Context: an optimization exercise on an open-source flow, tuned for small area. The choices shown serve that exercise and are no tape-out recipe.
Only simulation tests tie the RTL to the original design; equivalence was not proved.
Not every run is shown, and edits may drop behaviour that the tests do not exercise.
Power figures rest on the tool's default switching activity, not on a simulated workload.

**flow/run.sh**
```bash
#!/bin/bash
# synth_recipe.tcl (not shown) runs the flow's synth.tcl, then flattens the netlist and writes it again
# the make line also repeats each setting of config.mk as NAME=value (left out here)
make -C /OpenROAD-flow-scripts/flow DESIGN_CONFIG=/design/flow/config.mk WORK_HOME=/design/flow/orfs CLKGATE_MAP_FILE= SYNTH_SCRIPT=/design/flow/synth_recipe.tcl finish
```
**flow/constraint.sdc**
```tcl
create_clock -name core_clock -period 6.0 [get_ports {clk}]
set_input_delay 1.2000 -clock core_clock [delete_from_list [all_inputs] [get_ports {clk}]]
set_output_delay 1.2000 -clock core_clock [all_outputs]
set_load 0.01 [all_outputs]
```
**flow/config.mk**
```make
export PLATFORM = sky130hd
export DESIGN_NAME = ATM_TOP
export DESIGN_NICKNAME = ATM_TOP
export VERILOG_FILES = /design/flow/design.v
export SDC_FILE = /design/flow/constraint.sdc
export NUM_CORES = 4
export LEC_CHECK = 0
export CAP_MARGIN = 20
export CORE_MARGIN = 2
export CORE_UTILIZATION = 40
export SLEW_MARGIN = 20
```
**flow/design.v**
```verilog
module timer (
    input wire           clk,
    input wire           rst,
    input wire           start,
    input wire           restart,
    input wire [31:0]    threshold,
    output reg           time_out
);
reg [31:0] counter;
always @(posedge clk or negedge rst) 
begin
    if (!rst) 
    begin
        counter  <= 'b0;
        time_out <= 1'b0;
    end 
    else if (start) 
    begin
        if(!restart)
        begin
            counter <= counter + 'b1;
        end
        else
        begin
            counter <= 'b0;
        end
        if (counter == threshold) 
        begin
            time_out <= 1'b1;
            counter  <= 'd0 ;
        end
        else
        begin
            time_out <= 1'b0;
        end
    end
    else
    begin
        counter <= 'd0;
    end
end
endmodule
module card_handling #(parameter    C_WIDTH   = 6,
                                    P_WIDTH   = 16,
                                    B_WIDTH   = 20,
                                    USERS_NUM = 10)
(
    input wire                  clk,
    input wire                  rst,
    input wire [C_WIDTH-1:0]    card_number,
    input wire                  card_in,
    input wire                  card_out,
    input wire                  operation_done,
    input wire [B_WIDTH-1:0]    updated_balance,
    output reg [P_WIDTH-1:0]    password,
    output reg [B_WIDTH-1:0]    balance,
    output reg                  pass_en     
);
reg [P_WIDTH-1:0] password_rom ;
always @(*)
begin
    case (card_number)
    'd0    : password_rom = 'b0011_0011_0111_0000 ;
    'd1    : password_rom = 'b0011_0101_0000_0110 ;
    'd2    : password_rom = 'b0100_0000_0111_0110 ;
    'd3    : password_rom = 'b0011_0011_0111_0000 ;
    'd4    : password_rom = 'b0101_0010_1001_1000 ;
    'd5    : password_rom = 'b0110_0110_0011_1001 ;
    'd6    : password_rom = 'b0010_0010_1000_0100 ;
    'd7    : password_rom = 'b1001_0001_0010_0101 ;
    'd8    : password_rom = 'b1000_0110_0101_0111 ;
    'd9    : password_rom = 'b0101_0111_1001_0001 ;
    default: password_rom = 'b0 ;
    endcase
end
reg [B_WIDTH*USERS_NUM-1:0] balance_memory ;
reg [B_WIDTH-1:0]           balance_rd ;
localparam [B_WIDTH*USERS_NUM-1:0] BALANCE_INIT = {
    20'd15000 , 20'd40000 , 20'd25000 , 20'd20000 , 20'd4000   ,
    20'd100000, 20'd200000, 20'd10000 , 20'd50000 , 20'd2200   } ;
genvar i ;
generate
for (i = 0 ; i < USERS_NUM ; i = i + 1)
begin : g_balance
    always @(posedge clk or negedge rst) 
    begin
        if (!rst) 
        begin
            balance_memory[i*B_WIDTH +: B_WIDTH] <= BALANCE_INIT[i*B_WIDTH +: B_WIDTH] ;
        end
        else if((card_number == i) && (card_out || operation_done))
        begin
            balance_memory[i*B_WIDTH +: B_WIDTH] <= updated_balance ;
        end
    end
end
endgenerate
integer k ;
always @(*)
begin
    balance_rd = 'b0 ;
    for (k = 0 ; k < USERS_NUM ; k = k + 1)
    begin
        if (card_number == k)
        begin
            balance_rd = balance_memory[k*B_WIDTH +: B_WIDTH] ;
        end
    end
end
always @(posedge clk or negedge rst) 
begin
    if (!rst) 
    begin
        password <= 'b0 ;
        balance  <= 'b0 ;
    end 
    else 
    begin
        if(card_number < USERS_NUM)
        begin
            if(card_in)
            begin
                password <= password_rom ;
                balance  <= balance_rd  ;
            end
        end
        else
        begin
            password <= 'b0 ;
            balance  <= 'b0 ;
        end
    end
end
always @(posedge clk or negedge rst) 
begin
    if(!rst)
    begin
        pass_en <= 1'b0 ;
    end
    else if(card_number < USERS_NUM)
    begin
        pass_en <= card_in ;
    end
    else begin
    end
end
endmodule
module user_interface #(parameter  	P_WIDTH = 16,
                            		B_WIDTH = 20 )
(
    input wire                      clk,
    input wire                      rst,
	input wire                      card_in,
    input wire                      button_0,
    input wire                      button_1,
    input wire                      button_2,
    input wire                      button_3,
    input wire                      button_4,
    input wire                      button_5,
    input wire                      button_6,
    input wire                      button_7,
    input wire                      button_8,
    input wire                      button_9,
    input wire                      enter_button,
    input wire                      cancel_button,
	input wire                      multiple_100_button,
    input wire                      multiple_1000_button,
    input wire                      withdraw_button,
    input wire                      deposit_button,
    input wire                      show_balance,
    input wire                      another_service,
    input wire                      English_button,
    input wire                      Arabic_button,
	output reg     [B_WIDTH-1:0]    entry_value,  
    output reg     [P_WIDTH-1:0]    in_password,  
	output reg     [1:0]            operation,
	output reg     [1:0]	        language
);
reg  [1:0]  count ; 
reg  [3:0]  temp1, temp2, temp3, temp4 ;
reg     [P_WIDTH-1:0]    in_password_temp;
reg     [B_WIDTH-1:0]    entry_value_temp;
reg                 withdraw_hold, withdraw_100_hold, withdraw_1000_hold ;
reg                 withdraw_hold_reg, withdraw_100_hold_reg, withdraw_1000_hold_reg ;
always @(posedge clk or negedge rst) 
begin
	if(!rst)
	begin
		withdraw_hold_reg      <= 1'b0;
		withdraw_100_hold_reg  <= 1'b0;
		withdraw_1000_hold_reg <= 1'b0;
	end
	else
	begin
		withdraw_hold_reg      <= withdraw_hold ;
		withdraw_100_hold_reg  <= withdraw_100_hold ;
		withdraw_1000_hold_reg <= withdraw_1000_hold ;
	end
end
always @(posedge clk or negedge rst) 
begin
	if(!rst)
	begin
		in_password     <= 'b0;
		entry_value  <= 'b0;
	end
	else
	begin
		in_password     <= in_password_temp ;
		entry_value     <= entry_value_temp ;
	end
end
always @(*) 
begin
	if(withdraw_button || deposit_button)
	begin
		entry_value_temp = entry_value ;
		withdraw_hold       = 1'b1; 
		withdraw_100_hold   = 1'b0;
		withdraw_1000_hold  = 1'b0;
	end
	else if(withdraw_hold_reg)
	begin
		entry_value_temp   = entry_value ;
		withdraw_hold      = withdraw_hold_reg ;
		withdraw_100_hold  = withdraw_100_hold_reg ;
		withdraw_1000_hold = withdraw_1000_hold_reg ;
		  if(multiple_100_button)
		begin
			entry_value_temp = entry_value ;
			withdraw_100_hold   = 1'b1;
			withdraw_hold       = 1'b1;
			withdraw_1000_hold  = 1'b0;
		end
		else if(withdraw_100_hold_reg)
		begin
			if(button_1)
			begin
				entry_value_temp = 'd100;
				withdraw_100_hold   = 1'b0;
				withdraw_hold       = 1'b0;
				withdraw_1000_hold  = 1'b0;
			end
			else if(button_2)
			begin
				entry_value_temp = 'd200 ;
				withdraw_100_hold   = 1'b0;
				withdraw_hold       = 1'b0;
				withdraw_1000_hold  = 1'b0;
			end
			else if(button_3)
			begin
				entry_value_temp = 'd300 ;
				withdraw_100_hold   = 1'b0;
				withdraw_hold       = 1'b0;
				withdraw_1000_hold  = 1'b0;
			end
			else if(button_4)
			begin
				entry_value_temp = 'd400 ;
				withdraw_100_hold   = 1'b0;
				withdraw_hold       = 1'b0;
				withdraw_1000_hold  = 1'b0;
			end
			else if(button_5)
			begin
				entry_value_temp      = 'd500 ;
				withdraw_100_hold   = 1'b0;
				withdraw_hold       = 1'b0;
				withdraw_1000_hold  = 1'b0;
			end
			else if(button_6)
			begin
				entry_value_temp      = 'd600 ;
				withdraw_100_hold   = 1'b0;
				withdraw_hold       = 1'b0;
				withdraw_1000_hold  = 1'b0;
			end
			else if(button_7)
			begin
				entry_value_temp      = 'd700 ;
				withdraw_100_hold   = 1'b0;
				withdraw_hold       = 1'b0;
				withdraw_1000_hold  = 1'b0;
			end
			else if(button_8)
			begin
				entry_value_temp      = 'd800 ;
				withdraw_100_hold   = 1'b0;
				withdraw_hold       = 1'b0;
				withdraw_1000_hold  = 1'b0;
			end
			else if(button_9)
			begin
				entry_value_temp      = 'd900 ;
				withdraw_100_hold   = 1'b0;
				withdraw_hold       = 1'b0;
				withdraw_1000_hold  = 1'b0;
			end
			else
			begin
				entry_value_temp = entry_value ;
				withdraw_100_hold   = 1'b1;
				withdraw_hold       = 1'b1;
				withdraw_1000_hold  = 1'b0;
			end
		end
		else if(multiple_1000_button)
		begin
			entry_value_temp = entry_value ;
			withdraw_hold      = 1'b1;
			withdraw_100_hold  = 1'b0;
			withdraw_1000_hold = 1'b1;
		end
		else if(withdraw_1000_hold_reg)
		begin
			if(button_1)
			begin
				entry_value_temp = 'd1000 ;
				withdraw_hold      = 1'b0;
				withdraw_100_hold  = 1'b0;
				withdraw_1000_hold = 1'b0;
			end
			else if(button_2)
			begin
				entry_value_temp = 'd2000 ;
				withdraw_hold      = 1'b0;
				withdraw_100_hold  = 1'b0;
				withdraw_1000_hold = 1'b0;
			end
			else if(button_3)
			begin
				entry_value_temp = 'd3000 ;
				withdraw_hold      = 1'b0;
				withdraw_100_hold  = 1'b0;
				withdraw_1000_hold = 1'b0;
			end
			else if(button_4)
			begin
				entry_value_temp = 'd4000 ;
				withdraw_hold      = 1'b0;
				withdraw_100_hold  = 1'b0;
				withdraw_1000_hold = 1'b0;
			end
			else if(button_5)
			begin
				entry_value_temp = 'd5000 ;
				withdraw_hold      = 1'b0;
				withdraw_100_hold  = 1'b0;
				withdraw_1000_hold = 1'b0;
			end
			else if(button_6)
			begin
				entry_value_temp = 'd6000 ;
				withdraw_hold      = 1'b0;
				withdraw_100_hold  = 1'b0;
				withdraw_1000_hold = 1'b0;
			end
			else if(button_7)
			begin
				entry_value_temp = 'd7000 ;
				withdraw_hold      = 1'b0;
				withdraw_100_hold  = 1'b0;
				withdraw_1000_hold = 1'b0;
			end
			else if(button_8)
			begin
				entry_value_temp = 'd8000 ;
				withdraw_hold      = 1'b0;
				withdraw_100_hold  = 1'b0;
				withdraw_1000_hold = 1'b0;
			end
			else if(button_9)
			begin
				entry_value_temp = 'd9000 ;
				withdraw_hold      = 1'b0;
				withdraw_100_hold  = 1'b0;
				withdraw_1000_hold = 1'b0;
			end
			else
			begin
				entry_value_temp = entry_value ;
				withdraw_hold      = 1'b1;
				withdraw_100_hold  = 1'b0;
				withdraw_1000_hold = 1'b1;
			end
		end 
	end
	else
	begin
		entry_value_temp = entry_value ;
		withdraw_hold      = 1'b0;
		withdraw_100_hold  = 1'b0;
		withdraw_1000_hold = 1'b0;
	end
end
always @(*) 
begin
	if(withdraw_button)
	begin
		operation = 2'b00 ;
	end
	else if(deposit_button)
	begin
		operation = 2'b01 ;
	end
	else if(show_balance)
	begin
		operation = 2'b10 ;
	end
	else
	begin
		operation = 2'b11 ;  
	end
end
always @(posedge clk or negedge rst) 
begin
    if(!rst)
    begin
        count <= 'b0;
		temp1 <= 'd0;
		temp2 <= 'd0;
		temp3 <= 'd0;
		temp4 <= 'd0;
    end
    else if(card_in)
	begin
		count <= 'b0 ;
	end
	else
    begin
        if(button_0)
        begin
		  if(count == 'd0)
		  begin
		   temp1 <= 'd0;
		   count <= count + 1'b1 ;
		  end
		  else if(count == 'd1)
		  begin
		   temp2 <= 'd0;
		   count <= count + 1'b1 ;
		  end
		  else if(count == 'd2)
		  begin
		   temp3 <= 'd0;
		   count <= count + 1'b1 ;
		  end
		  else
		  begin
		   temp4 <= 'd0;
		   count <= 1'b0 ;
		  end
        end
        else if (button_1) 
        begin
		  if(count == 'd0)
		  begin
		   temp1 <= 'd1;
		   count <= count + 1'b1 ;
		  end
		  else if(count == 'd1)
		  begin
		   temp2 <= 'd1;
		   count <= count + 1'b1 ;
		  end
		  else if(count == 'd2)
		  begin
		   temp3 <= 'd1;
		   count <= count + 1'b1 ;
		  end
		  else
		  begin
		   temp4 <= 'd1;
		   count <= 1'b0 ;
		  end
        end
        else if (button_2) 
        begin
		 if(count == 'd0)
		  begin
		   temp1 <= 'd2;
		   count <= count + 1'b1 ;
		  end
		  else if(count == 'd1)
		  begin
		   temp2 <= 'd2;
		   count <= count + 1'b1 ;
		  end
		  else if(count == 'd2)
		  begin
		   temp3 <= 'd2;
		   count <= count + 1'b1 ;
		  end
		  else
		  begin
		   temp4 <= 'd2;
		   count <= 1'b0 ;
		  end
        end
        else if (button_3) 
        begin
		 if(count == 'd0)
		  begin
		   temp1 <= 'd3;
		   count <= count + 1'b1 ;
		  end
		  else if(count == 'd1)
		  begin
		   temp2 <= 'd3;
		   count <= count + 1'b1 ;
		  end
		  else if(count == 'd2)
		  begin
		   temp3 <= 'd3;
		   count <= count + 1'b1 ;
		  end
		  else
		  begin
		   temp4 <= 'd3;
		   count <= 1'b0 ;
		  end
        end
        else if (button_4) 
        begin
		  if(count == 'd0)
		  begin
		   temp1 <= 'd4;
		   count <= count + 1'b1 ;
		  end
		  else if(count == 'd1)
		  begin
		   temp2 <= 'd4;
		   count <= count + 1'b1 ;
		  end
		  else if(count == 'd2)
		  begin
		   temp3 <= 'd4;
		   count <= count + 1'b1 ;
		  end
		  else
		  begin
		   temp4 <= 'd4;
		   count <= 1'b0 ;
		  end
        end
        else if (button_5) 
        begin
           if(count == 'd0)
		  begin
		   temp1 <= 'd5;
		   count <= count + 1'b1 ;
		  end
		  else if(count == 'd1)
		  begin
		   temp2 <= 'd5;
		   count <= count + 1'b1 ;
		  end
		  else if(count == 'd2)
		  begin
		   temp3 <= 'd5;
		   count <= count + 1'b1 ;
		  end
		  else
		  begin
		   temp4 <= 'd5;
		   count <= 1'b0 ;
		  end 
        end
        else if (button_6) 
        begin
		 if(count == 'd0)
		  begin
		   temp1 <= 'd6;
		   count <= count + 1'b1 ;
		  end
		  else if(count == 'd1)
		  begin
		   temp2 <= 'd6;
		   count <= count + 1'b1 ;
		  end
		  else if(count == 'd2)
		  begin
		   temp3 <= 'd6;
		   count <= count + 1'b1 ;
		  end
		  else
		  begin
		   temp4 <= 'd6;
		   count <= 1'b0 ;
		  end 
        end
        else if (button_7) 
        begin
            if(count == 'd0)
		  begin
		   temp1 <= 'd7;
		   count <= count + 1'b1 ;
		  end
		  else if(count == 'd1)
		  begin
		   temp2 <= 'd7;
		   count <= count + 1'b1 ;
		  end
		  else if(count == 'd2)
		  begin
		   temp3 <= 'd7;
		   count <= count + 1'b1 ;
		  end
		  else
		  begin
		   temp4 <= 'd7;
		   count <= 1'b0 ;
		  end 
        end
        else if (button_8) 
        begin
            if(count == 'd0)
		  begin
		   temp1 <= 'd8;
		   count <= count + 1'b1 ;
		  end
		  else if(count == 'd1)
		  begin
		   temp2 <= 'd8;
		   count <= count + 1'b1 ;
		  end
		  else if(count == 'd2)
		  begin
		   temp3 <= 'd8;
		   count <= count + 1'b1 ;
		  end
		  else
		  begin
		   temp4 <= 'd8;
		   count <= 1'b0 ;
		  end 
        end
        else if (button_9) 
        begin
            if(count == 'd0)
		  begin
		   temp1 <= 'd9;
		   count <= count + 1'b1 ;
		  end
		  else if(count == 'd1)
		  begin
		   temp2 <= 'd9;
		   count <= count + 1'b1 ;
		  end
		  else if(count == 'd2)
		  begin
		   temp3 <= 'd9;
		   count <= count + 1'b1 ;
		  end
		  else
		  begin
		   temp4 <= 'd9;
		   count <= 1'b0 ;
		  end 
        end
    end
end
always @(*) begin
    if(enter_button ) 
	begin
		in_password_temp = {temp1, temp2, temp3, temp4} ;
	end
	else
	begin
		in_password_temp = in_password ;
	end
end
always @(*) 
begin
	if(English_button)
	begin
		language = 2'b01;
	end	
	else if(Arabic_button)
	begin
		language = 2'b10;
	end
	else
	begin
		language = 2'b00;   
	end
end
endmodule
module ATM_FSM #(parameter  P_WIDTH = 16,
                            B_WIDTH = 20 )
(
    input wire              clk,
    input wire              rst,
    input wire                       time_out,
    input wire     [P_WIDTH-1:0]     user_password,
    input wire     [B_WIDTH-1:0]     current_balance,
    input wire                       pass_en,
    input wire     [P_WIDTH-1:0]     in_password,
    input wire                       enter_button,
    input wire                       cancel_button,
    input wire                       correction_button,
    input wire                       another_service,
    input wire     [1:0]             language,       
    input wire     [1:0]             operation,      
    input wire     [B_WIDTH-1:0]     actual_deposit_value,
    input wire     [B_WIDTH-1:0]     entry_value,
    output reg     [B_WIDTH-1:0]     updated_balance,
    output reg                       wrong_password,
    output reg                       operation_done,  
    output reg                       error,  
    output reg                       start_timer,  
    output wire                      restart_timer,  
    output reg                       card_out
);
localparam          IDLE             = 4'b0000 ,
                    LANGUAGE         = 4'b0001 ,
                    WRITE_PASS       = 4'b0010 ,
                    CHECK_PASS       = 4'b0011 ,
                    OPERATION        = 4'b0100 ,
                    WRITE_WITHDRAW   = 4'b0101 ,
                    WITHDRAW         = 4'b0110 ,
                    WRITE_DEPOSIT    = 4'b0111 ,
                    DEPOSIT          = 4'b1000 ,
                    BALANCE          = 4'b1001 ;
reg      [3:0]      current_state ,
                    next_state ;
reg      [B_WIDTH-1:0]     updated_balance_comb ;
reg      [1:0]    error_count ;
reg      [1:0]    error_count_reg ;
always @(posedge clk or negedge rst) 
begin
    if(!rst)
    begin
        error_count_reg <= 'b0 ;
    end
    else
    begin
        error_count_reg <= error_count ;
    end
end
reg                        op_done_reg ;
always @(posedge clk or negedge rst) 
begin
    if(!rst)
    begin
        op_done_reg <= 1'b0 ;
    end
    else
    begin
        op_done_reg <= operation_done && ((current_state == WITHDRAW) || (current_state == DEPOSIT)) ;
    end
end
always @(posedge clk or negedge rst) 
begin
    if(!rst)
    begin
        updated_balance <= 'b0 ;
    end
    else
    begin
        if(pass_en)
        begin
            updated_balance <= current_balance ;
        end
        else
        begin
            updated_balance <= updated_balance_comb ;
        end
    end   
end
always @ (posedge clk or negedge rst)
begin
    if(!rst)
    begin
        current_state <= IDLE ;
    end
    else
    begin
        current_state <= next_state ;
    end
end
always @ (*)
begin
    error_count = error_count_reg;
    case (current_state)
    IDLE : begin
        error_count = 'b0;
        if(pass_en)
        begin
            next_state = LANGUAGE ;
        end
        else
        begin
            next_state = IDLE ;
        end
    end
    LANGUAGE : begin
        if(time_out || cancel_button)  
        begin
            next_state = IDLE ;
        end
        else
        begin
            if(language == 2'b01 || language == 2'b10)
            begin
                next_state = WRITE_PASS ;
            end
            else
            begin
                next_state = LANGUAGE ;
            end
        end
    end
    WRITE_PASS : begin
        error_count = error_count_reg;
        if(time_out || cancel_button)
        begin
            next_state = IDLE ;
        end
        else if(enter_button)
        begin
            next_state = CHECK_PASS ;
        end
        else
        begin
            next_state = WRITE_PASS ;
        end
    end
    CHECK_PASS : begin
        if(wrong_password)  
        begin
            if(error_count_reg == 2'b10)
            begin
                error_count = 2'b0;
                next_state = IDLE ;
            end
            else
            begin
                error_count = error_count_reg + 'b1 ;
                next_state = WRITE_PASS ;
            end    
        end
        else
        begin
            error_count = 2'b0;
            next_state = OPERATION ;
        end
    end
    OPERATION : begin
        if(time_out || cancel_button)  
        begin
            next_state = IDLE ;
        end
        else
        begin
            if(operation == 2'b00)
            begin
                next_state = WRITE_WITHDRAW ;
            end
            else if(operation == 2'b01)
            begin
                next_state = WRITE_DEPOSIT ;
            end
            else if(operation == 2'b10)
            begin
                next_state = BALANCE ;
            end
            else
            begin
                next_state = OPERATION ;
            end
        end
    end
    WRITE_WITHDRAW : begin
         error_count = error_count_reg;
        if(time_out || cancel_button)
        begin
            next_state = IDLE ;
        end
        else
        begin
            if(enter_button)
            begin
                next_state = WITHDRAW ;
            end
            else 
            begin
                next_state = WRITE_WITHDRAW ;
            end
        end
    end
    WITHDRAW : begin
        if(operation_done)
        begin
            error_count = 2'b0;
            if(time_out || cancel_button)
            begin
                next_state = IDLE ;
            end
            else
            begin
                if(another_service)
                begin
                    next_state = OPERATION ;
                end
                else
                begin
                    next_state = WITHDRAW ;
                end
            end
        end
        else  
        begin
            if(error_count_reg == 2'b10)
            begin
                error_count = 2'b0;
                next_state = IDLE ;
            end
            else
            begin
                error_count = error_count_reg + 'b1 ;
                next_state = WRITE_WITHDRAW ;
            end
        end
    end
    WRITE_DEPOSIT : begin
         error_count = error_count_reg;
        if(time_out || cancel_button)
        begin
            next_state = IDLE ;
        end
        else
        begin
            if(enter_button)
            begin
                next_state = DEPOSIT ;
            end
            else
            begin
                next_state = WRITE_DEPOSIT ;
            end
        end
    end
    DEPOSIT : begin
        if(operation_done)
        begin
            error_count = 2'b0;
            if(time_out || cancel_button)
            begin
                next_state = IDLE ;
            end
            else
            begin
                if(another_service)
                begin
                    next_state = OPERATION ;
                end
                else
                begin
                    next_state = DEPOSIT ;
                end
            end 
        end
        else  
        begin
            if(error_count_reg == 2'b10)
            begin
                error_count = 2'b0;
                next_state = IDLE ;
            end
            else
            begin
                error_count = error_count_reg + 'b1 ;
                next_state = WRITE_DEPOSIT ;
            end
        end
    end
    BALANCE : begin
        if(time_out || cancel_button)
        begin
            next_state = IDLE ;
        end
        else
        begin
            if(another_service)
            begin
                next_state = OPERATION ;
            end
            else
            begin
                next_state = BALANCE ;
            end
        end
    end
    default : begin
        next_state = IDLE ;
    end
    endcase
end
always @ (*)
begin
    case (current_state)
    IDLE : begin
        wrong_password = 1'b0 ;
        operation_done = 1'b0 ;
        error = 1'b0 ;
        updated_balance_comb = updated_balance ; 
        start_timer = 1'b0 ;
        card_out = 1'b0 ;
    end
    LANGUAGE : begin
        wrong_password = 1'b0 ;
        operation_done = 1'b0 ;
        error = 1'b0 ;
        updated_balance_comb = updated_balance ; 
        start_timer = 1'b1 ;
        if(time_out || cancel_button) 
        begin
            card_out = 1'b1 ;
        end
        else
        begin
            card_out = 1'b0 ;
        end  
    end
    WRITE_PASS : begin
        wrong_password = 1'b0 ;
        operation_done = 1'b0 ;
        error = 1'b0 ;
        updated_balance_comb = updated_balance ; 
        start_timer = 1'b1 ;
        if(time_out || cancel_button) 
        begin
            card_out = 1'b1 ;
        end
        else
        begin
            card_out = 1'b0 ;
        end  
    end
    CHECK_PASS : begin
        operation_done = 1'b0 ;
        updated_balance_comb = updated_balance ; 
        start_timer = 1'b0 ;
        card_out = 1'b0 ;
        if(in_password == user_password)
        begin
            wrong_password = 1'b0 ;
            error = 1'b0 ;
        end
        else
        begin
            wrong_password = 1'b1 ;
            error = 1'b1 ;
        end
    end
    OPERATION : begin
        wrong_password = 1'b0 ;
        operation_done = 1'b0 ;
        error = 1'b0 ;
        updated_balance_comb = updated_balance ;
        start_timer = 1'b1 ;
        if(time_out || cancel_button) 
        begin
            card_out = 1'b1 ;
        end
        else
        begin
            card_out = 1'b0 ;
        end  
    end
    WRITE_WITHDRAW : begin
        wrong_password = 1'b0 ;
        operation_done = 1'b0 ;
        error = 1'b0 ;
        updated_balance_comb = updated_balance ; 
        start_timer = 1'b1 ;
        if(time_out || cancel_button) 
        begin
            card_out = 1'b1 ;
        end
        else
        begin
            card_out = 1'b0 ;
        end  
    end
    WITHDRAW : begin
        wrong_password = 1'b0 ;
        start_timer = 1'b1 ;
        if(!op_done_reg)  
        begin
            if(entry_value > current_balance)
            begin
                error = 1'b1 ;
                updated_balance_comb = updated_balance ;
                operation_done = 1'b0 ;
            end
            else
            begin
                error = 1'b0 ;
                updated_balance_comb = updated_balance - entry_value ;
                operation_done = 1'b1 ;
            end
        end
        else
        begin
            error = 1'b0 ;
            updated_balance_comb = updated_balance ;
            operation_done = 1'b1 ;
        end 
        if(time_out || cancel_button) 
        begin
            card_out = 1'b1 ;
        end
        else
        begin
            card_out = 1'b0 ;
        end  
    end
    WRITE_DEPOSIT : begin
        wrong_password = 1'b0 ;
        operation_done = 1'b0 ;
        error = 1'b0 ;
        updated_balance_comb = updated_balance ; 
        start_timer = 1'b1 ;
        if(time_out || cancel_button) 
        begin
            card_out = 1'b1 ;
        end
        else
        begin
            card_out = 1'b0 ;
        end  
    end
    DEPOSIT : begin
        wrong_password = 1'b0 ;
        start_timer = 1'b1 ;
        if(!op_done_reg)  
        begin
            if(entry_value == actual_deposit_value)
            begin
                error = 1'b0 ;
                updated_balance_comb = updated_balance + actual_deposit_value ;
                operation_done = 1'b1 ;
            end
            else
            begin
                error = 1'b1 ;
                updated_balance_comb = updated_balance ;
                operation_done = 1'b0 ;
            end
        end
        else
        begin
            error = 1'b0 ;
            updated_balance_comb = updated_balance ;
            operation_done = 1'b1 ;
        end
        if(time_out || cancel_button) 
        begin
            card_out = 1'b1 ;
        end
        else
        begin
            card_out = 1'b0 ;
        end   
    end
    BALANCE : begin
        wrong_password = 1'b0 ;
        operation_done = 1'b1 ;
        error = 1'b0 ;
        updated_balance_comb = updated_balance ; 
        start_timer = 1'b1 ;
        if(time_out || cancel_button) 
        begin
            card_out = 1'b1 ;
        end
        else
        begin
            card_out = 1'b0 ;
        end  
    end
    default : begin
        wrong_password = 1'b0 ;
        operation_done = 1'b0 ;
        error = 1'b0 ;
        updated_balance_comb = updated_balance ; 
        start_timer = 1'b0 ;
        card_out = 1'b0 ;
    end
    endcase
end
assign restart_timer = another_service || enter_button || (language == 2'b01) || (language == 2'b10) || (operation == 2'b00) || (operation == 2'b01) || (operation == 2'b10);
endmodule
module ATM_TOP #(parameter  P_WIDTH = 16,
                            B_WIDTH = 20, 
							C_WIDTH = 6)
( 
    input   wire                    clk,
    input   wire                    rst,
	input wire [C_WIDTH-1:0]         card_number,
	input wire                       card_in,
    input wire                      button_0,
    input wire                      button_1,
    input wire                      button_2,
    input wire                      button_3,
    input wire                      button_4,
    input wire                      button_5,
    input wire                      button_6,
    input wire                      button_7,
    input wire                      button_8,
    input wire                      button_9,
    input wire                      enter_button,
    input wire                      cancel_button,
    input wire                      withdraw_button,
    input wire                      deposit_button,
    input wire                      show_balance,
	input wire                      another_service,
    input wire                      English_button,
    input wire                      Arabic_button,
	input wire                      multiple_100_button,
    input wire                      multiple_1000_button,
    input wire     [B_WIDTH-1:0]     actual_deposit_value,
	input wire [31:0]                threshold,
	output wire	                         card_out,
	output wire  [B_WIDTH-1:0]     updated_balance,  
	output wire                    operation_done, 
	output wire                    error,
	output wire                    wrong_password
	);
wire  [B_WIDTH-1:0]         entry_value;
wire  [P_WIDTH-1:0]         password; 
wire  [B_WIDTH-1:0]         balance; 
wire                        pass_en; 
wire  [P_WIDTH-1:0]         in_password ;  
wire  [1:0]                 operation ;  
wire                         time_out ;  
wire                         start_timer ;  
wire                         restart_timer;  
wire     [1:0]               language ;
card_handling U0_card_handling (
    .clk(clk),
    .rst(rst),
    .card_number(card_number),
    .card_in(card_in),
	.card_out(card_out),
	.updated_balance(updated_balance),
    .password(password),
    .balance(balance),
	.operation_done(operation_done),
    .pass_en(pass_en)
);
user_interface U0_user_interface (
    .clk(clk),
    .rst(rst),
    .button_0(button_0),
	.button_1(button_1),
	.button_2(button_2),
	.button_3(button_3),
	.button_4(button_4),
	.button_5(button_5),
	.button_6(button_6),
	.button_7(button_7),
	.button_8(button_8),
	.button_9(button_9),
    .card_in(card_in),
	.multiple_100_button(multiple_100_button),
	.multiple_1000_button(multiple_1000_button),
    .enter_button(enter_button),
    .cancel_button(cancel_button),
    .withdraw_button(withdraw_button),
    .deposit_button(deposit_button),
	.show_balance(show_balance),
	.another_service(another_service),
	.English_button(English_button),
	.Arabic_button(Arabic_button),
	.entry_value(entry_value),
	.in_password(in_password),
	.operation(operation),
	.language(language)
);
timer U0_timer (
    .clk(clk),
    .rst(rst),
	.restart(restart_timer),
    .start(start_timer),
    .threshold(threshold),
    .time_out(time_out)
);
ATM_FSM U0_ATM_FSM (
    .clk(clk),
    .rst(rst),
    .time_out(time_out),
    .user_password(password),
    .current_balance(balance),
    .pass_en(pass_en),
	.card_out(card_out),
    .in_password(in_password),
    .enter_button(enter_button),
	.cancel_button(cancel_button),
	.correction_button(1'b0),
	.another_service(another_service),
	.language(language),
	.operation(operation),
	.entry_value(entry_value),
	.actual_deposit_value(actual_deposit_value),
	.updated_balance(updated_balance),
	.wrong_password(wrong_password),
	.operation_done(operation_done),
	.error(error),
	.start_timer(start_timer),
	.restart_timer(restart_timer)
);
endmodule
```
### Signal wires on met3, run 1

The bar under the picture is 50 um long.
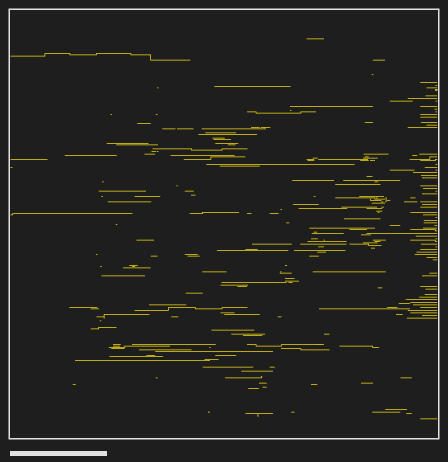
nets with wire on the layer = 181
longest straight run = 75.9 um
WL final: 50300 um
via count: 14100
met3 Track Usage GR: 0.0327

### Clock network drawn from the DEF, run 1

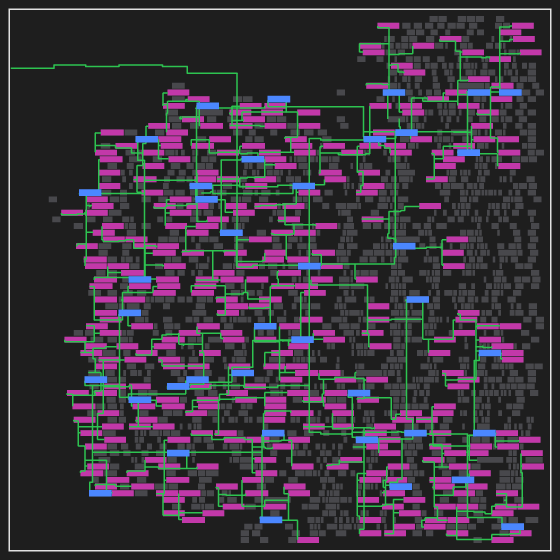
blue -> clock-net drivers  # count 39
magenta -> flip-flops  # count 345
green -> clock wires  # length 4690 um
flops lie = widely spread
routed clock nets = 40
Clock Power: 2620 uW
clock share of power: 0.397

### Cell sizes after repair, run 1

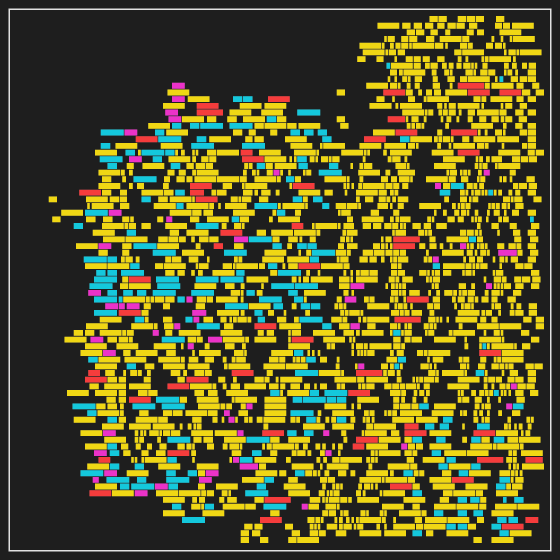
red -> x6 and larger  # cells 58, share 3.2%, most used clkbuf_16
cyan -> x2  # cells 194, share 11%, most used mux2_2
yellow -> x1 and smaller  # cells 1525, share 83%, most used dfrtp_1
magenta -> x3 and x4  # cells 54, share 2.9%, most used buf_4

### The metal 2 layer, run 1

The bar under the picture is 50 um long.
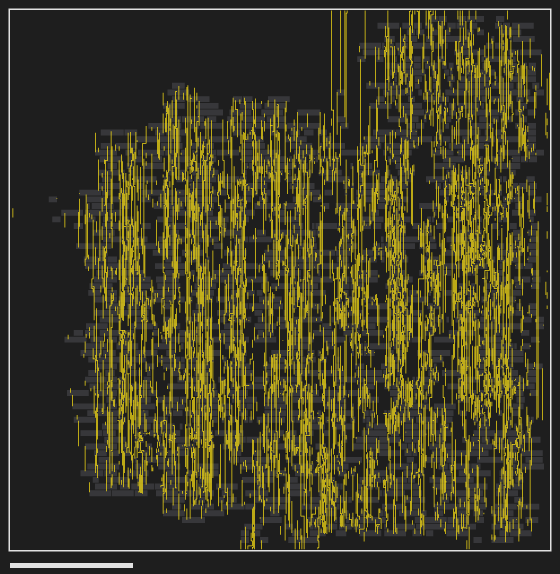
main direction = vertical
wire length on this layer = 23.5 mm

==> run 1: kinds of logic (layout without fill, tap and decap cells) <==
group                      Yosys count  count (layout)  share of synthesized area
muxes                              247             247                      0.152
buffers and inverters              166             247                     0.0403
xor gates and xnor gates           104             104                     0.0488
AOI/OAI and AO/OA                  392             392                      0.143
and+or+nand+nor                    452             452                      0.119
adders and majority gates           44              44                     0.0299
DFF                                345             345                      0.467
==> run 1: cell usage in the layout, fill, tap and decap left out, types with 9 or more instances in the layout <==
master           netlist  routed
nand3_1               23      23
ha_1                  43      43
inv_1                 45      45
nand4_1               28      28
o211ai_1              23      23
clkbuf_16              0      39
mux2_2               105     105
mux2i_1               15      15
xor2_1                33      33
a21oi_1               78      77
o22ai_1               22      22
nand2_1              111     111
nor2_1               151     151
xnor2_1               71      71
o21ai_0               85      85
dfstp_2               56      56
and3_1                19      19
nor3_1                35      35
nor2b_1               10      10
a221oi_1              38      38
mux2_4                20      20
a2111oi_0             10       9
buf_4                  2      26
clkdlybuf4s50_1        0     102
mux2_1               107     107
and2_1                10      10
dfrtp_1              289     289
nor4_1                20      19
o31ai_1               12      12
clkbuf_1              81      10
o21a_1                14      14
o221ai_1               9       9
==> run 1: stage by stage <==
stage	util	total power [uW]	hold WS, ns	instance area [sq um]
after detailed placement	0.435	4000	0.467	20100
after global placement	0.435	3950	0.468	20100
after CTS	0.466	6640	0.488	21500
final	0.466	6590	0.483	21500
after global routing	0.466	6900	0.502	21500
after floorplan	-	3550	0.450	18600
==> run 1: per-layer routing <==
layer  vias to the layer above  GRT usage  wire length, um
met5                         -          0                0
met4                         0     0.0512              967
met3                        76     0.0327             2940
met2                       405      0.346            23500
met1                      7100      0.294            22900
li1                       6470          -                -
==> run 1: report_power, final <==
| group | switching, uW | internal, uW |
|---|---|---|
| Sequential | 265 | 2570 |
| Clock | 999 | 1620 |
| Combinational | 604 | 533 |
| Total | 1870 | 4720 |
==> run 1: layout make-up <==
| class | instances | area (sq um) | share of cell area |
|---|---|---|---|
| clock inverter | 16 | 318 | 0.0148 |
| clock buffer | 54 | 1080 | 0.0502 |
| inverter | 45 | 169 | 0.00784 |
| timing repair buffer | 132 | 1270 | 0.0588 |
| sequential | 345 | 8700 | 0.404 |
| multi-input combinational | 1239 | 9250 | 0.429 |
| tap | 607 | 759 | 0.0352 |
==> run 1: how the worst min path moves through the flow <==
stage,cells past startpoint,end,start
after global placement,1,U0_card_handling.balance_memory[118],U0_card_handling.balance_memory[118]
after floorplan,2,U0_ATM_FSM.updated_balance[6],U0_card_handling.balance[6]
after detailed placement,2,U0_ATM_FSM.updated_balance[6],U0_card_handling.balance[6]
final,1,U0_user_interface.temp3[2],U0_user_interface.temp3[2]
after global routing,1,U0_user_interface.temp3[2],U0_user_interface.temp3[2]
after CTS,2,U0_ATM_FSM.updated_balance[6],U0_card_handling.balance[6]
==> impl_metrics.yaml, run 1 <==
power:
  peakVddDrop_v: 0.000242
  p_leak_uw: 0.00956
  p_per_area_nw_per_um2: 306
route:
  via_per_inst: 5.76
  drtAntennaViolNets: 0
  avgRoutedWirePerCell_um: 20.6
  first_pass_iters: 5
  drc: 0
  drt_iter0_markers: 1103
timing:
  period_minus_slack_ns: 4.79
  fin_worst_skew_ns: 0.0254
  clock.fmax_mhz: 209
  grt_setup_unrepaired: "no"
  fin_ws_ns: 1.21
  final.setup.tns_ns: 0
place:
  place.gp.congestion: 0.882
  io_buffers: 104
  place_ws_ns: 1.27
  place_hpwl_um: 35400
global_routing:
  gr-usage-all-layers: 0.211
  grt-ovfl-total: 0
  grt_pass1_vias: 14200
  grt_start_max_net_pins: 118
  antenna_found_initial: 0
outcome:
  status: "complete, no violations"
cells_and_area:
  largest_register_ffs: 200
  n_antenna_cell: 0
  final_cells: 2438
  top_regs: "U0_card_handling.balance_memory (200), U0_timer.counter (32)"
clock_tree:
  cts_tree: "yes"
  htree_levels: 2
  cts_made_buffers: 39
  cts_buffer_depth: 3
  clk_root_buffer_cell: "clkbuf_16"
  post-cts-setup-buffer-count: 0
  insertion_delay_ns: 0.58
  post_cts_resized: 0
worst_setup_path:
  required_ns: 4.80
  crit_start: "actual_deposit_value[18]"
  end_kind: "output port"
  start_kind: "input port"
  crit-reg2reg-launch: "U0_ATM_FSM.current_state[1]"
  r2r_end: "U0_ATM_FSM.updated_balance[18]"
  cp.depth: 9
  cpPeakStageDelay_ns: 0.49
  reg2reg_depth: 13
  crit_type: "input port to output port"
  critical_path.endpoint: "error"
  cp_cell_sequence: "clkdlybuf4s50_1, nor4_1, nand2_1, nor4_4, nor2_1, a21o_1, a21oi_1, inv_1, clkdlybuf4s50_1"
  worstPathArrival_ns: 3.59
synthesis:
  synth.distinct_cells: 83
  synth_flop_cell: "dfrtp_1"
  ys_seq_area_frac: 0.467
  syn_inst: 1750
  synth_area_sq_um: 18600
  synth_common_cells: "dfrtp_1, nor2_1, nand2_1, mux2_1, mux2_2"
  synthArstFlopShare: 1.00
  synth_area_leaders: "dfrtp_1, dfstp_2, mux2_1"
  yosysWarnings: 4
floorplanning:
  chipWidth_um: 220
  std_cell_rows: 79
  die_area_sq_um: 48400
  die_height_um: 220
  start_util: 0.403
worst_hold_path:
  hold_path_class: "flop to flop"
--- run 2 (changed files replaced; the others as in run 1) ---
==> flow/design.v <==
module timer (
    input  wire          clk,
    input  wire          rst,
    input  wire          start,
    input  wire          restart,
    input  wire [31:0]   threshold,
    output reg           time_out
);
reg  [31:0] counter;
wire        hit = (counter == threshold);
always @(posedge clk)
    counter <= (start && !restart && !hit) ? counter + 32'd1 : 32'd0;
always @(posedge clk or negedge rst)
    if (!rst)
        time_out <= 1'b0;
    else if (start)
        time_out <= hit;
endmodule
module card_handling (
    input  wire          clk,
    input  wire          rst,
    input  wire [5:0]    card_number,
    input  wire          card_in,
    input  wire          write_en,           
    input  wire [19:2]   updated_balance,
    output reg  [15:0]   password_next,      
    output reg  [19:2]   balance,
    output reg           pass_en
);
wire valid = (card_number < 6'd10);
reg  [3:0] pin_idx;
wire [3:0] pin_idx_next = valid ? (card_in ? card_number[3:0] : pin_idx) : 4'd15;
always @(posedge clk)
    pin_idx <= pin_idx_next;
always @(*)
begin
    case (pin_idx_next)
    4'd0   : password_next = 16'h3370;
    4'd1   : password_next = 16'h3506;
    4'd2   : password_next = 16'h4076;
    4'd3   : password_next = 16'h3370;
    4'd4   : password_next = 16'h5298;
    4'd5   : password_next = 16'h6639;
    4'd6   : password_next = 16'h2284;
    4'd7   : password_next = 16'h9125;
    4'd8   : password_next = 16'h8657;
    4'd9   : password_next = 16'h5791;
    default: password_next = 16'h0000;
    endcase
end
localparam [20*10-1:0] BALANCE_INIT = {
    20'd15000 , 20'd40000 , 20'd25000 , 20'd20000 , 20'd4000   ,
    20'd100000, 20'd200000, 20'd10000 , 20'd50000 , 20'd2200   } ;
reg [19:2] mem [0:9];
genvar i;
generate
for (i = 0; i < 10; i = i + 1)
begin : g_balance
    always @(posedge clk or negedge rst)
        if (!rst)
            mem[i] <= BALANCE_INIT[i*20+2 +: 18];
        else if ((card_number == i) && write_en)
            mem[i] <= updated_balance;
end
endgenerate
wire [19:2] balance_rd = card_number[3] ? (card_number[0] ? mem[9] : mem[8])
                                        : mem[card_number[2:0]];
always @(posedge clk)
    if (!valid)
        balance <= 18'd0;
    else if (card_in)
        balance <= balance_rd;
always @(posedge clk or negedge rst)
    if (!rst)
        pass_en <= 1'b0;
    else if (valid)
        pass_en <= card_in;
endmodule
module user_interface (
    input  wire          clk,
    input  wire          rst,
    input  wire          card_in,
    input  wire [9:0]    digit,
    input  wire          withdraw_button,
    input  wire          deposit_button,
    input  wire          multiple_100_button,
    input  wire          multiple_1000_button,
    input  wire [15:0]   password_next,
    output reg           pin_ok,            
    output reg           entry_big,         
    output reg  [3:0]    entry_digit
);
reg [3:0] pin_digit;
integer k;
always @(*)
begin
    pin_digit = 4'd0;
    for (k = 9; k >= 0; k = k - 1)
        if (digit[k]) pin_digit = k;
end
reg [3:0] amt_digit;
always @(*)
begin
    amt_digit = 4'd0;
    for (k = 9; k >= 1; k = k - 1)
        if (digit[k]) amt_digit = k;
end
wire amt_any = |digit[9:1];
reg [1:0] count;
reg [3:0] temp1, temp2, temp3, temp4;
always @(posedge clk or negedge rst)
begin
    if (!rst) begin
        count <= 2'd0;
        temp1 <= 4'd0; temp2 <= 4'd0; temp3 <= 4'd0; temp4 <= 4'd0;
    end
    else if (card_in)
        count <= 2'd0;
    else if (|digit) begin
        case (count)
        2'd0: temp1 <= pin_digit;
        2'd1: temp2 <= pin_digit;
        2'd2: temp3 <= pin_digit;
        2'd3: temp4 <= pin_digit;
        endcase
        count <= count + 2'd1;
    end
end
always @(posedge clk)
    pin_ok <= ({temp1, temp2, temp3, temp4} == password_next);
localparam H_NONE = 2'd0, H_WAIT = 2'd1, H_100 = 2'd2, H_1000 = 2'd3;
reg [1:0] hold;
always @(posedge clk or negedge rst)
begin
    if (!rst) begin
        hold        <= H_NONE;
        entry_big   <= 1'b0;
        entry_digit <= 4'd0;
    end
    else if (withdraw_button || deposit_button)
        hold <= H_WAIT;
    else if (hold != H_NONE) begin
        if (multiple_100_button)
            hold <= H_100;
        else if (hold == H_100) begin
            if (amt_any) begin
                hold        <= H_NONE;
                entry_big   <= 1'b0;
                entry_digit <= amt_digit;
            end
        end
        else if (multiple_1000_button)
            hold <= H_1000;
        else if (hold == H_1000) begin
            if (amt_any) begin
                hold        <= H_NONE;
                entry_big   <= 1'b1;
                entry_digit <= amt_digit;
            end
        end
    end
end
endmodule
module ATM_FSM (
    input  wire          clk,
    input  wire          rst,
    input  wire          time_out,
    input  wire [19:2]   current_balance,
    input  wire          pass_en,
    input  wire          pin_ok,
    input  wire          enter_button,
    input  wire          cancel_button,
    input  wire          another_service,
    input  wire          language_key,       
    input  wire          withdraw_button,
    input  wire          deposit_button,
    input  wire          show_balance,
    input  wire          entry_big,
    input  wire [3:0]    entry_digit,
    input  wire [19:0]   actual_deposit_value,
    output reg  [19:2]   updated_balance,
    output wire          wrong_password,
    output wire          operation_done,
    output wire          error,
    output wire          start_timer,
    output wire          card_out
);
localparam [3:0]    IDLE             = 4'd0 ,
                    LANGUAGE         = 4'd1 ,
                    WRITE_PASS       = 4'd2 ,
                    CHECK_PASS       = 4'd3 ,
                    OPERATION        = 4'd4 ,
                    WRITE_WITHDRAW   = 4'd5 ,
                    WITHDRAW         = 4'd6 ,
                    WRITE_DEPOSIT    = 4'd7 ,
                    DEPOSIT          = 4'd8 ,
                    BALANCE          = 4'd9 ;
reg [3:0] state, next_state;
reg [1:0] error_count, error_count_next;
reg       op_done_reg;
reg [13:2] entry;
always @(*)
begin
    case ({entry_big, entry_digit})
    5'h01: entry = 100  >> 2;
    5'h02: entry = 200  >> 2;
    5'h03: entry = 300  >> 2;
    5'h04: entry = 400  >> 2;
    5'h05: entry = 500  >> 2;
    5'h06: entry = 600  >> 2;
    5'h07: entry = 700  >> 2;
    5'h08: entry = 800  >> 2;
    5'h09: entry = 900  >> 2;
    5'h11: entry = 1000 >> 2;
    5'h12: entry = 2000 >> 2;
    5'h13: entry = 3000 >> 2;
    5'h14: entry = 4000 >> 2;
    5'h15: entry = 5000 >> 2;
    5'h16: entry = 6000 >> 2;
    5'h17: entry = 7000 >> 2;
    5'h18: entry = 8000 >> 2;
    5'h19: entry = 9000 >> 2;
    default: entry = 12'd0;
    endcase
end
wire st_withdraw = (state == WITHDRAW);
wire st_deposit  = (state == DEPOSIT);
wire st_check    = (state == CHECK_PASS);
wire st_balance  = (state == BALANCE);
wire over = (current_balance[19:14] != 6'd0) ? 1'b0 : (entry > current_balance[13:2]);
wire dep_ok = (actual_deposit_value == {6'd0, entry, 2'b00});
wire op_ok = st_withdraw ? !over : dep_ok;
wire op_fresh = (st_withdraw || st_deposit) && !op_done_reg;
assign operation_done = st_balance || ((st_withdraw || st_deposit) && (op_done_reg || op_ok));
assign error          = (st_check && !pin_ok) || (op_fresh && !op_ok);
assign wrong_password = st_check && !pin_ok;
assign start_timer = (state != IDLE) && (state != CHECK_PASS) && (state <= BALANCE);
wire   abort       = time_out || cancel_button;
assign card_out    = start_timer && abort;
wire        do_op  = op_fresh && op_ok;
wire        sub    = st_withdraw;
wire [19:2] addend = do_op ? (sub ? ~{6'd0, entry} : {6'd0, entry}) : 18'd0;
wire [19:2] sum    = updated_balance + addend + {17'd0, do_op && sub};
always @(posedge clk or negedge rst)
    if (!rst)
        updated_balance <= 18'd0;
    else if (pass_en)
        updated_balance <= current_balance;
    else
        updated_balance <= sum;
always @(posedge clk or negedge rst)
    if (!rst) begin
        state       <= IDLE;
        error_count <= 2'd0;
        op_done_reg <= 1'b0;
    end
    else begin
        state       <= next_state;
        error_count <= error_count_next;
        op_done_reg <= operation_done && (st_withdraw || st_deposit);
    end
always @(*)
begin
    next_state       = state;
    error_count_next = error_count;
    case (state)
    IDLE: begin
        error_count_next = 2'd0;
        if (pass_en) next_state = LANGUAGE;
    end
    LANGUAGE: begin
        if (abort) next_state = IDLE;
        else if (language_key) next_state = WRITE_PASS;
    end
    WRITE_PASS: begin
        if (abort) next_state = IDLE;
        else if (enter_button) next_state = CHECK_PASS;
    end
    CHECK_PASS: begin
        if (!pin_ok) begin
            if (error_count == 2'd2) begin
                error_count_next = 2'd0;
                next_state = IDLE;
            end
            else begin
                error_count_next = error_count + 2'd1;
                next_state = WRITE_PASS;
            end
        end
        else begin
            error_count_next = 2'd0;
            next_state = OPERATION;
        end
    end
    OPERATION: begin
        if (abort) next_state = IDLE;
        else if (withdraw_button) next_state = WRITE_WITHDRAW;
        else if (deposit_button) next_state = WRITE_DEPOSIT;
        else if (show_balance) next_state = BALANCE;
    end
    WRITE_WITHDRAW: begin
        if (abort) next_state = IDLE;
        else if (enter_button) next_state = WITHDRAW;
    end
    WRITE_DEPOSIT: begin
        if (abort) next_state = IDLE;
        else if (enter_button) next_state = DEPOSIT;
    end
    WITHDRAW, DEPOSIT: begin
        if (operation_done) begin
            error_count_next = 2'd0;
            if (abort) next_state = IDLE;
            else if (another_service) next_state = OPERATION;
        end
        else begin
            if (error_count == 2'd2) begin
                error_count_next = 2'd0;
                next_state = IDLE;
            end
            else begin
                error_count_next = error_count + 2'd1;
                next_state = st_withdraw ? WRITE_WITHDRAW : WRITE_DEPOSIT;
            end
        end
    end
    BALANCE: begin
        if (abort) next_state = IDLE;
        else if (another_service) next_state = OPERATION;
    end
    default: next_state = IDLE;
    endcase
end
endmodule
module ATM_TOP #(parameter  P_WIDTH = 16,
                            B_WIDTH = 20,
                            C_WIDTH = 6)
(
    input  wire                     clk,
    input  wire                     rst,
    input  wire [C_WIDTH-1:0]       card_number,
    input  wire                     card_in,
    input  wire                     button_0,
    input  wire                     button_1,
    input  wire                     button_2,
    input  wire                     button_3,
    input  wire                     button_4,
    input  wire                     button_5,
    input  wire                     button_6,
    input  wire                     button_7,
    input  wire                     button_8,
    input  wire                     button_9,
    input  wire                     enter_button,
    input  wire                     cancel_button,
    input  wire                     withdraw_button,
    input  wire                     deposit_button,
    input  wire                     show_balance,
    input  wire                     another_service,
    input  wire                     English_button,
    input  wire                     Arabic_button,
    input  wire                     multiple_100_button,
    input  wire                     multiple_1000_button,
    input  wire [B_WIDTH-1:0]       actual_deposit_value,
    input  wire [31:0]              threshold,
    output wire                     card_out,
    output wire [B_WIDTH-1:0]       updated_balance,
    output wire                     operation_done,
    output wire                     error,
    output wire                     wrong_password
);
wire [19:2] ub;
wire [19:2] balance;
wire [15:0] password_next;
wire        pass_en, pin_ok, entry_big, time_out, start_timer;
wire [3:0]  entry_digit;
assign updated_balance = {ub, 2'b00};
wire restart_timer = another_service || enter_button || English_button || Arabic_button ||
                     withdraw_button || deposit_button || show_balance;
card_handling U0_card_handling (
    .clk(clk), .rst(rst),
    .card_number(card_number), .card_in(card_in),
    .write_en(card_out || operation_done),
    .updated_balance(ub),
    .password_next(password_next),
    .balance(balance),
    .pass_en(pass_en)
);
user_interface U0_user_interface (
    .clk(clk), .rst(rst),
    .card_in(card_in),
    .digit({button_9, button_8, button_7, button_6, button_5,
            button_4, button_3, button_2, button_1, button_0}),
    .withdraw_button(withdraw_button),
    .deposit_button(deposit_button),
    .multiple_100_button(multiple_100_button),
    .multiple_1000_button(multiple_1000_button),
    .password_next(password_next),
    .pin_ok(pin_ok),
    .entry_big(entry_big),
    .entry_digit(entry_digit)
);
timer U0_timer (
    .clk(clk), .rst(rst),
    .start(start_timer),
    .restart(restart_timer),
    .threshold(threshold),
    .time_out(time_out)
);
ATM_FSM U0_ATM_FSM (
    .clk(clk), .rst(rst),
    .time_out(time_out),
    .current_balance(balance),
    .pass_en(pass_en),
    .pin_ok(pin_ok),
    .enter_button(enter_button),
    .cancel_button(cancel_button),
    .another_service(another_service),
    .language_key(English_button || Arabic_button),
    .withdraw_button(withdraw_button),
    .deposit_button(deposit_button),
    .show_balance(show_balance),
    .entry_big(entry_big),
    .entry_digit(entry_digit),
    .actual_deposit_value(actual_deposit_value),
    .updated_balance(ub),
    .wrong_password(wrong_password),
    .operation_done(operation_done),
    .error(error),
    .start_timer(start_timer),
    .card_out(card_out)
);
endmodule
### Clock wiring as the flow saved it, run 2

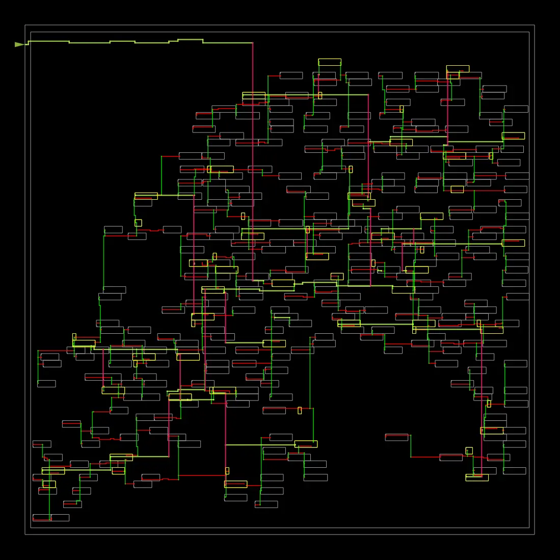
flip-flop and latch count: 287
CLK BUF: 61
CTS buffer count: 35
Num Clock Sinks: 287
Worst-Skew Late Latency: 0.53 ns

### The metal 2 layer, run 2

The bar under the picture is 50 um long.
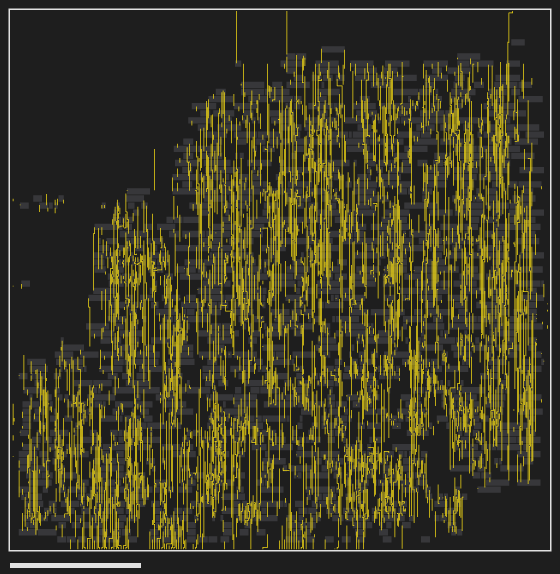
wire length on this layer = 20.1 mm
nets with wire on the layer = 1500
met2 Use GR: 0.334
WL final: 42100 um
via count: 12100

### Cell sizes after repair, run 2

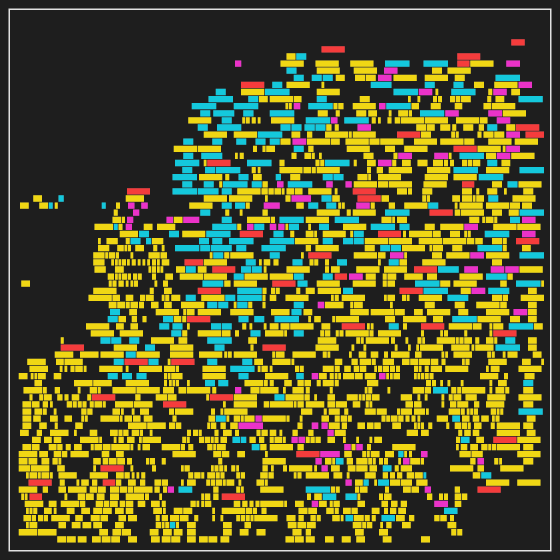
magenta -> x3 and x4  # cells 72, share 4.3%, most used buf_4
red -> x6 and larger  # cells 45, share 2.7%, most used clkbuf_16
cyan -> x2  # cells 214, share 13%, most used mux2_2
yellow -> x1 and smaller  # cells 1327, share 80%, most used dfrtp_1
Non-clock buffers: 137
PnR worst setup slack: 0.420 ns
final instance area: 19000 sq um
Area growth syn-to-layout: 15.3%

==> impl_metrics.yaml, run 2 <==
outcome:
  status: "complete, no violations"
route:
  drtAntennaViolNets: 0
  first_pass_iters: 5
  drt_iter0_markers: 779
  avgRoutedWirePerCell_um: 19.2
  via_per_inst: 5.50
  drc: 0
timing:
  final.setup.tns_ns: 0
  setup_viol: 0
  grt_setup_unrepaired: "no"
  final_hold_viol_count: 0
  holdWs_ns: 0.478
  min_period_over_period: 0.930
  clock.fmax_mhz: 179
  relSlewSlack: 0.380
  period_minus_slack_ns: 5.58
  tightestPinTransition_ns: 0.921
  final_max_slew_viol_count: 0
  fin_worst_skew_ns: 0.0320
cells_and_area:
  drive_gt1_frac: 0.200
  nNetsFinal: 1760
  top_register: "U0_card_handling.mem"
  fin_util: 0.466
  final_common_cell: "dfrtp_1"
  largest_register_ffs: 180
  top_regs: "U0_card_handling.mem (180), U0_timer.counter (32)"
  n_antenna_cell: 0
  fillCellCount: 3776
  mostFrequentLayoutCells: "dfrtp_1, mux2_2, nor2_1"
worst_hold_path:
  hold_path_class: "flop to flop"
clock_tree:
  cts_buffer_depth: 3
  htree_levels: 2
  post-cts-setup-buffer-count: 0
  clk_pin_slew_ns: 0.06
  clk_root_buffer_cell: "clkbuf_16"
  cts_tree: "yes"
power:
  p_per_area_nw_per_um2: 289
  peakVddDrop_v: 0.000179
  p_leak_uw: 0.00827
global_routing:
  grt-ovfl-total: 0
  antenna_found_initial: 4
  gr-usage-all-layers: 0.202
  grt_pass1_vias: 12300
  grt_pass1_wl_um: 68100
  grt_start_max_net_pins: 141
worst_setup_path:
  slowest_stage: "or4b_2"
  worst-path-max-fanout: 5
  cpPeakStageDelay_ns: 0.61
  required_ns: 6.45
  path_buf_inv: 2
  end_kind: "flop"
  crit_type: "flop to flop"
  worstPathArrival_ns: 6.03
  cp_top_family: "compound AO/OA/AOI/OAI gates"
  r2r_slack_ns: 0.42
  path_common_cell: "a21oi_1"
  cp_cell_sequence: "inv_1, ha_1, nand2b_1, a21oi_1, nor2_1, nor2_2, ha_1, a21oi_1, o21ai_0, a2111o_1, o21a_1, o21a_1, or3_1, fa_1, inv_1, fa_1, a21o_1, a21oi_1, o21ai_1, o211ai_1, a41oi_2, a21oi_1, or4b_2, nand3_1"
  start_kind: "flop"
synthesis:
  yosysWarnings: 5
  synth_area_leaders: "dfrtp_1, dfstp_2, mux2_2"
  synth_top_area_share: 0.268
  synth-seq-cells: 287
  syn_inst: 1551
  yosysMostFrequentCell: "dfrtp_1"
  synth_edf_count: 0
  synth.distinct_cells: 89
  syn_avg_cell_area_sq_um: 10.6
  synth_top_area_cell: "dfrtp_1"
  synthArstFlopShare: 0.808
  synth_common_cells: "dfrtp_1, mux2_2, nor2_1, nand2_1, o21ai_0"
  synth_area_sq_um: 16500
  ys_seq_area_frac: 0.424
  synth_flop_cell: "dfrtp_1"
floorplanning:
  core-area_sq_um: 40700
  ios: 105
  die_area_sq_um: 42800
  start_util: 0.404
  std_cell_rows: 74
  die_height_um: 207
  chipWidth_um: 207
place:
  io_buffers: 102
  place_hpwl_um: 29100
  place.gp.congestion: 0.870
  place_ws_ns: 0.00969
run:
  maxCapViolCount: 0
[run 2: cell type report]
| cell class | count | area, sq um | area share |
|---|---|---|---|
| repair buffers | 137 | 1280 | 0.0677 |
| flip-flops and latches | 287 | 6980 | 0.368 |
| clock buffers | 61 | 1070 | 0.0562 |
| multi-input cells | 1116 | 8740 | 0.461 |
| well taps | 532 | 666 | 0.0351 |
| clock inverters | 3 | 35.0 | 0.00185 |
| inverters | 54 | 203 | 0.0107 |
[run 2: final timing paths]
path / depth (start not counted) / end / start
worst max register to register: 24 / U0_ATM_FSM.updated_balance[18] / U0_user_interface.entry_digit[1]
max in group asynchronous: 2 / U0_user_interface.entry_big / rst
min in group asynchronous: 1 / U0_card_handling.mem[2][18] / rst
worst min register to register: 2 / U0_ATM_FSM.updated_balance[11] / U0_card_handling.balance[11]
worst min-delay path: 2 / U0_ATM_FSM.updated_balance[11] / U0_card_handling.balance[11]
worst max-delay path: 24 / U0_ATM_FSM.updated_balance[18] / U0_user_interface.entry_digit[1]
[run 2: kinds of logic (layout without fill, tap and decap cells)]
family | Yosys count | in the layout | synth area share
and+or+nand+nor | 404 | 404 | 0.126
DFF | 287 | 287 | 0.424
AOI/OAI and AO/OA | 283 | 283 | 0.112
muxes | 274 | 274 | 0.198
buffers and inverters | 149 | 255 | 0.0461
xor gates and xnor gates | 105 | 105 | 0.0559
adders and majority gates | 48 | 48 | 0.0374
other | 1 | 2 | 0.000228
[run 2: repair_timing]
item,in CTS,in global routing
gates resized for setup,0,6
endpoints found under the setup margin,0,1
hold buffers,0,0
[run 2: stage by stage]
step	instance area (sq um)	power [uW]	cells
detailed placement	17900	3480	2126
floorplan	16500	3080	1552
global route	19000	5790	2190
CTS	19000	5530	2190
global placement	17900	3470	2126
finish	19000	5490	2190
[run 2: metal layers]
layer | wire (um) | GRT usage
met1 | 19100 | 0.272
met2 | 20100 | 0.334
met3 | 1900 | 0.0358
met4 | 1010 | 0.0570
met5 | 24 | 0
[run 2: worst reg2reg max path, delay by kind of cell, from the launching register on]
family,cells,cell delay [ns]
flip-flops,1,0.37
AND/OR/NAND/NOR,6,1.44
AO/OA/AOI/OAI,12,2.26
buffers and inverters,2,0.26
adder cells (fa/ha/maj),4,1.17
[run 2: where the power goes]
| part | internal (uW) | total, uW | switching, uW |
|---|---|---|---|
| registers | 2100 | 2290 | 186 |
| clock network | 1210 | 2030 | 822 |
| logic | 555 | 1170 | 616 |
==> run 2 -> run 3 <==
--- a/flow/config.mk
+++ b/flow/config.mk
@@ -5,7 +5,10 @@
 export SDC_FILE = /design/flow/constraint.sdc
 export NUM_CORES = 4
 export LEC_CHECK = 0
+export ABC_AREA = 1
 export CAP_MARGIN = 20
 export CORE_MARGIN = 2
-export CORE_UTILIZATION = 40
+export CORE_UTILIZATION = 65
+export CTS_BUF_LIST = sky130_fd_sc_hd__clkbuf_4 sky130_fd_sc_hd__clkbuf_8
+export CTS_CLUSTER_SIZE = 30
 export SLEW_MARGIN = 20
### Clock network drawn from the DEF, run 3

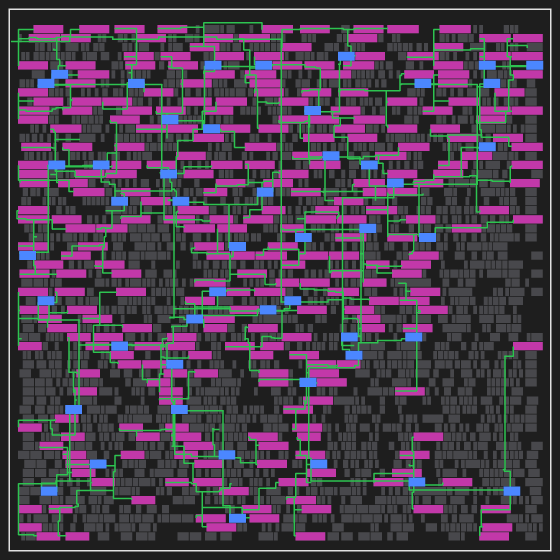
blue -> clock-net drivers  # count 48
green -> clock wires  # length 3830 um
magenta -> flip-flops  # count 287
routed clock nets = 49

### Cell sizes after repair, run 3

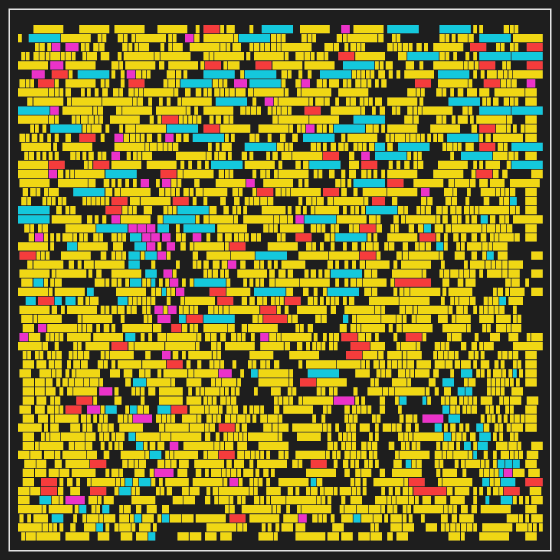
magenta -> x3 and x4  # cells 58, share 2.6%, most used buf_4
yellow -> x1 and smaller  # cells 2009, share 89%, most used nand2_1
red -> x6 and larger  # cells 69, share 3.0%, most used clkbuf_8
cyan -> x2  # cells 129, share 5.7%, most used dfstp_2
PnR worst setup slack: 0.854 ns
Non-clock buffers: 128

### Signal wires on met3, run 3

The bar under the picture is 50 um long.
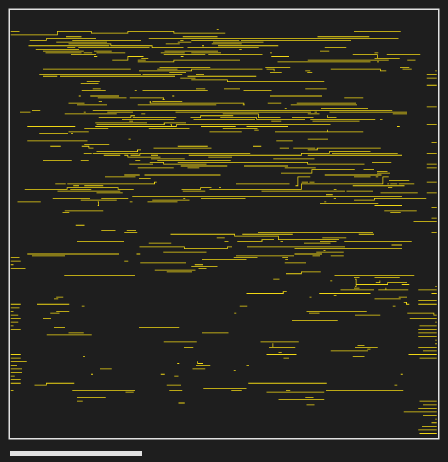
longest straight run = 113 um
share of all routed wire = 11%
main direction = horizontal
WL final: 46700 um
via count: 15200

==> impl_metrics.yaml, run 3 <==
power:
  power_frac_comb: 0.204
  peakVddDrop_v: 0.000262
  total_power_uw: 5260
  p_int_uw: 3560
worst_setup_path:
  required_ns: 4.80
  worstPathArrival_ns: 3.95
  end_kind: "output port"
  start_kind: "flop"
clock_tree:
  cts_made_buffers: 48
  clk_root_buffer_cell: "clkbuf_8"
  htree_levels: 2
  cts_tree: "yes"
  insertion_delay_ns: 0.60
  cts_sinks: 287
run:
  maxCapViolCount: 0
global_routing:
  gr-usage-all-layers: 0.355
  antenna_found_initial: 0
  grt-ovfl-total: 0
synthesis:
  synth_area_sq_um: 16300
  syn_inst: 2149
  synth_top_area_cell: "dfrtp_1"
  yosysWarnings: 5
  synthArstFlopShare: 0.808
  synth_flop_cell: "dfrtp_1"
route:
  first_pass_iters: 6
  via_per_inst: 5.89
cells_and_area:
  mostFrequentLayoutCells: "nand2_1, nand3_1, dfrtp_1"
  nNetsFinal: 2354
  final_cells: 2590
  largest_register_ffs: 180
  drive_gt1_frac: 0.113
floorplanning:
  start_util: 0.664
  ios: 105
  core-area_sq_um: 24500
outcome:
  status: "complete, no violations"
place:
  place_ws_ns: 0.865
  place.gp.congestion: 0.910
worst_hold_path:
  min_from: "U0_card_handling.mem[9][12]"
timing:
  final_hold_viol_count: 0
  setup_viol: 0
[run 3: logic make-up (layout without fill, tap and decap cells)]
logic type | after synthesis | in the layout | share of synthesized area
simple gates | 1198 | 1198 | 0.322
compound gates | 298 | 298 | 0.110
flops | 287 | 287 | 0.429
buf+inv | 272 | 387 | 0.0762
fa+ha+maj | 48 | 48 | 0.0379
xor+xnor | 45 | 45 | 0.0243
other cells | 1 | 3 | 0.000231
[run 3: layout make-up]
| type | instances | area [sq um] | share of cell area |
|---|---|---|---|
| multi-input cells | 1591 | 8070 | 0.438 |
| flip-flops and latches | 287 | 6980 | 0.378 |
| repair buffers | 128 | 1250 | 0.0680 |
| clock buffers | 82 | 1000 | 0.0544 |
| inverters | 169 | 634 | 0.0344 |
| well taps | 324 | 405 | 0.0220 |
| clock inverters | 8 | 88.8 | 0.00482 |
| diodes | 1 | 2.50 | 0.000136 |
[run 3: power groups by stage]
stage               combinational (uW)  sequential [uW]  clock (uW)
floorplan                          852             2200           0
global placement                  1020             2270           0
detailed placement                1050             2280           0
CTS                               1050             2250        1950
global route                      1180             2270        2040
finish                            1070             2250        1940
[run 3: routing by layer]
| metal | share of wire | vias up | track usage |
|---|---|---|---|
| met5 | 0 | - | 0 |
| met1 | 0.41 | 7112 | 0.484 |
| met3 | 0.11 | 122 | 0.0927 |
| met4 | 0.030 | 0 | 0.117 |
| li1 | - | 7233 | - |
| met2 | 0.45 | 778 | 0.556 |
[run 3: final timing paths]
check	end	slack [ns]	cells after the start
setup / recovery	error	0.85	17
hold / removal	U0_card_handling.mem[9][12]	0.46	2
setup reg to reg	U0_ATM_FSM.updated_balance[16]	0.98	29
hold reg to reg	U0_card_handling.mem[9][12]	0.46	2
max in group asynchronous	U0_card_handling.mem[0][5]	4.52	2
min in group asynchronous	U0_user_interface.entry_big	0.50	1
[run 3: critical path: stages (launching register included)]
cell	delay [ns]
dfrtp_1	0.50
inv_1	0.15
ha_1	0.34
nand2_1	0.06
nand2_1	0.08
nand2_1	0.07
nand2_1	0.12
inv_1	0.08
ha_1	0.30
nand4_1	0.12
nor3_1	0.20
nand2_1	0.09
nand4_1	0.07
nand3_1	0.07
nand2_1	0.14
nand3_2	0.11
o22ai_1	0.24
clkdlybuf4s50_1	0.61
[run 3: metrics by stage]
step | util | instance area (sq um)
2_1_floorplan | - | 16300
3_3_place_gp | 0.708 | 17300
3_5_place_dp | 0.708 | 17300
4_1_cts | 0.752 | 18400
5_1_grt | 0.753 | 18400
6_report | 0.754 | 18400
==> run 3 -> run 4 <==
--- a/flow/design.v
+++ b/flow/design.v
@@ -8,8 +8,25 @@
 );
 reg  [31:0] counter;
 wire        hit = (counter == threshold);
+wire [8:0]  group_carry;
+wire [31:0] carry;
+wire [31:0] inc;
+assign group_carry[0] = 1'b1;
+genvar g;
+generate
+for (g = 0; g < 8; g = g + 1)
+begin : g_inc
+    assign group_carry[g+1] = group_carry[g] & (&counter[4*g+3:4*g]);
+    assign carry[4*g]   = group_carry[g];
+    assign carry[4*g+1] = group_carry[g] & counter[4*g];
+    assign carry[4*g+2] = group_carry[g] & (&counter[4*g+1:4*g]);
+    assign carry[4*g+3] = group_carry[g] & (&counter[4*g+2:4*g]);
+end
+endgenerate
+assign inc = counter ^ carry;
+wire run = start && !restart && !hit;
 always @(posedge clk)
-    counter <= (start && !restart && !hit) ? counter + 32'd1 : 32'd0;
+    counter <= run ? inc : 32'd0;
 always @(posedge clk or negedge rst)
     if (!rst)
         time_out <= 1'b0;
@@ -52,24 +69,32 @@
     20'd15000 , 20'd40000 , 20'd25000 , 20'd20000 , 20'd4000   ,
     20'd100000, 20'd200000, 20'd10000 , 20'd50000 , 20'd2200   } ;
 reg [19:2] mem [0:9];
+wire [9:0] sel;
+wire       hi_zero = (card_number[5:4] == 2'd0);
+wire       load    = valid && card_in;
+wire       keep    = valid && !card_in;
 genvar i;
 generate
 for (i = 0; i < 10; i = i + 1)
 begin : g_balance
+    assign sel[i] = (card_number[3:0] == i);
     always @(posedge clk or negedge rst)
         if (!rst)
             mem[i] <= BALANCE_INIT[i*20+2 +: 18];
-        else if ((card_number == i) && write_en)
+        else if (sel[i] && hi_zero && write_en)
             mem[i] <= updated_balance;
 end
 endgenerate
-wire [19:2] balance_rd = card_number[3] ? (card_number[0] ? mem[9] : mem[8])
-                                        : mem[card_number[2:0]];
+reg [19:2] balance_next;
+integer k;
+always @(*)
+begin
+    balance_next = keep ? balance : 18'd0;
+    for (k = 0; k < 10; k = k + 1)
+        balance_next = balance_next | ({18{sel[k] && load}} & mem[k]);
+end
 always @(posedge clk)
-    if (!valid)
-        balance <= 18'd0;
-    else if (card_in)
-        balance <= balance_rd;
+    balance <= balance_next;
 always @(posedge clk or negedge rst)
     if (!rst)
         pass_en <= 1'b0;
@@ -227,7 +252,16 @@
 wire st_deposit  = (state == DEPOSIT);
 wire st_check    = (state == CHECK_PASS);
 wire st_balance  = (state == BALANCE);
-wire over = (current_balance[19:14] != 6'd0) ? 1'b0 : (entry > current_balance[13:2]);
+wire [14:2] gt_c;
+assign gt_c[2] = 1'b0;
+genvar gi;
+generate
+for (gi = 2; gi < 14; gi = gi + 1)
+begin : g_gt
+    assign gt_c[gi+1] = (entry[gi] & ~current_balance[gi]) | ((entry[gi] | ~current_balance[gi]) & gt_c[gi]);
+end
+endgenerate
+wire over = (current_balance[19:14] == 6'd0) && gt_c[14];
 wire dep_ok = (actual_deposit_value == {6'd0, entry, 2'b00});
 wire op_ok = st_withdraw ? !over : dep_ok;
 wire op_fresh = (st_withdraw || st_deposit) && !op_done_reg;
@@ -239,14 +273,14 @@
 assign card_out    = start_timer && abort;
 wire        do_op  = op_fresh && op_ok;
 wire        sub    = st_withdraw;
-wire [19:2] addend = do_op ? (sub ? ~{6'd0, entry} : {6'd0, entry}) : 18'd0;
-wire [19:2] sum    = updated_balance + addend + {17'd0, do_op && sub};
+wire [19:2] addend = sub ? ~{6'd0, entry} : {6'd0, entry};
+wire [19:2] sum    = updated_balance + addend + {17'd0, sub};
 always @(posedge clk or negedge rst)
     if (!rst)
         updated_balance <= 18'd0;
     else if (pass_en)
         updated_balance <= current_balance;
-    else
+    else if (do_op)
         updated_balance <= sum;
 always @(posedge clk or negedge rst)
     if (!rst) begin
--- a/flow/config.mk
+++ b/flow/config.mk
@@ -9,6 +9,4 @@
 export CAP_MARGIN = 20
 export CORE_MARGIN = 2
 export CORE_UTILIZATION = 65
-export CTS_BUF_LIST = sky130_fd_sc_hd__clkbuf_4 sky130_fd_sc_hd__clkbuf_8
-export CTS_CLUSTER_SIZE = 30
 export SLEW_MARGIN = 20
### Signal wires on met3, run 4

The bar under the picture is 50 um long.
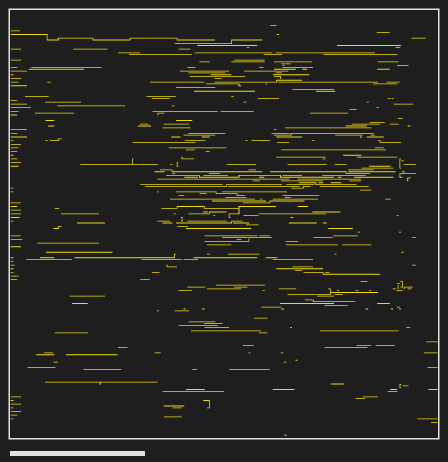
nets with wire on the layer = 205
share of all routed wire = 7.7%
wire length on this layer = 3330 um
main direction = horizontal
longest straight run = 48.8 um
WL final: 43400 um
met3 Track Usage GR: 0.0474
via count: 14000

### Clock network drawn from the DEF, run 4

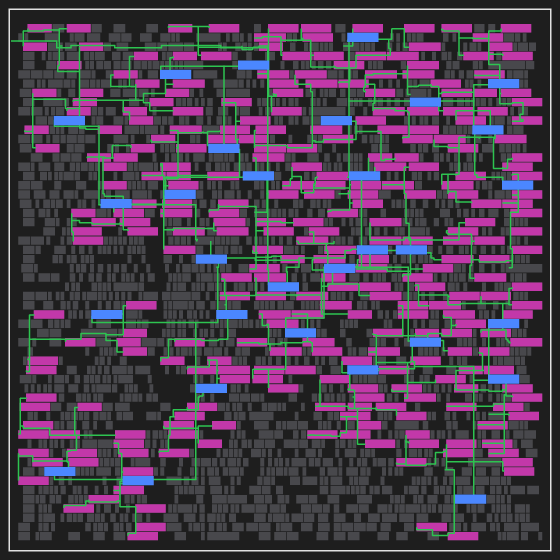
green -> clock wires  # length 3290 um
magenta -> flip-flops  # count 287
blue -> clock-net drivers  # count 30
routed clock nets = 31

### Clock tree after CTS, run 4

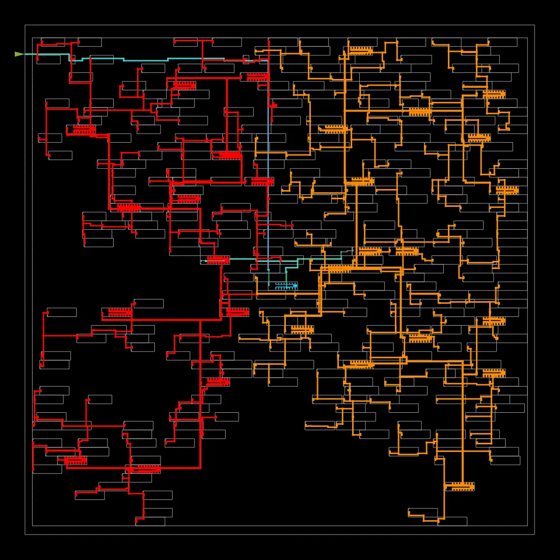
htree depth: 1
CTS buffer count: 30
CTS root buffer: clkbuf_16

==> impl_metrics.yaml, run 4 <==
outcome:
  status: "complete, no violations"
power:
  p_per_area_nw_per_um2: 272
  total_power_uw: 4830
  switching_share: 0.286
  switching_power_uw: 1380
  peakVddDrop_v: 0.000251
  p_leak_uw: 0.00836
  power_frac_comb: 0.168
  clock_power_share: 0.403
place:
  place.gp.congestion: 0.912
cells_and_area:
  largest_register_ffs: 180
  fin_area_sq_um: 17700
  mostFrequentLayoutCells: "nand2_1, nand3_1, dfrtp_1"
  fin_util: 0.754
  final_common_cell: "nand2_1"
clock_tree:
  cts_buffer_depth: 3
  clk_pin_slew_ns: 0.06
  post-cts-setup-buffer-count: 0
  insertion_delay_ns: 0.57
  cts_tree: "yes"
worst_setup_path:
  crit_type: "flop to output port"
  cp_cell_sequence: "inv_1, nand2_1, nand3_2, nor2_1, nand2_1, nand3_1, nand2_1, nand2_1, nand2_1, nand2_1, nand2_1, nand2_1, nand3_1, nand3_1, nand2_1, nand2_1, nand2_1, nand2_2, nand3_2, nand2_2, nand2_1, clkdlybuf4s50_1"
  crit-reg2reg-launch: "U0_user_interface.entry_digit[3]"
  worstPathArrival_ns: 3.84
  path_common_cell: "nand2_1"
  worst-path-max-fanout: 13
  cpPeakStageDelay_ns: 0.67
floorplanning:
  ios: 105
  chipWidth_um: 159
  core-area_sq_um: 23500
  start_util: 0.664
timing:
  final.setup.tns_ns: 0
  clock.fmax_mhz: 198
  final_max_slew_viol_count: 0
  relSlewSlack: 0.225
  final_hold_viol_count: 0
  tightestPinTransition_ns: 1.16
route:
  avgRoutedWirePerCell_um: 18.3
  first_pass_iters: 5
  drc: 0
worst_hold_path:
  hold_path_class: "flop to flop"
  hold_end: "U0_card_handling.mem[1][15]"
  min_from: "U0_card_handling.mem[1][15]"
synthesis:
  synth_edf_count: 0
  synth_flop_cell: "dfrtp_1"
  synth.distinct_cells: 67
  synth_area_sq_um: 15600
  synthArstFlopShare: 0.808
  yosysMostFrequentCell: "nand2_1"
  synth_common_cells: "nand2_1, nand3_1, dfrtp_1, inv_1, nor2_1"
  synth_top_area_share: 0.282
global_routing:
  gr-usage-all-layers: 0.344
  grt-ovfl-total: 0
  grt_pass1_vias: 13600
-- run 4: how the worst max path moves through the flow --
stage | to | from | cells after the start | slack (ns)
2_1_floorplan | U0_user_interface.pin_ok | card_number[5] | 16 | 2.20
3_3_place_gp | operation_done | actual_deposit_value[0] | 11 | 1.01
3_5_place_dp | U0_user_interface.pin_ok | card_number[1] | 16 | 0.96
4_1_cts | operation_done | U0_user_interface.entry_digit[3] | 22 | 0.98
5_1_grt | operation_done | U0_user_interface.entry_digit[0] | 15 | 0.59
6_report | operation_done | U0_user_interface.entry_digit[3] | 22 | 0.96
-- run 4: per-layer routing --
| layer | vias up | routed length [um] | track usage |
|---|---|---|---|
| met4 | 0 | 2130 | 0.146 |
| met2 | 644 | 20400 | 0.573 |
| li1 | 6592 | - | - |
| met1 | 6634 | 17600 | 0.455 |
| met3 | 144 | 3330 | 0.0474 |
| met5 | - | 0 | 0 |
-- run 4: cell families after synthesis --
family / count (synthesis) / share of synthesized area
AND/OR/NAND/NOR: 1073 / 0.302
flip-flops: 287 / 0.447
buffers and inverters: 248 / 0.0769
AO/OA/AOI/OAI: 236 / 0.0996
XOR/XNOR: 72 / 0.0404
adder cells (fa/ha/maj): 42 / 0.0341
other: 1 / 0.000240
-- run 4: final cells by class --
type | instances | area share
Timing Repair Buffer | 129 | 0.0704
Multi-Input combinational cell | 1425 | 0.422
Clock inverter | 13 | 0.0104
Sequential cell | 287 | 0.393
Clock buffer | 43 | 0.0484
Tap cell | 319 | 0.0225
Inverter | 157 | 0.0334
-- run 4: critical path: cells and delay by family, from the launching register on --
family                 cells  cell delay [ns]
AND/OR/NAND/NOR           20             1.84
buffers and inverters      2             0.79
flip-flops                 1             0.67
-- run 4: power groups by stage --
| stage | registers, uW | clock network (uW) | logic [uW] |
|---|---|---|---|
| 6_report | 2070 | 1950 | 813 |
| 5_1_grt | 2080 | 2040 | 901 |
| 4_1_cts | 2070 | 1950 | 802 |
| 3_5_place_dp | 2100 | 0 | 798 |
| 3_3_place_gp | 2100 | 0 | 787 |
| 2_1_floorplan | 2080 | 0 | 636 |
-- run 4: metrics by stage --
step	std cells	hold slack [ns]	setup WS [ns]
after floorplan	1960	0.430	2.20
after global placement	2316	0.450	1.01
after detailed placement	2316	0.454	0.956
after CTS	2372	0.463	0.978
after global routing	2373	0.469	0.591
final	2373	0.463	0.956
==> run 4 -> run 5 <==
==> flow/flow/run.sh (new file) <==
#!/bin/bash
set -euo pipefail
cat >> config.mk <<'EOC'
export BUFFER_PORTS_ARGS = -buffer_cell sky130_fd_sc_hd__buf_1
export CTS_ARGS = -sink_clustering_enable -repair_clock_nets -dont_use_dummy_load -buf_list sky130_fd_sc_hd__clkbuf_16 -sink_clustering_size 30 -sink_clustering_max_diameter 120
EOC
bash standard.sh > standard.log 2>&1
==> flow/standard.sh (new file) <==
#!/bin/bash
# synth_recipe.tcl (not shown) runs the flow's synth.tcl, then flattens the netlist and writes it again
# the make line also repeats each setting of config.mk as NAME=value (left out here)
make -C /OpenROAD-flow-scripts/flow DESIGN_CONFIG=/design/flow/config.mk WORK_HOME=/design/flow/orfs CLKGATE_MAP_FILE= SYNTH_SCRIPT=/design/flow/synth_recipe.tcl "${@:-finish}"
--- a/flow/config.mk
+++ b/flow/config.mk
@@ -10,3 +10,5 @@
 export CORE_MARGIN = 2
 export CORE_UTILIZATION = 65
 export SLEW_MARGIN = 20
+export BUFFER_PORTS_ARGS = -buffer_cell sky130_fd_sc_hd__buf_1
+export CTS_ARGS = -sink_clustering_enable -repair_clock_nets -dont_use_dummy_load -buf_list sky130_fd_sc_hd__clkbuf_16 -sink_clustering_size 30 -sink_clustering_max_diameter 120
removed: flow/run.sh
### Signal wires on met3, run 5

The bar under the picture is 50 um long.
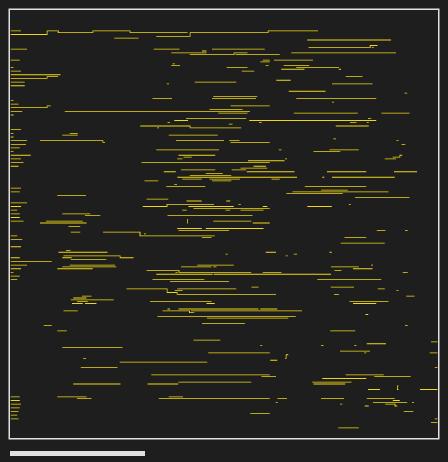
share of all routed wire = 7.2%
longest straight run = 68.5 um
nets with wire on the layer = 188
main direction = horizontal
wire length on this layer = 3040 um

### Clock tree after CTS, run 5

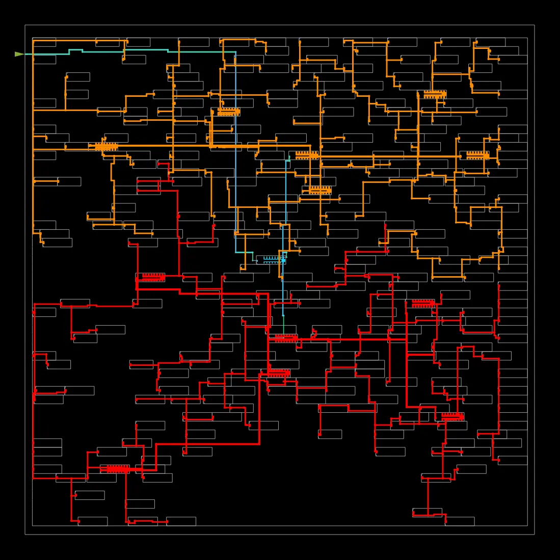
CTS buffer count: 13

### Cell sizes after repair, run 5

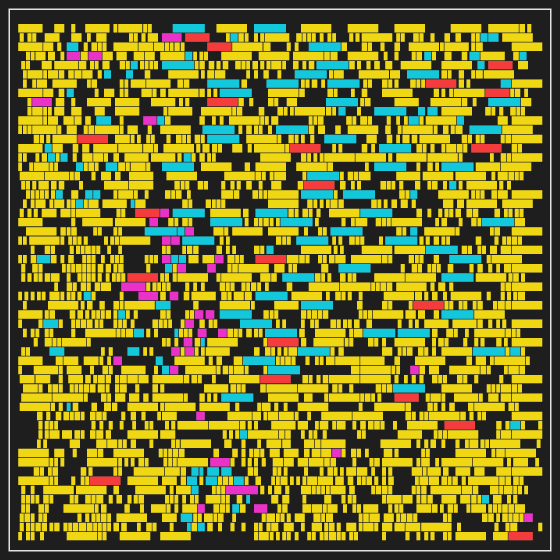
yellow -> x1 and smaller  # cells 1828, share 91%, most used nand2_1
red -> x6 and larger  # cells 20, share 1.0%, most used clkbuf_16
cyan -> x2  # cells 126, share 6.3%, most used dfstp_2
magenta -> x3 and x4  # cells 35, share 1.7%, most used buf_4
Area growth syn-to-layout: 4.77%
PnR worst setup slack: 1.08 ns

==> impl_metrics.yaml, run 5 <==
timing:
  setup_viol: 0
  final_max_slew_viol_count: 0
  tightestPinTransition_ns: 1.12
  grt_setup_unrepaired: "no"
  min_period_over_period: 0.820
  period_minus_slack_ns: 4.92
  clock.fmax_mhz: 203
  fin_worst_skew_ns: 0.0397
  relSlewSlack: 0.252
  final_hold_viol_count: 0
  final.setup.tns_ns: 0
clock_tree:
  htree_levels: 1
  cts_tree: "yes"
  clk_pin_slew_ns: 0.11
  cts_hold_buffers: 0
  insertion_delay_ns: 0.50
  cts_sinks: 287
  cts_buffer_depth: 3
  post_cts_resized: 0
  post-cts-setup-buffer-count: 0
synthesis:
  synth_area_sq_um: 15600
  synthArstFlopShare: 0.808
  yosysWarnings: 5
  synth_top_area_cell: "dfrtp_1"
  synth_common_cells: "nand2_1, nand3_1, dfrtp_1, inv_1, nor2_1"
  synth.distinct_cells: 67
  syn_inst: 1959
  synth_top_area_share: 0.282
  ys_seq_area_frac: 0.447
  synth_flop_cell: "dfrtp_1"
  synth-seq-cells: 287
  syn_avg_cell_area_sq_um: 7.98
  synth_edf_count: 0
worst_setup_path:
  r2r_slack_ns: 1.57
  required_ns: 4.80
  worstPathArrival_ns: 3.72
  crit_type: "flop to output port"
  start_kind: "flop"
  reg2reg_depth: 12
  crit-reg2reg-launch: "U0_user_interface.entry_digit[3]"
  end_kind: "output port"
cells_and_area:
  n_antenna_cell: 0
  fillCellCount: 2037
  top_regs: "U0_card_handling.mem (180), U0_timer.counter (32)"
  drive_gt1_frac: 0.0901
  nNetsFinal: 2134
  mostFrequentLayoutCells: "nand2_1, nand3_1, dfrtp_1"
  final_common_cell: "nand2_1"
  largest_register_ffs: 180
  fin_util: 0.695
  top_register: "U0_card_handling.mem"
place:
  io_buffers: 102
  place.gp.congestion: 0.933
route:
  drtAntennaViolNets: 0
  top_layer_used: "met4"
  via_per_inst: 5.85
  wl_met1_um: 17600
  drc: 0
  wl_met3_um: 3040
  avgRoutedWirePerCell_um: 18.0
  met2_length_um: 19700
  drt_iter0_markers: 1208
  vias: 13600
global_routing:
  grt_pass1_vias: 13000
  grt_start_max_net_pins: 92
  antenna_found_initial: 0
  grt_pass1_wl_um: 67700
floorplanning:
  ios: 105
  core-area_sq_um: 23500
  start_util: 0.664
  chipWidth_um: 159
  std_cell_rows: 56
  die_area_sq_um: 25300
outcome:
  status: "complete, no violations"
power:
  peakVddDrop_v: 0.000198
  p_per_area_nw_per_um2: 233
  p_leak_uw: 0.00774
run:
  maxCapViolCount: 0
worst_hold_path:
  hold_path_class: "flop to flop"
  min_path_cells: 2
## run 5: worst max-delay path, cell delays in order (launching register included)
cell	delay (ns)
dfrtp_1	0.67
inv_1	0.26
nor3_1	0.76
xor2_1	0.14
nor4_1	0.31
nand3b_1	0.12
nor2_1	0.10
nand4_1	0.27
nand3_2	0.18
nand2_2	0.10
nand2_1	0.17
buf_1	0.18
## run 5: kinds of logic after synthesis
group / after synthesis / synth area share
AND/OR/NAND/NOR: 1073 / 0.302
adder cells (fa/ha/maj): 42 / 0.0341
buffers and inverters: 248 / 0.0769
AO/OA/AOI/OAI: 236 / 0.0996
XOR/XNOR: 72 / 0.0404
other: 1 / 0.000240
flip-flops: 287 / 0.447
## run 5: power breakdown
group,internal [uW],switching [uW]
Sequential,2000,63.3
Clock,395,591
Combinational,230,541
Total,2630,1190
## run 5: how the worst max path moves through the flow
stage / start / end / slack, ns / depth (start not counted)
floorplan: card_number[5] / U0_user_interface.pin_ok / 2.20 / 16
global placement: card_number[1] / U0_user_interface.pin_ok / 1.56 / 16
detailed placement: card_number[1] / U0_user_interface.pin_ok / 1.32 / 16
CTS: U0_user_interface.entry_digit[3] / operation_done / 1.12 / 11
global route: U0_user_interface.entry_digit[3] / operation_done / 0.80 / 11
finish: U0_user_interface.entry_digit[3] / operation_done / 1.08 / 11
## run 5: cell type report
class	instances	area (sq um)	share of cell area
tap	319	399	0.0244
sequential	287	6980	0.426
timing repair buffer	127	599	0.0366
clock buffer	13	325	0.0199
multi-input combinational	1425	7480	0.457
inverter	157	592	0.0362
## run 5: through the flow
step	area (sq um)	setup WS [ns]	std cells	hold slack [ns]
after floorplan	15600	2.20	1960	0.430
after global placement	16000	1.56	2315	0.450
after detailed placement	16000	1.32	2315	0.453
after CTS	16400	1.12	2328	0.470
after global routing	16400	0.796	2328	0.481
final	16400	1.08	2328	0.470
## run 5: layer usage
metal / track usage / vias up
met2: 0.547 / 517
li1: - / 6513
met4: 0.126 / 0
met3: 0.0349 / 83
met5: 0 / -
met1: 0.451 / 6509
==> run 5 -> run 6 <==
==> flow/flow/run.sh (replaced) <==
#!/bin/bash
# Standard layout (standard.sh, standard synthesis unchanged), with
# buf_1 port buffers and a clock tree built without dummy loads.
set -euo pipefail
cat >> config.mk <<'EOC'
export BUFFER_PORTS_ARGS = -buffer_cell sky130_fd_sc_hd__buf_1
export CTS_ARGS = -sink_clustering_enable -repair_clock_nets -dont_use_dummy_load
EOC
bash standard.sh > standard.log 2>&1
--- a/flow/config.mk
+++ b/flow/config.mk
@@ -11,4 +11,4 @@
 export CORE_UTILIZATION = 65
 export SLEW_MARGIN = 20
 export BUFFER_PORTS_ARGS = -buffer_cell sky130_fd_sc_hd__buf_1
-export CTS_ARGS = -sink_clustering_enable -repair_clock_nets -dont_use_dummy_load -buf_list sky130_fd_sc_hd__clkbuf_16 -sink_clustering_size 30 -sink_clustering_max_diameter 120
+export CTS_ARGS = -sink_clustering_enable -repair_clock_nets -dont_use_dummy_load
### Cell sizes after repair, run 6

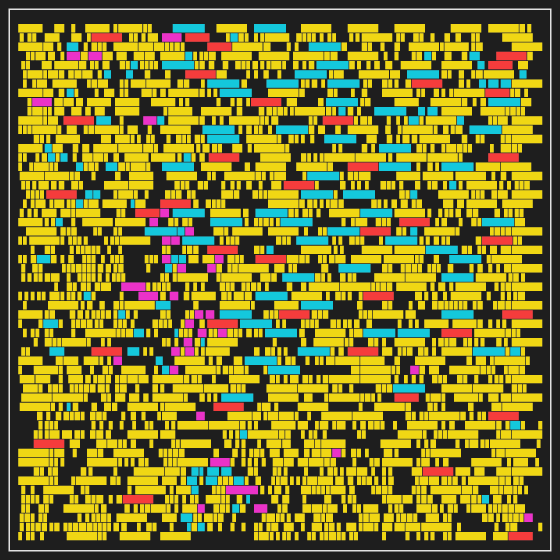
yellow -> x1 and smaller  # cells 1828, share 90%, most used nand2_1
red -> x6 and larger  # cells 37, share 1.8%, most used clkbuf_16
magenta -> x3 and x4  # cells 35, share 1.7%, most used buf_4
cyan -> x2  # cells 126, share 6.2%, most used dfstp_2
Non-clock buffers: 127
Area growth syn-to-layout: 7.50%
PnR worst setup slack: 1.03 ns
final instance area: 16800 sq um

### Clock wiring as the flow saved it, run 6

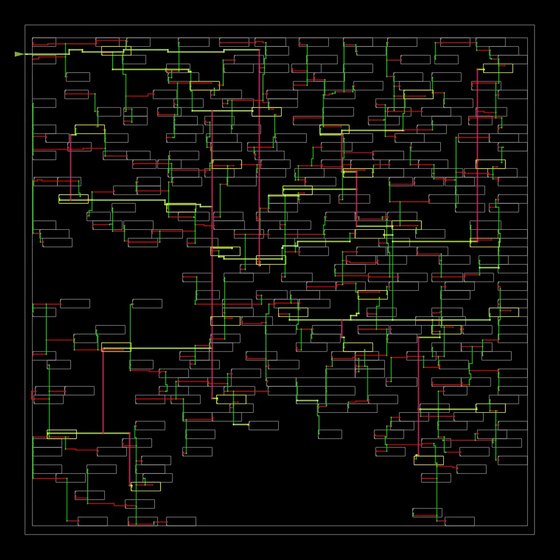
Clock Power: 1570 uW
Worst-Skew Late Latency: 0.56 ns

### The metal 2 layer, run 6

The bar under the picture is 50 um long.
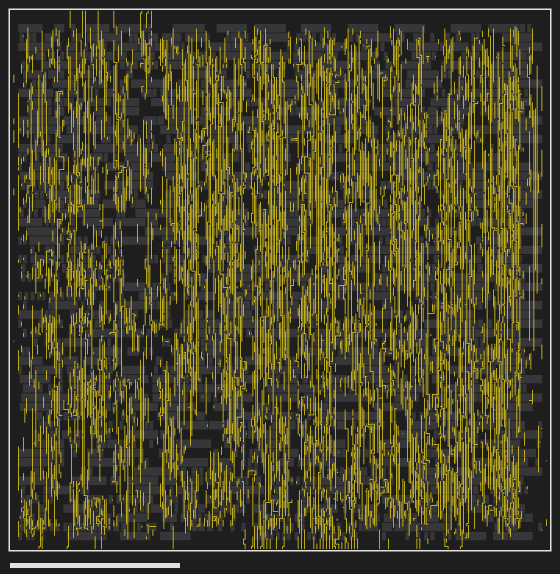
wire length on this layer = 20.1 mm
nets with wire on the layer = 1699
longest straight run = 92.1 um
main direction = vertical
met2 Use GR: 0.558
WL final: 42700 um
via count: 13900

==> impl_metrics.yaml, run 6 <==
worst_setup_path:
  required_ns: 4.80
  crit-reg2reg-launch: "U0_user_interface.entry_digit[3]"
  reg2reg_depth: 13
  cp_cell_sequence: "inv_1, nor3_1, xor2_1, nor4_1, nand3b_1, nor2_1, nand4_1, nand3_2, nand2_2, nand2_1, buf_1"
  path_buf_inv: 2
  r2r_slack_ns: 1.59
  cp_top_family: "simple AND/OR/NAND/NOR gates"
  end_kind: "output port"
  r2r_end: "U0_card_handling.mem[7][19]"
route:
  drc: 0
  via_per_inst: 5.92
  drt_iter0_markers: 1258
  drtAntennaViolNets: 0
  first_pass_iters: 5
synthesis:
  synth_edf_count: 0
  synthArstFlopShare: 0.808
  synth_top_area_share: 0.282
  yosysWarnings: 5
  syn_avg_cell_area_sq_um: 7.98
  synth.distinct_cells: 67
  yosysMostFrequentCell: "nand2_1"
  synth_area_sq_um: 15600
  synth_common_cells: "nand2_1, nand3_1, dfrtp_1, inv_1, nor2_1"
power:
  switching_power_uw: 1300
  pwr-share-seq: 0.469
  clock_power_share: 0.356
  power_frac_comb: 0.175
  peakVddDrop_v: 0.000202
  p_leak_uw: 0.00795
  p_int_uw: 3100
  p_per_area_nw_per_um2: 262
clock_tree:
  cts_tree: "yes"
  post_cts_resized: 0
  cts_made_buffers: 30
  post-cts-setup-buffer-count: 0
  cts_buffer_depth: 3
  clk_pin_slew_ns: 0.06
  clk_root_buffer_cell: "clkbuf_16"
  cts_hold_buffers: 0
timing:
  final_max_slew_viol_count: 0
  relSlewSlack: 0.235
  grt_setup_unrepaired: "no"
  final.setup.tns_ns: 0
  clock.fmax_mhz: 201
  holdWs_ns: 0.462
  period_minus_slack_ns: 4.97
cells_and_area:
  fin_util: 0.713
  top_register: "U0_card_handling.mem"
  top_regs: "U0_card_handling.mem (180), U0_timer.counter (32)"
  largest_register_ffs: 180
  n_antenna_cell: 0
  nNetsFinal: 2151
  mostFrequentLayoutCells: "nand2_1, nand3_1, dfrtp_1"
  drive_gt1_frac: 0.0977
worst_hold_path:
  min_from: "U0_card_handling.mem[9][9]"
  hold_end: "U0_card_handling.mem[9][9]"
  min_path_cells: 2
  hold_path_class: "flop to flop"
global_routing:
  grt_pass1_wl_um: 68900
  grt_pass1_vias: 13400
  grt_start_max_net_pins: 92
  gr-usage-all-layers: 0.335
  antenna_found_initial: 0
place:
  io_buffers: 102
  place.gp.congestion: 0.933
  postPlaceCellArea_sq_um: 16000
  place_hpwl_um: 29300
floorplanning:
  std_cell_rows: 56
  ios: 105
  chipWidth_um: 159
  die_area_sq_um: 25300
run:
  maxCapViolCount: 0
outcome:
  status: "complete, no violations"
==> run 6: cell counts after synthesis <==
No cell type changed its count.
==> run 6: cells by family after synthesis <==
group                    share of synthesized area
AND/OR/NAND/NOR                              0.302
flip-flops                                   0.447
buffers and inverters                       0.0769
AO/OA/AOI/OAI                               0.0996
XOR/XNOR                                    0.0404
adder cells (fa/ha/maj)                     0.0341
other                                     0.000240
==> run 6: metrics by stage <==
step / std cells / setup slack [ns]
floorplan: 1960 / 2.20
global placement: 2315 / 1.56
detailed placement: 2315 / 1.32
CTS: 2345 / 1.08
global route: 2345 / 0.766
finish: 2345 / 1.03
==> run 6: how the worst max path moves through the flow <==
stage	from	endpoint	slack (ns)
3_3_place_gp	card_number[1]	U0_user_interface.pin_ok	1.56
2_1_floorplan	card_number[5]	U0_user_interface.pin_ok	2.20
6_report	U0_user_interface.entry_digit[3]	operation_done	1.03
4_1_cts	U0_user_interface.entry_digit[3]	operation_done	1.08
3_5_place_dp	card_number[1]	U0_user_interface.pin_ok	1.32
5_1_grt	U0_user_interface.entry_digit[3]	operation_done	0.77
==> run 6: worst reg2reg max path, delay by kind of cell, from the launching register on <==
kind,cells,cell delay (ns)
xor gates and xnor gates,1,0.14
AOI/OAI and AO/OA,1,0.11
DFF,1,0.66
buffers and inverters,1,0.27
and+or+nand+nor,10,3.12
==> run 6: layout make-up <==
cell class	instances	area, sq um
flip-flops and latches	287	6980
repair buffers	127	599
fillers	1984	6750
inverters	157	592
clock buffers	30	751
multi-input cells	1425	7480
well taps	319	399
==> run 6: per-layer routing <==
metal	track usage	part of all wire	vias to the layer above
li1	-	-	6546
met1	0.454	0.42	6652
met2	0.558	0.47	573
met3	0.0372	0.070	107
met4	0.133	0.038	0
met5	0	0	-
==> run 6: power by group through the flow <==
stage | Combinational [uW] | Sequential (uW) | Clock [uW]
after floorplan | 636 | 2080 | 0
after global placement | 749 | 2100 | 0
after detailed placement | 759 | 2100 | 0
after CTS | 763 | 2070 | 1580
after global routing | 858 | 2080 | 1640
final | 771 | 2070 | 1570

## re-timing with driven ports
The flow's constraints put no driver on any port. The routed layouts listed below were extracted and timed again, unchanged, in two steps. Step 1: set_driving_cell puts a clkbuf_16 on clk and a buf_2 on each other input, an assumption about the parent block. Step 2 also shifts input and output timing later by t, the mid clock arrival at the registers, as if the neighbouring blocks saw the same clock. Slacks: ideal ports / drivers / drivers and shift; pairs: ideal ports / drivers.
run	t (ns)	slack for setup (ns)	hold WS [ns]
run 1	0.617	1.213 / 1.185 / 1.185	0.483 / 0.483 / 0.483
run 2	0.568	0.420 / 0.420 / 0.175	0.478 / 0.478 / 0.478
run 3	0.638	0.854 / 0.804 / 0.822	0.460 / 0.460 / 0.460
run 4	0.604	0.956 / 0.905 / 0.817	0.463 / 0.463 / 0.463
run 5	0.532	1.083 / 1.036 / 1.284	0.470 / 0.470 / 0.470
run 6	0.588	1.031 / 0.980 / 1.194	0.462 / 0.462 / 0.462
After both steps setup and hold are still met in every run listed. The setup slack of run 2, which loses most, moves by 0.000 ns with the drivers and by -0.245 ns with both steps.
